Context: an optimization exercise on an open-source flow, tuned for small area. The choices shown serve that exercise and are no tape-out recipe. RTL that was checked went through simulation tests only; none was proved equivalent to the original. Some runs may be left out. An edit can pass the tests and still lose a function that they never use. The RTL of run 6 was laid out without a check of its function. Power is estimated from default activity; no workload was simulated.

## flow/design.v

```verilog
module read_aoi3
(
  input  [2:0] s,
  input  [2:0] d,
  output       y
);
  assign y = ~|(s & d);
endmodule
module read_nand11
(
  input  [10:0] n,
  output        y
);
  assign y = ~&n;
endmodule
module read_bit
(
  input  [31:1] s,
  input  [31:1] d,
  output        y
);
  wire [10:0] n;
  genvar g;
  generate
    for (g = 0; g < 10; g = g + 1) begin: grp
      read_aoi3 aoi (.s(s[3*g+3:3*g+1]), .d(d[3*g+3:3*g+1]), .y(n[g]));
    end
  endgenerate
  assign n[10] = ~(s[31] & d[31]);
  read_nand11 comb (.n(n), .y(y));
endmodule
module register_bank
(
  input clk,
  input rst,
  input [31:0] data_in,
  input [4:0] sel_in,
  input load_en,
  output [31:0] data_out_a,
  input [4:0] sel_out_a,
  output [31:0] data_out_b,
  input [4:0] sel_out_b
);
  reg  [31:1] valid;
  reg  [31:0] q [1:31];
  wire [31:1] we;
  genvar i, b;
  generate
    for (i = 1; i < 32; i = i + 1) begin: x
      assign we[i] = load_en && (sel_in == i);
      always @(posedge clk) begin
        if (we[i])
          q[i] <= data_in;
      end
    end
  endgenerate
  always @(posedge clk, posedge rst) begin
    if (rst)
      valid <= 31'd0;
    else
      valid <= valid | we;
  end
  wire [31:1] sa, sb;
  generate
    for (i = 1; i < 32; i = i + 1) begin: s
      assign sa[i] = valid[i] && (sel_out_a == i);
      assign sb[i] = valid[i] && (sel_out_b == i);
    end
  endgenerate
  generate
    for (b = 0; b < 32; b = b + 1) begin: rd
      wire [31:1] col;
      for (i = 1; i < 32; i = i + 1) begin: c
        assign col[i] = q[i][b];
      end
      read_bit bit_a (.s(sa), .d(col), .y(data_out_a[b]));
      read_bit bit_b (.s(sb), .d(col), .y(data_out_b[b]));
    end
  endgenerate
endmodule
```

## flow/run.sh

```bash
#!/bin/bash
# synth_recipe.tcl (not shown) runs the flow's synth.tcl, then flattens the netlist and writes it again
# the make line also repeats each setting of config.mk as NAME=value (left out here)
make -C /OpenROAD-flow-scripts/flow DESIGN_CONFIG=/design/flow/config.mk WORK_HOME=/design/flow/orfs CLKGATE_MAP_FILE= SYNTH_SCRIPT=/design/flow/synth_recipe.tcl finish
```

## flow/config.mk

```make
export PLATFORM = sky130hd
export DESIGN_NAME = register_bank
export DESIGN_NICKNAME = register_bank
export VERILOG_FILES = /design/flow/design.v
export SDC_FILE = /design/flow/constraint.sdc
export NUM_CORES = 4
export LEC_CHECK = 0
export CAP_MARGIN = 20
export CORE_MARGIN = 2
export CORE_UTILIZATION = 50
export PLACE_DENSITY = 0.6
export SLEW_MARGIN = 20
export SYNTH_HIERARCHICAL = 1
```

## flow/constraint.sdc

```tcl
create_clock -name core_clock -period 7.0 [get_ports {clk}]
set_input_delay 1.4000 -clock core_clock [delete_from_list [all_inputs] [get_ports {clk}]]
set_output_delay 1.4000 -clock core_clock [all_outputs]
set_load 0.01 [all_outputs]
```

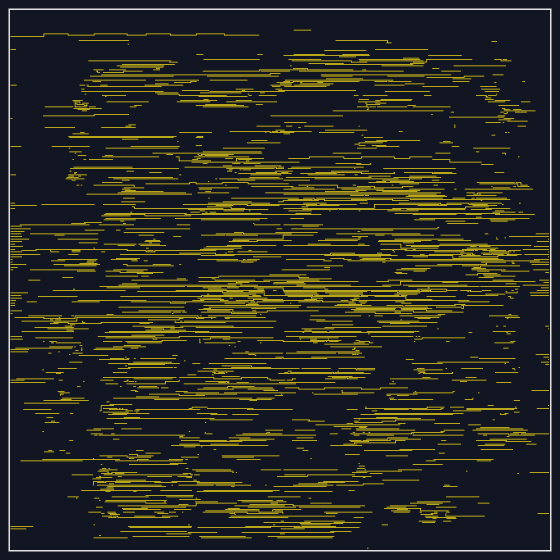
Figure 1: run 1, metal 3.
The wires run mostly horizontal. The layer carries 21.8 mm of wire. The longest straight run is 108 um. 589 nets have wire on it. The layer holds 15% of the routed length.

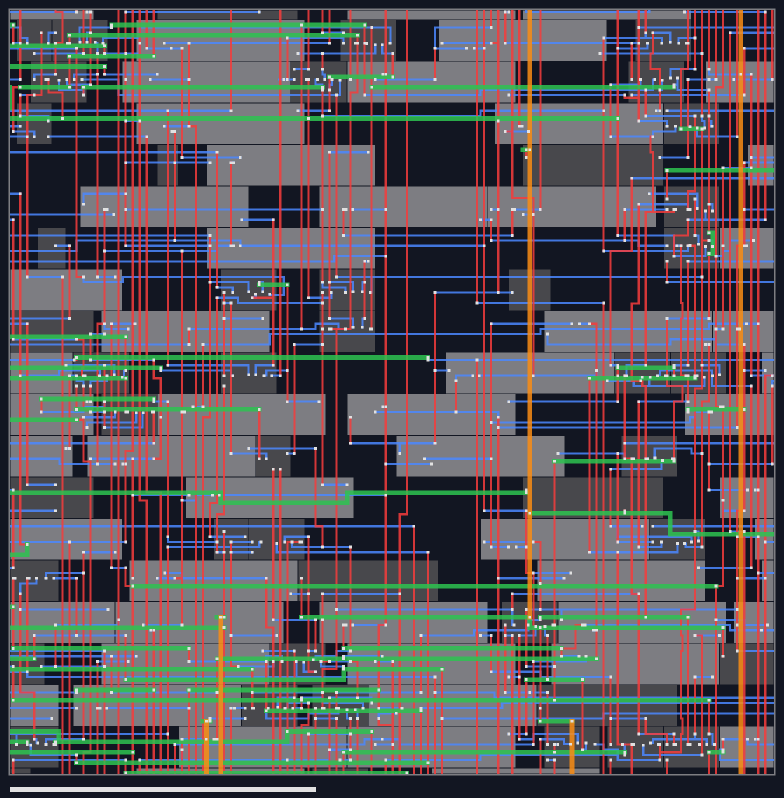
Figure 2: run 1, layout detail.
Scale bar: 20 um. Window x 190 to 240, y 190 to 240 um. Cells in grey, sequential cells in the stronger grey; small squares are vias.
Key: red = M2; blue = M1; green = M3; orange = M4
Netlist names of flops here include q (36). 78 logic cells have their middle in the window. Sequential cells in the window: 36. Most frequent: edfxtp_1 (36), a222oi_1 (29), clkbuf_16 (6).

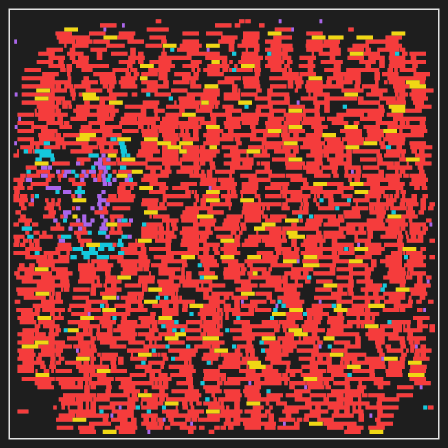
Figure 3: run 1, cells by drive strength.
Key: yellow = x6 and larger [cells 139, most used clkbuf_16]; cyan = x3 and x4 [cells 123, most used buf_4]; purple = x2 [cells 104, most used and3_2]; red = x1 and smaller [cells 2,181, most used edfxtp_1]

==> run 1: sequential cells by signal (all words and copies together), names as in the netlist <==
signal / flops
valid: 31
q: 992
==> run 1: area by class of cell <==
cell class              instances  share of cell area, %
well taps                    1050                   2.81
multi-input cells            1127                   20.4
clock inverters                58                   1.36
flip-flops and latches       1023                   65.4
diodes                          4                 0.0214
repair buffers                208                   3.97
clock buffers                 130                   6.04
inverters                       1                0.00803
==> run 1: placed cells by master, fill, tap and decap left out, types with 4 or more instances in the layout <==
| cell | count |
|---|---|
| nand4_1 | 129 |
| and3_2 | 58 |
| clkinv_2 | 15 |
| o21bai_1 | 28 |
| clkdlybuf4s50_1 | 90 |
| buf_4 | 85 |
| diode_2 | 4 |
| nand2_1 | 65 |
| nor3b_1 | 6 |
| nand3_1 | 68 |
| clkinv_1 | 19 |
| and3b_1 | 5 |
| buf_12 | 8 |
| clkbuf_16 | 108 |
| nor2b_1 | 6 |
| or3_1 | 64 |
| buf_2 | 23 |
| bufinv_16 | 13 |
| clkinvlp_4 | 5 |
| nor2_4 | 31 |
| clkbuf_1 | 18 |
| clkbuf_8 | 4 |
| a222oi_1 | 640 |
| dfrtp_1 | 31 |
| edfxtp_1 | 992 |
==> run 1: critical path: cells and delay by family <==
family / cells / cell delay, ps
buffers and inverters: 2 / 1190
AOI/OAI and AO/OA: 1 / 280
and+or+nand+nor: 4 / 2240
==> run 1: modules after synthesis (local to each module, per instance) <==
| module | flops+latches | cells inside | copies in the design | cell area (um^2) |
|---|---|---|---|---|
| register_bank | 1023 | 1209 | 1 | 31700 |
| read_nand11 | 0 | 4 | 64 | 23.8 |
| read_aoi3 | 0 | 1 | 640 | 10.0 |
| read_bit | 0 | 1 | 64 | 3.75 |
==> run 1: power groups by stage <==
stage / clock network (W) / registers (W) / logic, W
3_3_place_gp: 0 / 0.00702 / 0.000806
4_1_cts: 0.00568 / 0.00690 / 0.000819
6_report: 0.00565 / 0.00690 / 0.000831
3_5_place_dp: 0 / 0.00702 / 0.000817
5_1_grt: 0.00591 / 0.00690 / 0.000853
2_1_floorplan: 0 / 0.00700 / 0.000307
==> run 1: metal layers <==
| layer | GRT usage, % | part of all wire, % |
|---|---|---|
| met4 | 19.6 | 6.2 |
| met5 | 0 | 0.0081 |
| met3 | 8.55 | 15 |
| met2 | 54.2 | 45 |
| met1 | 47.0 | 34 |
==> flow_metrics.env, run 1 <==
export IMPL_fin_skew_ps=0
export IMPL_relSlewSlack_pct=17.5
export IMPL_synthTopCellsByCount="edfxtp_1 (992), a222oi_1 (640), nand4_1 (129)"
export IMPL_yosysTopAreaCell="edfxtp_1"
export IMPL_io_buffer_count=113
export IMPL_finalHoldViolations=0
export IMPL_fill_cells=5830
export IMPL_grt_pass1_wl_um=205000
export IMPL_placed_area_mm2=0.0434
export IMPL_syn_nets=2219
export IMPL_rr_worst_depth=1
export IMPL_ys_ff_latch=1023
export IMPL_slowest_stage="and3_2"
export IMPL_synth_compound_area_share_pct=16.7
export IMPL_grt_max_degree=33
export IMPL_io_pins=114
export IMPL_antenna_found_initial=4
export IMPL_holdPathEnd="valid[8]"
export IMPL_crit_start="sel_out_a[1]"
export IMPL_pwr_share_seq_pct=51.6
export IMPL_grtUsageTotal_pct=35.4
export IMPL_grt_overflow=0
export IMPL_final_instance_count_excl_fill=3601
export IMPL_cpMostUsedCell="clkdlybuf4s50_1"
export IMPL_synth_xor_area_share_pct=0
export IMPL_synth_cells=2169
export IMPL_dieWidth_um=286
export IMPL_max_freq_mhz=152
export IMPL_gp_congestion=0.964
export IMPL_yosys_warnings=8
export IMPL_slew_viol_final=0
export IMPL_vdd_ir_drop_max_uv=197
export IMPL_outcome="timing/DRC/antenna clean"
export IMPL_synth_top_flop_cell="edfxtp_1"
export IMPL_setup_violations=0
export IMPL_pwr_density_cell_mw_per_mm2=286
export IMPL_switching_share_pct=21.8
export IMPL_via_per_inst=8.11
export IMPL_reg2reg_slack_ps=6240
export IMPL_clk_pin_slew_ps=60
export IMPL_endpoint_kind="output port"
export IMPL_hold_buffers=0
export IMPL_multi_input_area_mm2=0.00954
export IMPL_vias=29188
export IMPL_power_w=0.0134
export IMPL_die_h_um=286
export IMPL_synth_cell_types=27
export IMPL_place_ws_ps=651
export IMPL_drt_initial_drc_count=7118
export IMPL_drcViolationCount=0
export IMPL_yosysTopAreaCellShare_pct=74.7
export IMPL_fin_util_pct=59.2
export IMPL_critical_path_class="in2out"
export IMPL_tightestPinTransition_ps=1240
export IMPL_synth_mux_area_share_pct=0
export IMPL_critical_path_max_fanout=32
export IMPL_syn2layout_area_growth_pct=17.3
export IMPL_rows=103
export IMPL_start_util_pct=50.5
export IMPL_insertion_delay_ps=660
export IMPL_seq_area_mm2=0.0306
export IMPL_fp_coreArea_mm2=0.0790
export IMPL_synth_edf_count=992
export IMPL_internal_power_w=0.0105
export IMPL_cp_required_ps=5600
export IMPL_max_cap_viol_count=0
export IMPL_cpPeakStageDelay_ps=1040
export IMPL_tritoncts="done"
export IMPL_dp_hpwl_um=85400
export IMPL_pwr_share_clk_pct=42.2
export IMPL_yosysSeqAreaShare_pct=76.7
export IMPL_fin_ws_ps=429
export IMPL_synth_simple_gate_area_share_pct=6.44
export IMPL_syn_area_per_cell_um2=18.4
export IMPL_synth_fa_ha_area_share_pct=0
export IMPL_route_detailed_wl_per_inst_um=41.1
export IMPL_dieArea_mm2=0.0820
export IMPL_cts_sinks=1023
export IMPL_async_flop_share_pct=3.03
export IMPL_power_frac_comb_pct=6.2
export IMPL_timing_hold_ws_ps=486
export IMPL_drive_gt1_share_pct=14.4
export IMPL_cp_endpoint="data_out_a[19]"
export IMPL_htreeDepth=3
export IMPL_tns_ps=0
export IMPL_cts_buffer_depth=3
export IMPL_synth_top_family_by_area="compound AO/OA/AOI/OAI gates"
export IMPL_arrival_ps=5170
export IMPL_cts_made_buffers=103
export IMPL_cts_resized=0
export IMPL_ant_nets=0
export IMPL_startpoint_type="input pin"
export IMPL_worstHoldStart="valid[8]"
export IMPL_synthMostInstantiatedCell="edfxtp_1"
export IMPL_cts_setup_buffers=0
export IMPL_cts_root_buf="clkbuf_16"
export IMPL_final_cell_area_mm2=0.0468
export IMPL_r2r_start="valid[11]"
export IMPL_p_switching_w=0.00292
export IMPL_p_leak_nw=14.8
export IMPL_firstDrtPassIters=13
export IMPL_placedCellCount=3408
export IMPL_timing_final_crit_share_pct=93.9
Figure 4. CTS result over the die (run 1).
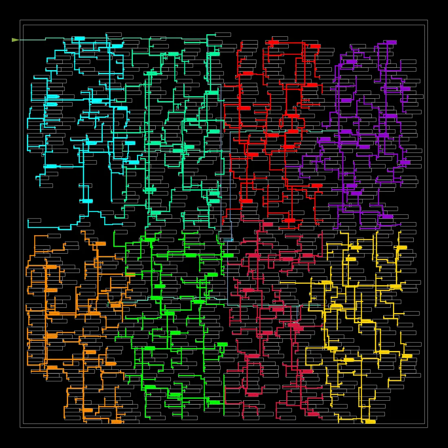

==> run 2: changes to the inputs <==
--- a/flow/design.v
+++ b/flow/design.v
@@ -1,2 +1,12 @@
+module hold_bit
+(
+  input  e,
+  input  h,
+  input  d,
+  input  q,
+  output y
+);
+  assign y = (e & d) | (h & q);
+endmodule
 module read_aoi3
 (
@@ -44,13 +54,17 @@
   reg  [31:1] valid;
   reg  [31:0] q [1:31];
+  wire [31:0] nxt [1:31];
   wire [31:1] we;
+  wire [31:1] hold;
   genvar i, b;
   generate
     for (i = 1; i < 32; i = i + 1) begin: x
       assign we[i] = load_en && (sel_in == i);
-      always @(posedge clk) begin
-        if (we[i])
-          q[i] <= data_in;
+      assign hold[i] = ~we[i];
+      for (b = 0; b < 32; b = b + 1) begin: h
+        hold_bit hb (.e(we[i]), .h(hold[i]), .d(data_in[b]), .q(q[i][b]), .y(nxt[i][b]));
       end
+      always @(posedge clk)
+        q[i] <= nxt[i];
     end
   endgenerate
==> flow/flow/run.sh (new file) <==
#!/bin/bash
# Standard ORFS layout with two changes:
#  - port buffers use the smallest buffer, sky130_fd_sc_hd__buf_1;
#  - clock tree synthesis without dummy loads, with small clkbuf_4 clusters.
set -euo pipefail
cd "$(dirname "$0")/.."
bash standard.sh finish \
  "BUFFER_PORTS_ARGS=-buffer_cell sky130_fd_sc_hd__buf_1" \
  "CTS_ARGS=-sink_clustering_enable -repair_clock_nets -dont_use_dummy_load -sink_clustering_size 8 -sink_clustering_max_diameter 30 -buf_list sky130_fd_sc_hd__clkbuf_4" \
  > standard.log 2>&1
==> flow/standard.sh (new file) <==
#!/bin/bash
# synth_recipe.tcl (not shown) runs the flow's synth.tcl, then flattens the netlist and writes it again
# the make line also repeats each setting of config.mk as NAME=value (left out here)
make -C /OpenROAD-flow-scripts/flow DESIGN_CONFIG=/design/flow/config.mk WORK_HOME=/design/flow/orfs CLKGATE_MAP_FILE= SYNTH_SCRIPT=/design/flow/synth_recipe.tcl "${@:-finish}"
--- a/flow/config.mk
+++ b/flow/config.mk
@@ -6,8 +6,8 @@
 export NUM_CORES = 4
 export LEC_CHECK = 0
-export CAP_MARGIN = 20
+export CAP_MARGIN = 0
 export CORE_MARGIN = 2
-export CORE_UTILIZATION = 50
-export PLACE_DENSITY = 0.6
-export SLEW_MARGIN = 20
+export CORE_UTILIZATION = 55
+export PLACE_DENSITY = 0.65
+export SLEW_MARGIN = 0
 export SYNTH_HIERARCHICAL = 1
removed: flow/run.sh
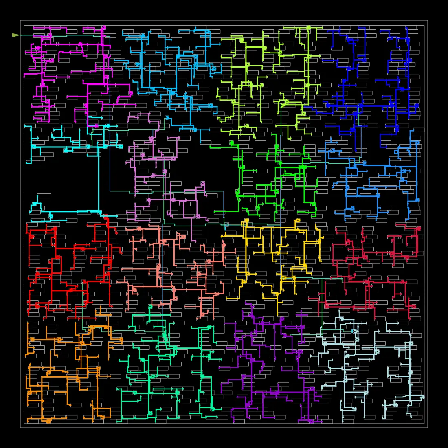
Figure 5: run 2, CTS result over the die.
Seq cells: 1,023
Root Buffer: clkbuf_4
H-tree Lvls: 4
CTS buffer count: 187

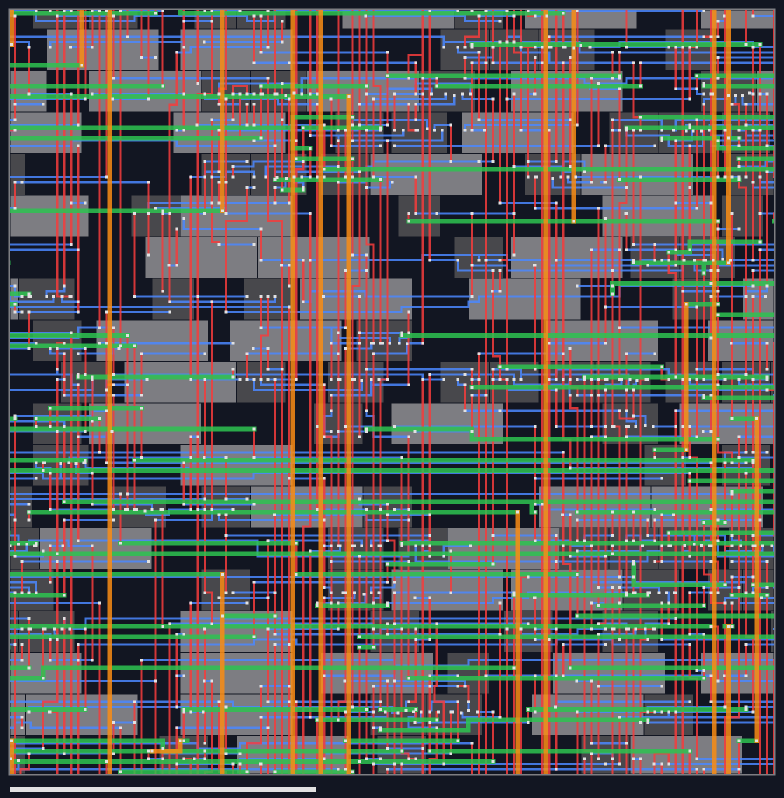
Figure 6: run 2, layout detail.
Scale bar: 20 um. Window x 177 to 227, y 177 to 227 um. Cells in grey, sequential cells in the stronger grey; small squares are vias.

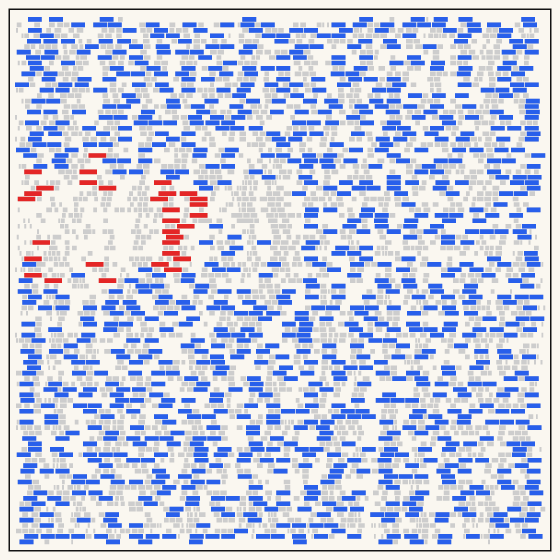
Figure 7: run 2, sequential cells grouped by signal name.
Key: blue = q [placed flops 992, where all over the die]; red = valid [placed flops 31]

==> run 2 against run 1 <==
The layout now fails its checks (max-capacitance violations, max-slew violations). Via count increased by 39%. Hold slack got worse by 14 ps. Largest power group unchanged. Wire length increased by 27%. Synthesized cell count increased by 48%. Critical path depth unchanged. Core utilization increased by 2.1 points. Highest routed layer unchanged. Non-clock buffer count increased by 6. Total power decreased by 3.1%.
==> flow_metrics.env, run 2 <==
export IMPL_outcome="complete, but fails checks"
export IMPL_so_faults="max-capacitance violations, max-slew violations"
export IMPL_insertion_delay_ps=1050
export IMPL_post_route_min_period_ps=5950
export IMPL_arrival_ps=4550
export IMPL_antenna_found_initial=21
export IMPL_rsz0062_at_grt="false"
export IMPL_max_freq_mhz=168
export IMPL_die_h_um=270
export IMPL_yosysTopAreaCellShare_pct=51.1
export IMPL_crit_chain="buf_1 -> nor3b_1 -> and3_2 -> a222oi_1 -> nand4_1 -> or3_1 -> buf_1"
export IMPL_slew_viol_final=66
export IMPL_rows=97
export IMPL_timing_final_crit_share_pct=85.0
export IMPL_clk_pin_slew_ps=40
export IMPL_syn_area_per_cell_um2=12.1
export IMPL_cts_buffer_depth=3
export IMPL_endpoint_kind="output port"
export IMPL_dieWidth_um=270
export IMPL_fin_skew_ps=0
export IMPL_tns_ps=0
export IMPL_critical_path_class="in2out"
export IMPL_synth_cell_types=34
export IMPL_grt_max_degree=33
export IMPL_yosysSeqAreaShare_pct=53.1
export IMPL_hold_class="reg2reg"
export IMPL_finalHoldViolations=0
export IMPL_nets=3639
export IMPL_reg2reg_slack_ps=6300
export IMPL_multi_input_area_mm2=0.0185
export IMPL_route_detailed_wl_per_inst_um=41.5
export IMPL_relSlewSlack_pct=-3.65
export IMPL_cts_sinks=1023
export IMPL_drcViolationCount=0
export IMPL_grtUsageTotal_pct=49.0
export IMPL_drt_initial_drc_count=11294
export IMPL_holdPathEnd="valid[31]"
export IMPL_power_w=0.0130
export IMPL_max_cap_viol_count=2
export IMPL_vias=40660
export IMPL_dieArea_mm2=0.0729
export IMPL_mostFrequentLayoutCells="a22o_1 (992), dfxtp_1 (992), a222oi_1 (640)"
export IMPL_wirelength_um=189000
export IMPL_yosys_warnings=9
export IMPL_start_util_pct=55.5
export IMPL_syn_nets=3260
export IMPL_holdPathStages=1
export IMPL_synthTopCellsByCount="a22o_1 (992), dfxtp_1 (992), a222oi_1 (640)"
export IMPL_cts_resized=0
export IMPL_ant_nets=0
export IMPL_p_leak_nw=17.4
export IMPL_largest_reg_flops=992
export IMPL_io_buffer_count=113
export IMPL_synth_edf_count=0
export IMPL_ys_ff_latch=1023
export IMPL_async_flop_share_pct=3.03
export IMPL_gp_congestion=0.986
export IMPL_fill_cells=5761
export IMPL_fp_coreArea_mm2=0.0700
export IMPL_tightestPinTransition_ps=1550
export IMPL_hold_buffers=0
export IMPL_fin_util_pct=61.3
export IMPL_setup_violations=0
export IMPL_regMostFlops="q"
export IMPL_vdd_ir_drop_max_uv=167
export IMPL_rr_endpoint="valid[2]"
export IMPL_synth_top_flop_cell="dfxtp_1"
export IMPL_yosysTopAreaCell="dfxtp_1"
export IMPL_synth_area_mm2=0.0389
export IMPL_rr_worst_depth=1
export IMPL_grt_pass1_wl_um=265000
export IMPL_drive_gt1_share_pct=10.3
export IMPL_cpPeakStageDelay_ps=1290
export IMPL_grt_overflow=0
export IMPL_cpMostUsedCell="buf_1"
export IMPL_via_per_inst=8.95
export IMPL_slowest_stage="and3_2"
export IMPL_worstHoldStart="valid[31]"
export IMPL_reg_top3="q x992, valid x31"
export IMPL_dp_hpwl_um=98900
export IMPL_critical_path_max_fanout=32
export IMPL_pwr_density_cell_mw_per_mm2=302
export IMPL_placed_area_mm2=0.0415
export IMPL_tritoncts="done"
export IMPL_synth_area_leaders="dfxtp_1 (51%), a22o_1 (22%), a222oi_1 (16%)"
export IMPL_r2r_start="valid[2]"
export IMPL_grt_pass1_vias=39205
export IMPL_seq_area_mm2=0.0206
export IMPL_syn2layout_area_growth_pct=10.3
export IMPL_startpoint_type="input pin"
export IMPL_io_pins=114
export IMPL_firstDrtPassIters=15
export IMPL_cts_setup_buffers=0
export IMPL_synth_cells=3210
export IMPL_final_cell_area_mm2=0.0429
export IMPL_cp_required_ps=5600
## run 2: changes by cell type in the layout (fill, tap and decap cells not counted), sizes merged, moves of 31 or more
cell	delta
clkbuf	+58
clkdlybuf4s50	-90
edfxtp	-992
a21o	+31
nand2	+31
buf	+95
clkinv	-37
a22o	+992
dfxtp	+992
o21bai	-31
## run 2: cell type report
| class | instances | area share, % |
|---|---|---|
| diodes | 17 | 0.0991 |
| well taps | 940 | 2.74 |
| inverters | 1 | 0.00875 |
| flip-flops and latches | 1023 | 48.1 |
| repair buffers | 214 | 2.79 |
| multi-input cells | 2162 | 43.0 |
| clock buffers | 187 | 3.27 |
## run 2: cells by family (layout without fill, tap and decap cells)
kind of cell / after synthesis / after routing / synth area share (%)
AO/OA/AOI/OAI: 1663 / 1663 / 39.4
AND/OR/NAND/NOR: 499 / 499 / 7.21
other: 0 / 17 / 0
buffers and inverters: 25 / 402 / 0.322
flip-flops: 1023 / 1023 / 53.1
## run 2: through the flow
step                      instances  worst slack [ps]  hold slack [ps]
after floorplan                3210              1100              433
after global placement         4340              1500              459
after detailed placement       4340              1450              453
after CTS                      4527              1450              456
after global routing           4535              1080              485
final                          4544              1050              472
## run 2: routing by layer
metal / vias up / global-route usage [%] / wire length, um
met2: 4582 / 68.8 / 75600
li1: 15580 / - / -
met3: 1235 / 20.1 / 32600
met4: 8 / 38.5 / 17400
met1: 19255 / 59.0 / 63000
met5: - / 1.45 / 54
## run 2: worst max path at each step
stage                 startpoint              to  slack [ps]  cells past startpoint
detailed placement  sel_out_b[0]  data_out_b[17]        1450                      7
floorplan           sel_out_a[1]   data_out_a[0]        1100                      5
global route        sel_out_b[1]  data_out_b[27]        1080                      7
finish              sel_out_b[0]   data_out_b[0]        1050                      7
global placement    sel_out_b[0]  data_out_b[17]        1500                      7
CTS                 sel_out_b[0]   data_out_b[0]        1450                      7
## run 2: where the power goes
group	switching [W]	internal, W
logic	0.000839	0.000908
registers	0.000974	0.00699
clock network	0.00204	0.00121
## run 2: worst max-delay path, delay by kind of cell
family	cells	cell delay, ps
simple gates	4	2470
compound gates	1	220
buf+inv	2	420
## run 2: Yosys stat by module (local to each module, per instance)
module         cell area, um^2  flip-flops and latches  cells  copies in the design
register_bank            22000                    1023   1258                     1
read_nand11               23.8                       0      4                    64
read_aoi3                 10.0                       0      1                   640
hold_bit                  8.76                       0      1                   992
read_bit                  3.75                       0      1                    64
Figure 8. Cells by drive strength (run 2).
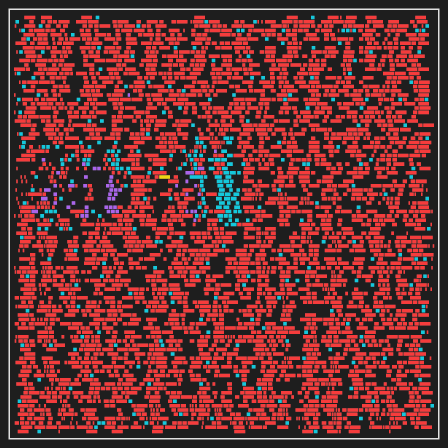

==> run 3: changes to the inputs <==
--- a/flow/config.mk
+++ b/flow/config.mk
@@ -6,8 +6,8 @@
 export NUM_CORES = 4
 export LEC_CHECK = 0
-export CAP_MARGIN = 0
+export CAP_MARGIN = 10
 export CORE_MARGIN = 2
 export CORE_UTILIZATION = 55
 export PLACE_DENSITY = 0.65
-export SLEW_MARGIN = 0
+export SLEW_MARGIN = 10
 export SYNTH_HIERARCHICAL = 1
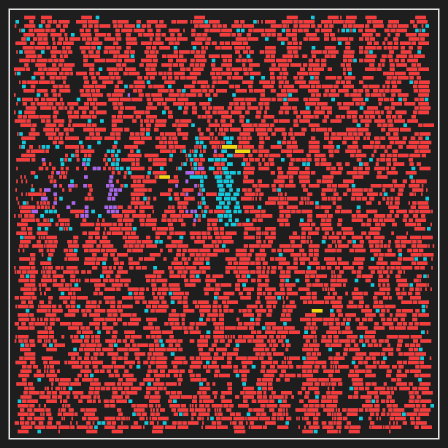
Figure 9: run 3, cells by drive strength.
Key: cyan = x3 and x4 [cells 320, most used clkbuf_4]; purple = x2 [cells 50, most used and3_2]; red = x1 and smaller [cells 3,216]; yellow = x6 and larger [cells 4]

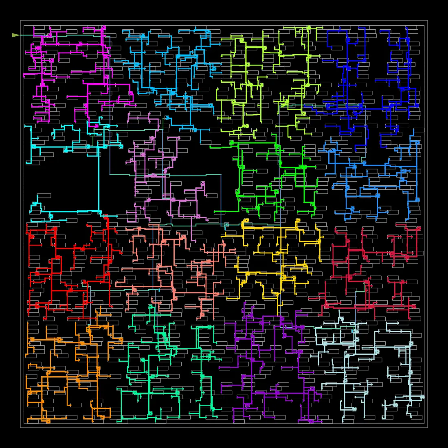
Figure 10: run 3, CTS result over the die.
Clock Sinks: 1,023

==> run 3 against run 2 <==
The layout still fails its checks (max-capacitance violations, max-slew violations). Critical endpoint is now data_out_b[22]. Via count fell by 0.18%. Non-clock buffer count up 3. Critical path type unchanged. Hold slack worse by 3.9 ps. Sequential share of layout area shrank 0.087 points. Clock-buffer cell count unchanged. Synthesized area stayed put.
==> flow_metrics.env, run 3 <==
export IMPL_synth_area_mm2=0.0389
export IMPL_max_cap_viol_count=1
export IMPL_cp_top_family="simple AND/OR/NAND/NOR gates"
export IMPL_synth_top_flop_cell="dfxtp_1"
export IMPL_io_pins=114
export IMPL_startpoint_type="input pin"
export IMPL_tritoncts="done"
export IMPL_endpoint_kind="output port"
export IMPL_ant_nets=0
export IMPL_nets=3642
export IMPL_cts_resized=0
export IMPL_setup_violations=0
export IMPL_rows=97
export IMPL_critical_path_max_fanout=32
export IMPL_slew_viol_final=33
export IMPL_synth_cells=3210
export IMPL_vdd_ir_drop_max_uv=167
export IMPL_io_buffer_count=113
export IMPL_largest_reg_flops=992
export IMPL_die_h_um=270
export IMPL_cts_made_buffers=187
export IMPL_hold_buffers=0
export IMPL_tightestPinTransition_ps=1540
export IMPL_p_leak_nw=17.4
export IMPL_fin_skew_ps=0
export IMPL_syn_area_per_cell_um2=12.1
export IMPL_via_per_inst=8.92
export IMPL_yosys_warnings=9
export IMPL_yosysSeqAreaShare_pct=53.1
export IMPL_grtUsageTotal_pct=49.0
export IMPL_synth_area_leaders="dfxtp_1 (51%), a22o_1 (22%), a222oi_1 (16%)"
export IMPL_synthTopCellsByCount="a22o_1 (992), dfxtp_1 (992), a222oi_1 (640)"
export IMPL_cp_required_ps=5600
export IMPL_cpPeakStageDelay_ps=1300
export IMPL_arrival_ps=4610
export IMPL_route_detailed_wl_per_inst_um=41.5
export IMPL_antenna_found_initial=21
export IMPL_rsz0062_at_grt="false"
export IMPL_so_faults="max-capacitance violations, max-slew violations"
export IMPL_ys_ff_latch=1023
export IMPL_grt_pass1_vias=39205
export IMPL_post_route_min_period_ps=6010
export IMPL_regMostFlops="q"
export IMPL_slowest_stage="and3_2"
export IMPL_timing_final_crit_share_pct=85.8
export IMPL_outcome="complete, but fails checks"
export IMPL_gp_congestion=0.986
export IMPL_firstDrtPassIters=14
export IMPL_clk_pin_slew_ps=40
export IMPL_critPathBufInv=2
export IMPL_fin_ws_ps=995
export IMPL_cts_setup_buffers=0
export IMPL_htreeDepth=4
export IMPL_drt_initial_drc_count=11257
export IMPL_timing_hold_ws_ps=468
export IMPL_synth_cell_types=34
export IMPL_syn_nets=3260
export IMPL_start_util_pct=55.5
export IMPL_place_ws_ps=1450
export IMPL_max_freq_mhz=167
export IMPL_fp_coreArea_mm2=0.0700
export IMPL_yosysTopAreaCell="dfxtp_1"
export IMPL_drive_gt1_share_pct=10.4
export IMPL_dieArea_mm2=0.0729
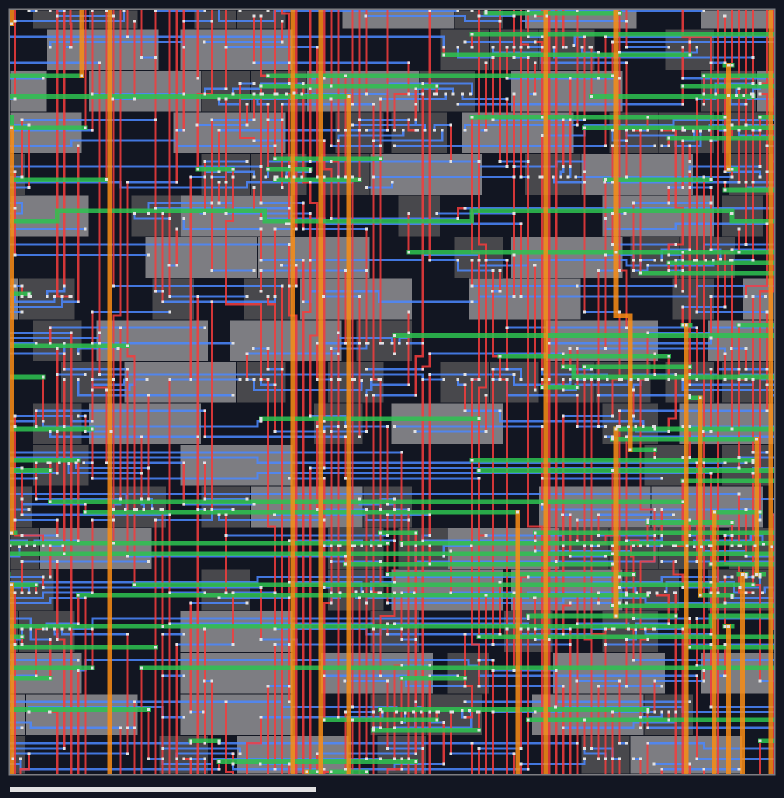
Figure 11: run 3, layout detail.
Scale bar: 20 um. Window x 177 to 227, y 177 to 227 um. Cells in grey, sequential cells in the stronger grey; small squares are vias.
Key: orange = M4; red = M2; blue = M1; green = M3
118 logic cells have their middle in the window. Sequential cells in the window: 45. Netlist names of flops here include q (45). Most frequent: dfxtp_1 (45), a22o_1 (38), a222oi_1 (26).

run 3: cell count changes in the layout (fill, tap and decap cells not counted):
cell | before | now
buf_12 | 1 | 2
buf_16 | 0 | 2
diode_2 | 17 | 18
run 3: stage by stage:
stage / util [%] / instance area (um^2) / cells / power, W
global placement: 59.2 / 41500 / 4340 / 0.00952
floorplan: - / 38900 / 3210 / 0.00889
detailed placement: 59.2 / 41500 / 4340 / 0.00967
global route: 61.4 / 43000 / 4538 / 0.0134
CTS: 61.2 / 42900 / 4527 / 0.0128
finish: 61.4 / 43000 / 4548 / 0.0130
run 3: power breakdown:
part	total (W)	internal, W	switching, W
registers	0.00797	0.00699	0.000974
logic	0.00175	0.000909	0.000837
clock network	0.00326	0.00121	0.00204
total	0.0130	0.00911	0.00386
run 3: layout make-up:
cell class	instances	area, um^2	share of cell area, %
antenna	18	45.0	0.105
clock buffer	187	1400	3.27
inverter	1	3.75	0.00873
multi-input combinational	2162	18500	42.9
sequential	1023	20600	48.0
tap	940	1180	2.74
timing repair buffer	217	1270	2.96
run 3: per-module statistics from Yosys, one instance, submodules excluded:
module         cells inside  flops+latches  area [um^2]
register_bank          1258           1023        22000
read_nand11               4              0         23.8
read_aoi3                 1              0         10.0
hold_bit                  1              0         8.76
read_bit                  1              0         3.75
run 3: kinds of logic (layout without fill, tap and decap cells):
| kind of cell | after synthesis | after routing | share of synthesized area (%) |
|---|---|---|---|
| DFF | 1023 | 1023 | 53.1 |
| and+or+nand+nor | 499 | 499 | 7.21 |
| AOI/OAI and AO/OA | 1663 | 1663 | 39.4 |
| buffers and inverters | 25 | 405 | 0.322 |
| other | 0 | 18 | 0 |
run 3: routing by layer:
layer / GRT usage [%] / vias up / share of wire, %
met5: 1.45 / - / 0.029
met4: 38.5 / 8 / 9.2
met3: 20.1 / 1221 / 17
met2: 68.8 / 4486 / 40
met1: 59.0 / 19282 / 34
li1: - / 15591 / -
run 3: path summary, 6_finish.rpt:
kind                            slack, ps          from              to  cells past startpoint
worst max-delay path                  990  sel_out_b[0]  data_out_b[22]                      7
worst min-delay path                  470     valid[31]       valid[31]                      1
worst max register to register       6300     valid[23]       valid[23]                      1
worst min register to register        470     valid[31]       valid[31]                      1
max in group asynchronous            6070           rst       valid[31]                      3
min in group asynchronous             510           rst       valid[16]                      3
Figure 12. Sequential cells grouped by signal name (run 3).
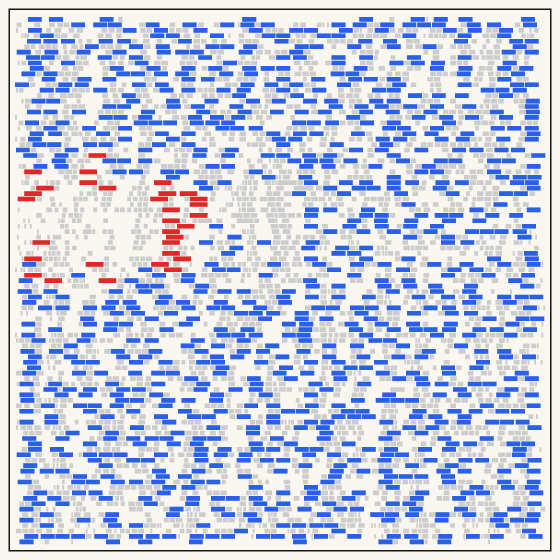

==> run 4: changes to the inputs <==
--- a/flow/config.mk
+++ b/flow/config.mk
@@ -6,8 +6,8 @@
 export NUM_CORES = 4
 export LEC_CHECK = 0
-export CAP_MARGIN = 10
+export CAP_MARGIN = 20
 export CORE_MARGIN = 2
 export CORE_UTILIZATION = 55
 export PLACE_DENSITY = 0.65
-export SLEW_MARGIN = 10
+export SLEW_MARGIN = 20
 export SYNTH_HIERARCHICAL = 1
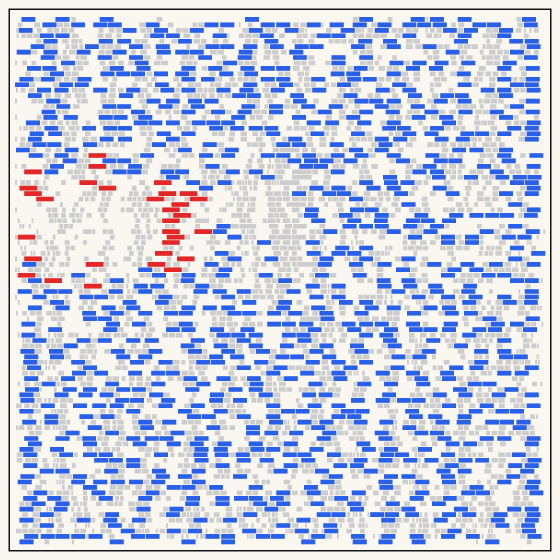
Figure 13: run 4, sequential cells grouped by signal name.
Key: red = valid [placed flops 31]; blue = q [placed flops 992, where all over the die]
total area of sequential cells: 0.0206 mm^2
Flop+latch power: 0.00797 W
Post-Route Utilization: 61.7%
Seq/total area: 47.8%

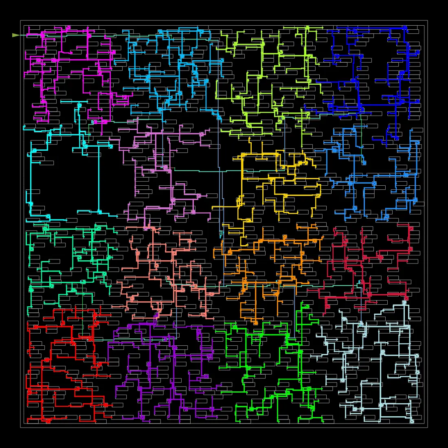
Figure 14: run 4, CTS result over the die.

==> run 4 against run 3 <==
Now clean on timing, DRC and antenna. Maximum frequency is 3.4% higher. Critical endpoint is now data_out_a[22]. Largest cell class unchanged. Core utilization is 0.32 points higher. Highest routed layer unchanged. Sequential share of layout area is 0.25 points lower. Design area is 0.52% higher. Combinational power hardly changed. Synthesized area stayed put. Total power is 0.26% higher. Synthesized cell count stayed put. Register-to-register slack worse by 20 ps. Final cell count is 0.18% higher. First-iteration DRC count is 0.71% higher.
==> flow_metrics.env, run 4 <==
export IMPL_reg_top3="q x992, valid x31"
export IMPL_pwr_density_cell_mw_per_mm2=301
export IMPL_max_cap_viol_count=0
export IMPL_antenna_found_initial=21
export IMPL_mostFrequentLayoutCells="a22o_1 (992), dfxtp_1 (992), a222oi_1 (640)"
export IMPL_wl_met1_um=63400
export IMPL_via_per_inst=8.97
export IMPL_outcome="timing/DRC/antenna clean"
export IMPL_regMostFlops="q"
export IMPL_cpPeakStageDelay_ps=1140
export IMPL_yosysSeqAreaShare_pct=53.1
export IMPL_cts_resized=0
export IMPL_vdd_ir_drop_max_uv=192
export IMPL_wirelength_um=190000
export IMPL_drive_gt1_share_pct=10.6
export IMPL_cts_made_buffers=187
export IMPL_nets=3650
export IMPL_critical_path_class="in2out"
export IMPL_finalHoldViolations=0
export IMPL_io_pins=114
export IMPL_ys_ff_latch=1023
export IMPL_relSlewSlack_pct=7.56
export IMPL_syn2layout_area_growth_pct=11.1
export IMPL_drt_initial_drc_count=11337
export IMPL_dieArea_mm2=0.0729
export IMPL_rsz0062_at_grt="false"
export IMPL_clk_pin_slew_ps=50
export IMPL_hold_class="reg2reg"
export IMPL_arrival_ps=4410
export IMPL_synth_cells=3210
export IMPL_highest_layer="met5"
export IMPL_tightestPinTransition_ps=1390
export IMPL_die_h_um=270
export IMPL_cts_buffer_depth=3
export IMPL_async_flop_share_pct=3.03
export IMPL_route_detailed_wl_per_inst_um=41.7
export IMPL_placedCellCount=4348
export IMPL_synth_top_flop_cell="dfxtp_1"
export IMPL_grt_max_degree=33
export IMPL_start_util_pct=55.5
export IMPL_synth_edf_count=0
export IMPL_gp_congestion=0.986
export IMPL_grt_pass1_wl_um=266000
export IMPL_switching_share_pct=29.9
export IMPL_timing_final_crit_share_pct=82.9
export IMPL_cts_sinks=1023
export IMPL_slowest_stage="and3_2"
export IMPL_syn_area_per_cell_um2=12.1
export IMPL_reg2reg_slack_ps=6280
export IMPL_synth_area_mm2=0.0389
export IMPL_insertion_delay_ps=1030
export IMPL_final_instance_count_excl_fill=4556
export IMPL_synth_area_leaders="dfxtp_1 (51%), a22o_1 (22%), a222oi_1 (16%)"
export IMPL_fin_ws_ps=1190
export IMPL_startpoint_type="input pin"
export IMPL_route_met3_wl_um=32900
export IMPL_largest_reg_flops=992
export IMPL_pwr_share_clk_pct=25.2
export IMPL_crit_chain="buf_1 -> nor2b_1 -> and3_2 -> a222oi_1 -> nand3_1 -> or3_1 -> buf_1"
export IMPL_internal_power_w=0.00912
export IMPL_tritoncts="done"
export IMPL_setup_violations=0
export IMPL_dp_hpwl_um=100000
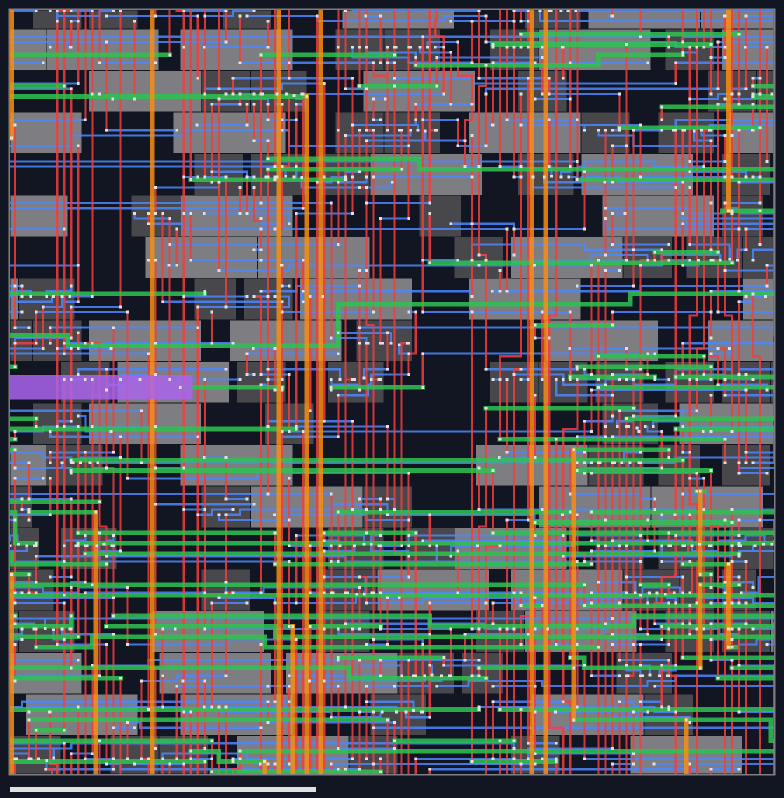
Figure 15: run 4, layout detail.
Scale bar: 20 um. Window x 177 to 227, y 177 to 227 um. Cells in grey, sequential cells in the stronger grey; small squares are vias.

run 4: critical path: cells and delay by family:
family	cells	cell delay (ps)
AND/OR/NAND/NOR	4	2340
AO/OA/AOI/OAI	1	240
buffers and inverters	2	390
run 4: path summary, 6_finish.rpt:
| check | startpoint | to | depth (start not counted) |
|---|---|---|---|
| hold reg to reg | valid[24] | valid[24] | 1 |
| min in group asynchronous | rst | valid[7] | 3 |
| setup reg to reg | valid[23] | valid[23] | 1 |
| max in group asynchronous | rst | valid[27] | 3 |
| hold / removal | valid[24] | valid[24] | 1 |
| setup / recovery | sel_out_a[3] | data_out_a[22] | 7 |
run 4: per-module statistics from Yosys (local to each module, per instance):
module | copies in the design | flip-flops and latches | cells
hold_bit | 992 | 0 | 1
read_aoi3 | 640 | 0 | 1
read_bit | 64 | 0 | 1
read_nand11 | 64 | 0 | 4
register_bank | 1 | 1023 | 1258
run 4: area by class of cell:
type	count	area, um^2	area share [%]
sequential	1023	20600	47.8
multi-input combinational	2162	18500	42.8
timing repair buffer	225	1470	3.40
clock buffer	187	1400	3.25
tap	940	1180	2.72
antenna	18	45.0	0.104
inverter	1	3.75	0.00869
run 4: power groups by stage:
stage                     Clock, W  Sequential (W)  Combinational, W
final                      0.00328         0.00797           0.00175
after detailed placement         0         0.00800           0.00168
after global placement           0         0.00792           0.00160
after global routing       0.00353         0.00806           0.00183
after floorplan                  0         0.00774           0.00115
after CTS                  0.00326         0.00789           0.00168
run 4: logic make-up after synthesis:
family | Yosys count | synth area share, %
AOI/OAI and AO/OA | 1663 | 39.4
DFF | 1023 | 53.1
and+or+nand+nor | 499 | 7.21
buffers and inverters | 25 | 0.322
run 4: per-stage QoR:
| stage | total power, W | instance area, um^2 | hold slack (ps) |
|---|---|---|---|
| after detailed placement | 0.00967 | 41700 | 455 |
| after global placement | 0.00952 | 41500 | 459 |
| after global routing | 0.0134 | 43200 | 494 |
| after CTS | 0.0128 | 43100 | 465 |
| after floorplan | 0.00889 | 38900 | 433 |
| final | 0.0130 | 43200 | 479 |
run 4: routing by layer:
metal,vias up,GRT usage (%)
met5,-,0.789
met4,10,38.7
met1,19421,59.3
li1,15602,-
met3,1258,20.3
met2,4556,69.4
Figure 16. Metal 3 (run 4).
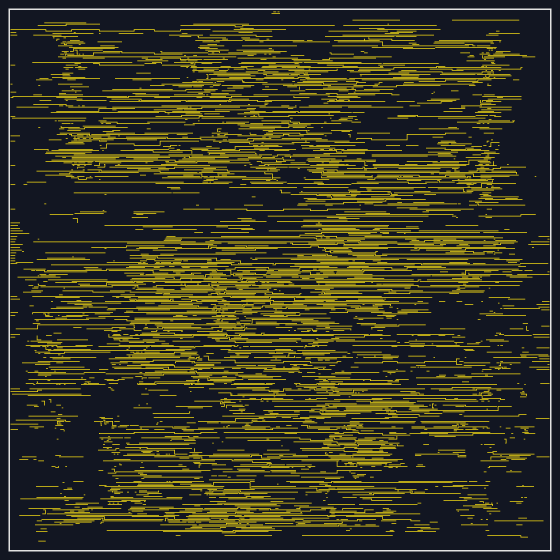

==> run 5: changes to the inputs <==
==> flow/flow/run.sh (replaced) <==
#!/bin/bash
# Standard ORFS layout with two changes:
#  - port buffers use the smallest buffer, sky130_fd_sc_hd__buf_1;
#  - clock tree synthesis without dummy loads, with small clkbuf_4 clusters.
set -euo pipefail
cd "$(dirname "$0")/.."
bash standard.sh finish \
  "BUFFER_PORTS_ARGS=-buffer_cell sky130_fd_sc_hd__buf_1" \
  "CTS_ARGS=-sink_clustering_enable -repair_clock_nets -dont_use_dummy_load -sink_clustering_size 9 -sink_clustering_max_diameter 35 -buf_list sky130_fd_sc_hd__clkbuf_4" \
  > standard.log 2>&1
--- a/flow/config.mk
+++ b/flow/config.mk
@@ -8,6 +8,6 @@
 export CAP_MARGIN = 20
 export CORE_MARGIN = 2
-export CORE_UTILIZATION = 55
-export PLACE_DENSITY = 0.65
+export CORE_UTILIZATION = 60
+export PLACE_DENSITY = 0.7
 export SLEW_MARGIN = 20
 export SYNTH_HIERARCHICAL = 1
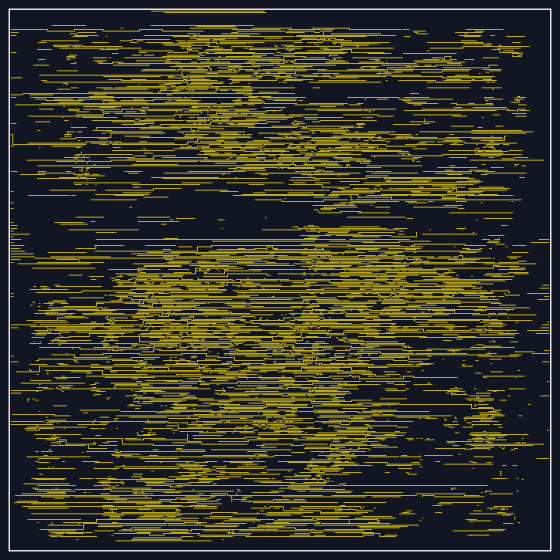
Figure 17: run 5, metal 3.
met3 Track Usage GR: 24.8%
final WL: 186,000 um
vias post-DR: 40,968

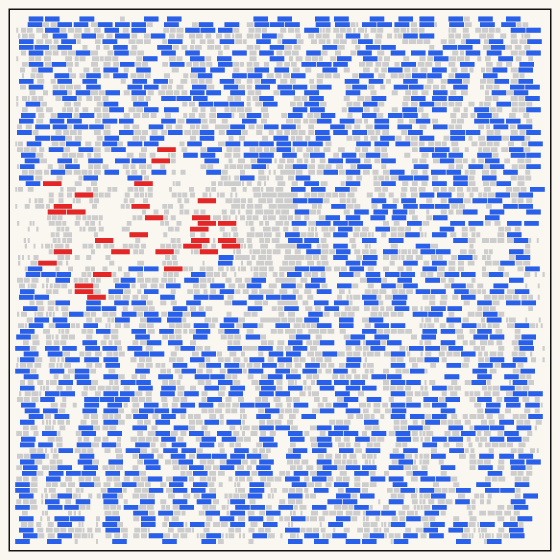
Figure 18: run 5, sequential cells grouped by signal name.
Key: red = valid [placed flops 31, where west]; blue = q [placed flops 992, where all over the die]
Seq/total area: 47.9%
Post-Route Utilization: 67.1%
Flop+latch power: 0.00795 W

==> run 5 against run 4 <==
Clock-buffer cell count is 28 lower. Clock power is 6.4% lower. Core utilization is 5.4 points higher. Design area is 0.30% lower. Combinational power hardly changed. Flip-flop and latch count stayed put. Largest cell class unchanged.
==> flow_metrics.env, run 5 <==
export IMPL_tightestPinTransition_ps=1370
export IMPL_vdd_ir_drop_max_uv=174
export IMPL_cts_setup_buffers=0
export IMPL_io_buffer_count=113
export IMPL_largest_reg_flops=992
export IMPL_power_w=0.0128
export IMPL_reg2reg_slack_ps=6290
export IMPL_cp_required_ps=5600
export IMPL_yosysTopAreaCell="dfxtp_1"
export IMPL_io_pins=114
export IMPL_cts_resized=0
export IMPL_post_route_min_period_ps=6190
export IMPL_htreeDepth=4
export IMPL_drcViolationCount=0
export IMPL_multi_input_area_mm2=0.0184
export IMPL_rr_endpoint="valid[24]"
export IMPL_startpoint_type="input pin"
export IMPL_grt_overflow=0
export IMPL_crit_chain="buf_1 -> nor3b_1 -> and3_1 -> buf_4 -> a222oi_1 -> nand4_1 -> or3_1 -> buf_1"
export IMPL_fp_coreArea_mm2=0.0642
export IMPL_synth_top_flop_cell="dfxtp_1"
export IMPL_yosys_warnings=9
export IMPL_firstDrtPassIters=22
export IMPL_timing_hold_ws_ps=467
export IMPL_grt_pass1_vias=39552
export IMPL_grt_max_degree=33
export IMPL_drt_initial_drc_count=12589
export IMPL_endpoint_kind="output port"
export IMPL_hold_buffers=0
export IMPL_via_per_inst=9.18
export IMPL_cpPeakStageDelay_ps=830
export IMPL_timing_final_crit_share_pct=88.4
export IMPL_fin_skew_ps=0
export IMPL_start_util_pct=60.6
export IMPL_p_leak_nw=17.5
export IMPL_finalHoldViolations=0
export IMPL_rsz0062_at_grt="false"
export IMPL_synth_cells=3210
export IMPL_synth_area_leaders="dfxtp_1 (51%), a22o_1 (22%), a222oi_1 (16%)"
export IMPL_rows=93
export IMPL_ys_ff_latch=1023
export IMPL_yosysSeqAreaShare_pct=53.1
export IMPL_max_cap_viol_count=0
export IMPL_hold_class="reg2reg"
export IMPL_syn2layout_area_growth_pct=10.8
export IMPL_critical_path_max_fanout=32
export IMPL_slew_viol_final=0
export IMPL_max_freq_mhz=162
export IMPL_route_detailed_wl_per_inst_um=41.6
export IMPL_grt_pass1_wl_um=261000
export IMPL_tns_ps=0
export IMPL_reg_top3="q x992, valid x31"
export IMPL_mostFrequentLayoutCells="a22o_1 (992), dfxtp_1 (992), a222oi_1 (640)"
export IMPL_relSlewSlack_pct=8.47
export IMPL_synth_area_mm2=0.0389
export IMPL_async_flop_share_pct=3.03
export IMPL_holdPathStages=1
export IMPL_worstHoldStart="valid[1]"
export IMPL_cts_root_buf="clkbuf_4"
export IMPL_fin_ws_ps=810
export IMPL_gp_congestion=1.03
export IMPL_rr_worst_depth=1
export IMPL_slowest_stage="nand4_1"
export IMPL_cp_top_family="simple AND/OR/NAND/NOR gates"
export IMPL_ant_nets=0
export IMPL_nets=3647
export IMPL_syn_nets=3260
export IMPL_fill_cells=4967
export IMPL_die_h_um=259
export IMPL_holdPathEnd="valid[1]"
export IMPL_arrival_ps=4790
export IMPL_cts_buffer_depth=3
export IMPL_setup_violations=0
export IMPL_regMostFlops="q"
export IMPL_pwr_density_cell_mw_per_mm2=297
export IMPL_clk_pin_slew_ps=50
export IMPL_tritoncts="done"
export IMPL_place_ws_ps=1420
export IMPL_grtUsageTotal_pct=52.8
export IMPL_synth_cell_types=34
export IMPL_syn_area_per_cell_um2=12.1
export IMPL_cts_sinks=1023
export IMPL_dieWidth_um=259
export IMPL_dieArea_mm2=0.0669
export IMPL_synth_edf_count=0
export IMPL_synthTopCellsByCount="a22o_1 (992), dfxtp_1 (992), a222oi_1 (640)"
export IMPL_seq_area_mm2=0.0206
export IMPL_insertion_delay_ps=1060
export IMPL_antenna_found_initial=15
export IMPL_critPathBufInv=3
export IMPL_yosysTopAreaCellShare_pct=51.1
export IMPL_cpMostUsedCell="buf_1"
export IMPL_dp_hpwl_um=99300
export IMPL_critical_path_class="in2out"
export IMPL_drive_gt1_share_pct=10.1
export IMPL_r2r_start="valid[24]"
export IMPL_outcome="timing/DRC/antenna clean"
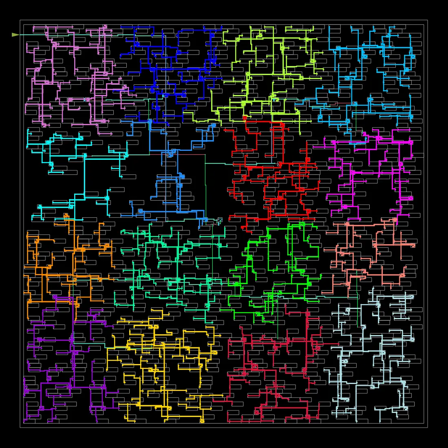
Figure 19: run 5, CTS result over the die.
CTS buffer count: 159

-- run 5: cell counts after synthesis --
No cell type changed its count.
-- run 5: area by class of cell --
type / count / area share [%]
Clock buffer: 159 / 2.77
Antenna cell: 15 / 0.0871
Inverter: 1 / 0.00871
Multi-Input combinational cell: 2162 / 42.8
Tap cell: 855 / 2.48
Sequential cell: 1023 / 47.9
Timing Repair Buffer: 250 / 3.97
-- run 5: cell families after synthesis --
group           synth area share (%)
buf+inv                        0.322
compound gates                  39.4
flops                           53.1
simple gates                    7.21
-- run 5: how the worst max path moves through the flow --
stage	endpoint	slack (ps)	depth (start not counted)	startpoint
6_report	data_out_a[11]	810	8	sel_out_a[1]
5_1_grt	data_out_a[11]	910	8	sel_out_a[1]
4_1_cts	data_out_a[27]	1410	8	sel_out_a[1]
3_5_place_dp	data_out_b[6]	1420	8	sel_out_b[2]
3_3_place_gp	data_out_a[25]	1450	7	sel_out_a[3]
2_1_floorplan	data_out_a[0]	1100	5	sel_out_a[1]
-- run 5: layer usage --
layer	track usage, %	vias to the layer above	part of all wire, %	wire [um]
met5	0.285	-	0.039	72
met4	43.2	12	9.8	18200
met3	24.8	1375	18	33500
met2	74.1	4652	40	74800
met1	61.3	19334	32	59100
li1	-	15595	-	-
-- run 5: through the flow --
step                      instances  instance area, um^2
after floorplan                3210                38900
after global placement         4276                41500
after detailed placement       4283                41600
after CTS                      4442                42800
after global routing           4457                43100
final                          4465                43100
-- run 5: power by group --
| group | switching (W) | internal [W] | total (W) |
|---|---|---|---|
| sequential | 0.000962 | 0.00699 | 0.00795 |
| clock | 0.00203 | 0.00104 | 0.00307 |
| combinational | 0.000850 | 0.000915 | 0.00176 |
-- run 5: Yosys stat by module, one instance, submodules excluded --
module | flip-flops and latches | copies in the design | cell area (um^2) | cells
hold_bit | 0 | 992 | 8.76 | 1
read_aoi3 | 0 | 640 | 10.0 | 1
read_bit | 0 | 64 | 3.75 | 1
read_nand11 | 0 | 64 | 23.8 | 4
register_bank | 1023 | 1 | 22000 | 1258
Figure 20. Cells by drive strength (run 5).
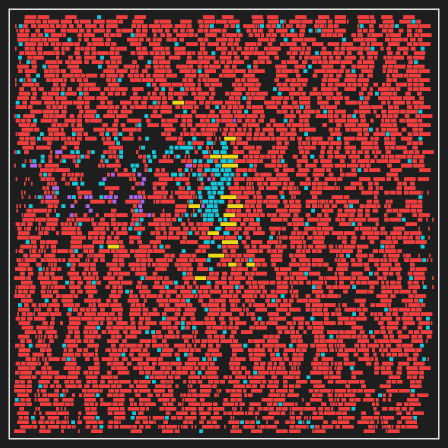

==> run 6: changes to the inputs <==
==> flow/design.v (replaced) <==
module register # (
  parameter SIZE = 32
)
(
  input clk,
  input rst,
  input load_en,
  input [SIZE-1:0] d,
  output reg [SIZE-1:0] q
);
  always @(posedge clk, posedge rst) begin
    if (rst) begin
      q <= 0;
    end else begin
      if (load_en)
        q <= d;
    end
  end
endmodule
module register_bank
(
  input clk,
  input rst,
  input [31:0] data_in,
  input [4:0] sel_in,
  input load_en,
  output reg [31:0] data_out_a,
  input [4:0] sel_out_a,
  output reg [31:0] data_out_b,
  input [4:0] sel_out_b
);
  genvar i;
  generate
    for (i = 1; i < 32; i = i+1) begin: x
        wire [31:0] q;
        register #(.SIZE(32)) reg_instance (
            .clk(clk),
            .rst(rst),
            .load_en(load_en && (sel_in == i)),
            .d(data_in),
            .q(q)
        );
    end
  endgenerate
  always @(*) begin
    case (sel_out_a)
        5'd00: data_out_a = 32'd0;
        5'd01: data_out_a = x[01].q;
        5'd02: data_out_a = x[02].q;
        5'd03: data_out_a = x[03].q;
        5'd04: data_out_a = x[04].q;
        5'd05: data_out_a = x[05].q;
        5'd06: data_out_a = x[06].q;
        5'd07: data_out_a = x[07].q;
        5'd08: data_out_a = x[08].q;
        5'd09: data_out_a = x[09].q;
        5'd10: data_out_a = x[10].q;
        5'd11: data_out_a = x[11].q;
        5'd12: data_out_a = x[12].q;
        5'd13: data_out_a = x[13].q;
        5'd14: data_out_a = x[14].q;
        5'd15: data_out_a = x[15].q;
        5'd16: data_out_a = x[16].q;
        5'd17: data_out_a = x[17].q;
        5'd18: data_out_a = x[18].q;
        5'd19: data_out_a = x[19].q;
        5'd20: data_out_a = x[20].q;
        5'd21: data_out_a = x[21].q;
        5'd22: data_out_a = x[22].q;
        5'd23: data_out_a = x[23].q;
        5'd24: data_out_a = x[24].q;
        5'd25: data_out_a = x[25].q;
        5'd26: data_out_a = x[26].q;
        5'd27: data_out_a = x[27].q;
        5'd28: data_out_a = x[28].q;
        5'd29: data_out_a = x[29].q;
        5'd30: data_out_a = x[30].q;
        5'd31: data_out_a = x[31].q;
    endcase
  end
  always @(*) begin
    case (sel_out_b)
        5'd00: data_out_b = 32'd0;
        5'd01: data_out_b = x[01].q;
        5'd02: data_out_b = x[02].q;
        5'd03: data_out_b = x[03].q;
        5'd04: data_out_b = x[04].q;
        5'd05: data_out_b = x[05].q;
        5'd06: data_out_b = x[06].q;
        5'd07: data_out_b = x[07].q;
        5'd08: data_out_b = x[08].q;
        5'd09: data_out_b = x[09].q;
        5'd10: data_out_b = x[10].q;
        5'd11: data_out_b = x[11].q;
        5'd12: data_out_b = x[12].q;
        5'd13: data_out_b = x[13].q;
        5'd14: data_out_b = x[14].q;
        5'd15: data_out_b = x[15].q;
        5'd16: data_out_b = x[16].q;
        5'd17: data_out_b = x[17].q;
        5'd18: data_out_b = x[18].q;
        5'd19: data_out_b = x[19].q;
        5'd20: data_out_b = x[20].q;
        5'd21: data_out_b = x[21].q;
        5'd22: data_out_b = x[22].q;
        5'd23: data_out_b = x[23].q;
        5'd24: data_out_b = x[24].q;
        5'd25: data_out_b = x[25].q;
        5'd26: data_out_b = x[26].q;
        5'd27: data_out_b = x[27].q;
        5'd28: data_out_b = x[28].q;
        5'd29: data_out_b = x[29].q;
        5'd30: data_out_b = x[30].q;
        5'd31: data_out_b = x[31].q;
    endcase
  end
endmodule
==> flow/run.sh (new file) <==
#!/bin/bash
# synth_recipe.tcl (not shown) runs the flow's synth.tcl, then flattens the netlist and writes it again
# the make line also repeats each setting of config.mk as NAME=value (left out here)
make -C /OpenROAD-flow-scripts/flow DESIGN_CONFIG=/design/flow/config.mk WORK_HOME=/design/flow/orfs CLKGATE_MAP_FILE= SYNTH_SCRIPT=/design/flow/synth_recipe.tcl finish
--- a/flow/config.mk
+++ b/flow/config.mk
@@ -8,6 +8,5 @@
 export CAP_MARGIN = 20
 export CORE_MARGIN = 2
-export CORE_UTILIZATION = 60
-export PLACE_DENSITY = 0.7
+export CORE_UTILIZATION = 50
+export PLACE_DENSITY = 0.6
 export SLEW_MARGIN = 20
-export SYNTH_HIERARCHICAL = 1
removed: flow/flow/run.sh
removed: flow/standard.sh
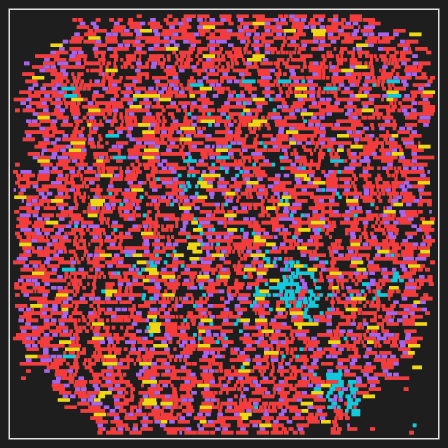
Figure 21: run 6, cells by drive strength.
fin area: 0.0578 mm^2
min setup slack post-route: 231 ps
nonclk buf count: 329

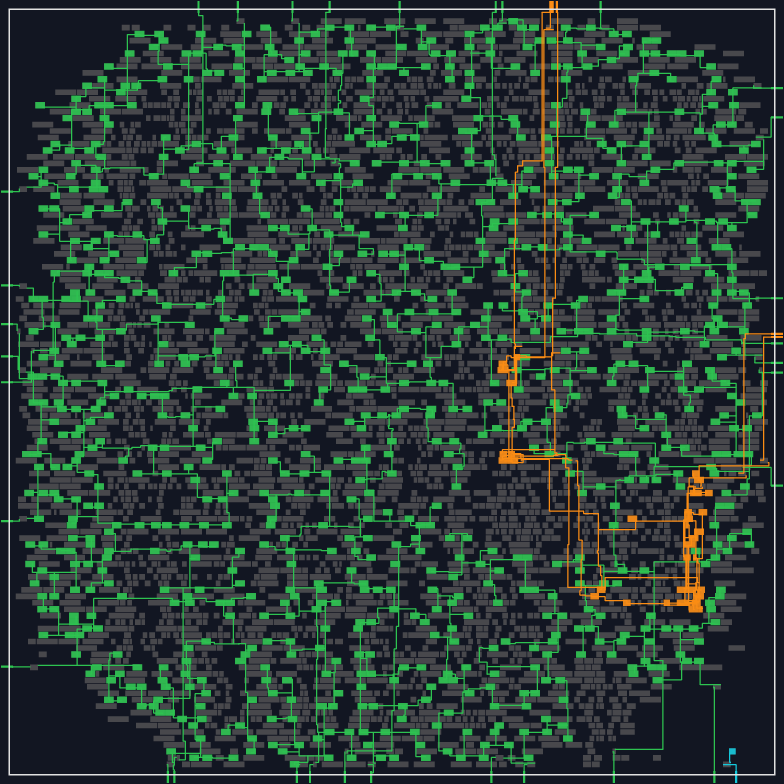
Figure 22: run 6, I/O nets highlighted.
Key: green = data_in [bits 32, direction input, edge 10 south, 8 north, 7 east, 7 west, end cells 992, buffers 33, wire 10,000 um]; cyan = rst [bits 1, direction input, edge south, end cells 1, buffers 1, wire 13.6 um]; orange = sel_out_a [bits 5, direction input, edge 3 north, 2 east, end cells 39, buffers 10, wire 1,690 um]
I/O pins: 114
I/O Buffers: 113

==> run 6 against run 5 <==
Maximum frequency fell by 8.6%. Core utilization shrank 9.2 points. Critical path depth is 1 higher. Synthesized cell count is 31% higher. Flip-flop and latch count shrank 31. Via count up 7.3%. Design area grew 34%. Combinational power up 35%. Hold slack improved by 59 ps. Non-clock buffer count increased by 79.
==> flow_metrics.env, run 6 <==
export IMPL_outcome="timing/DRC/antenna clean"
export IMPL_grt_overflow=0
export IMPL_ys_ff_latch=992
export IMPL_cp_required_ps=5600
export IMPL_reg2reg_slack_ps=6090
export IMPL_reg_top3="x.reg_instance.q x992"
export IMPL_relSlewSlack_pct=13.2
export IMPL_yosysTopAreaCellShare_pct=49.2
export IMPL_setup_violations=0
export IMPL_drt_initial_drc_count=8632
export IMPL_insertion_delay_ps=720
export IMPL_async_flop_share_pct=100
export IMPL_tritoncts="done"
export IMPL_regMostFlops="x.reg_instance.q"
export IMPL_slew_viol_final=0
export IMPL_nets=4250
export IMPL_tightestPinTransition_ps=1300
export IMPL_post_route_min_period_ps=6770
export IMPL_rsz0062_at_grt="false"
export IMPL_cts_setup_buffers=0
export IMPL_max_freq_mhz=148
export IMPL_fp_coreArea_mm2=0.100
export IMPL_route_detailed_wl_per_inst_um=42.6
export IMPL_place_ws_ps=537
export IMPL_drive_gt1_share_pct=35.0
export IMPL_power_w=0.0167
export IMPL_dieWidth_um=322
export IMPL_final_common_cell="dfrtp_1"
export IMPL_drcViolationCount=0
export IMPL_via_per_inst=7.86
export IMPL_fin_skew_ps=0
export IMPL_yosysSeqAreaShare_pct=49.2
export IMPL_cts_buffer_depth=3
export IMPL_placed_area_mm2=0.0539
export IMPL_timing_final_crit_share_pct=96.7
export IMPL_ant_nets=0
export IMPL_syn2layout_area_growth_pct=14.7
export IMPL_start_util_pct=50.4
export IMPL_endpoint_kind="output port"
export IMPL_max_cap_viol_count=0
export IMPL_grt_pass1_vias=41544
export IMPL_pwr_density_cell_mw_per_mm2=288
export IMPL_firstDrtPassIters=9
export IMPL_vias=43976
export IMPL_startpoint_type="input pin"
export IMPL_synth_area_mm2=0.0504
export IMPL_die_h_um=322
export IMPL_arrival_ps=5370
export IMPL_synth_cell_types=58
export IMPL_htreeDepth=3
export IMPL_rows=116
export IMPL_yosys_warnings=2
export IMPL_antenna_found_initial=21
export IMPL_synthMostInstantiatedCell="dfrtp_1"
export IMPL_finalHoldViolations=0
export IMPL_gp_congestion=0.992
export IMPL_mostFrequentLayoutCells="dfrtp_1 (992), mux2_2 (965), a22oi_1 (598)"
export IMPL_clk_pin_slew_ps=60
export IMPL_wirelength_um=238000
export IMPL_synthTopCellsByCount="dfrtp_1 (992), mux2_2 (965), a22oi_1 (598)"
export IMPL_cts_sinks=992
export IMPL_critical_path_class="in2out"
export IMPL_grt_max_degree=163
export IMPL_grtUsageTotal_pct=45.6
export IMPL_largest_reg_flops=992
export IMPL_critical_path_max_fanout=20
export IMPL_hold_class="reg2reg"
export IMPL_cts_resized=0
export IMPL_syn_area_per_cell_um2=12.0
export IMPL_dp_hpwl_um=140000
export IMPL_synth_top_flop_cell="dfrtp_1"
export IMPL_fin_util_pct=57.8
export IMPL_p_leak_nw=26.7
export IMPL_yosysTopAreaCell="dfrtp_1"
export IMPL_synth_area_leaders="dfrtp_1 (49%), mux2_2 (22%), a22oi_1 (8.9%)"
export IMPL_timing_hold_ws_ps=525
export IMPL_hold_buffers=0
export IMPL_dieArea_mm2=0.103
export IMPL_vdd_ir_drop_max_uv=273
export IMPL_synth_edf_count=0
export IMPL_synth_cells=4219
export IMPL_syn_nets=4269
export IMPL_grt_pass1_wl_um=330000
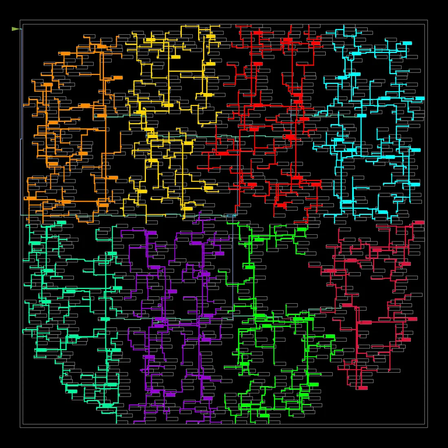
Figure 23: run 6, CTS result over the die.
Root Buffer: clkbuf_16
CTS buffer count: 109

-- run 6: changes by cell type after synthesis, moves of 60 or more --
cell,change
a2111oi_0,+100
a222oi_1,-619
a22o_1,-990
a22oi_1,+598
and3_1,+358
buf_1,+60
clkbuf_1,+341
dfrtp_1,+961
dfxtp_1,-992
mux2_2,+965
nand3_1,+106
or3_1,-60
or4_1,+62
-- run 6: through the flow --
stage                     TNS [ps]  cells
after floorplan           -8001800   4219
after global placement           0   5383
after detailed placement         0   5384
after CTS                        0   5582
after global routing             0   5587
final                            0   5596
-- run 6: final cells by class --
type                       instances  area, um^2
fill                            8236       42200
multi-input combinational       2765       24200
inverter                           3        15.0
sequential                       992       24800
timing repair buffer             329        3240
antenna                           11        27.5
clock buffer                     159        3220
clock inverter                    39         663
tap                             1298        1620
-- run 6: logic make-up after synthesis --
logic type	count (synthesis)	synth area share, %
compound gates	827	13.5
simple gates	929	10.9
buf+inv	462	3.76
flops	992	49.2
mux	1009	22.6
-- run 6: where the power goes --
group	internal (W)	switching (W)	total, W
combinational	0.00124	0.00113	0.00237
sequential	0.00686	0.00112	0.00798
clock	0.00380	0.00250	0.00630
total	0.0119	0.00475	0.0167
-- run 6: path summary, 6_finish.rpt --
kind,start,end,cells past startpoint
worst max-delay path,sel_out_b[0],data_out_b[10],9
worst min-delay path,x[7].reg_instance.q[19],x[7].reg_instance.q[19],1
worst max register to register,x[30].reg_instance.q[10],x[30].reg_instance.q[10],1
worst min register to register,x[7].reg_instance.q[19],x[7].reg_instance.q[19],1
max in group asynchronous,rst,x[16].reg_instance.q[15],3
min in group asynchronous,rst,x[3].reg_instance.q[31],2
-- run 6: metal layers --
metal | vias to the layer above | GRT usage (%) | wire [um]
li1 | 16346 | - | -
met1 | 22215 | 60.8 | 88400
met2 | 4243 | 62.2 | 95500
met3 | 1162 | 17.7 | 36300
met4 | 10 | 27.6 | 18200
met5 | - | 0 | 64
-- run 6: critical path, cell delays in order --
cell	delay [ps]
clkdlybuf4s50_1	870
nand3b_1	290
buf_4	240
nor2_4	920
buf_4	480
a22oi_1	110
nand3_1	130
or4_1	280
clkdlybuf4s50_1	600

==> afterwards: timing with drivers on the ports <==
Ports are ideal in the flow. The routed layouts listed here were re-timed in OpenROAD.
Step 1 sets driving cells, clkbuf_16 on the clock port and buf_2 on the other inputs (assumed; they add their load-dependent delay and slew).
Step 2 moves the port delays by t, midway between the first and last clock arrival at a register: inputs arrive t later, outputs are due t later. That takes back most of the time a late clock gives input paths.
a / b / c = no drivers / after step 1 / after step 2; a / b = the first two.
run	shift t [ns]	slack for setup (ns)	worst setup path after step 2	clock arrival spread, ns	worst register clock-pin slew, ns
run 1	0.728	0.429 / 0.405 / 0.405	input to output	0.023 / 0.023	0.07 / 0.07
run 2	1.075	1.047 / 1.017 / 1.017	input to output	0.133 / 0.133	0.10 / 0.10
run 3	1.088	0.995 / 0.966 / 0.966	input to output	0.130 / 0.130	0.09 / 0.09
run 4	1.103	1.194 / 1.173 / 1.173	input to output	0.127 / 0.127	0.10 / 0.10
run 5	1.091	0.810 / 0.780 / 0.780	input to output	0.115 / 0.115	0.11 / 0.11
run 6	0.782	0.231 / 0.207 / 0.207	input to output	0.030 / 0.030	0.07 / 0.07
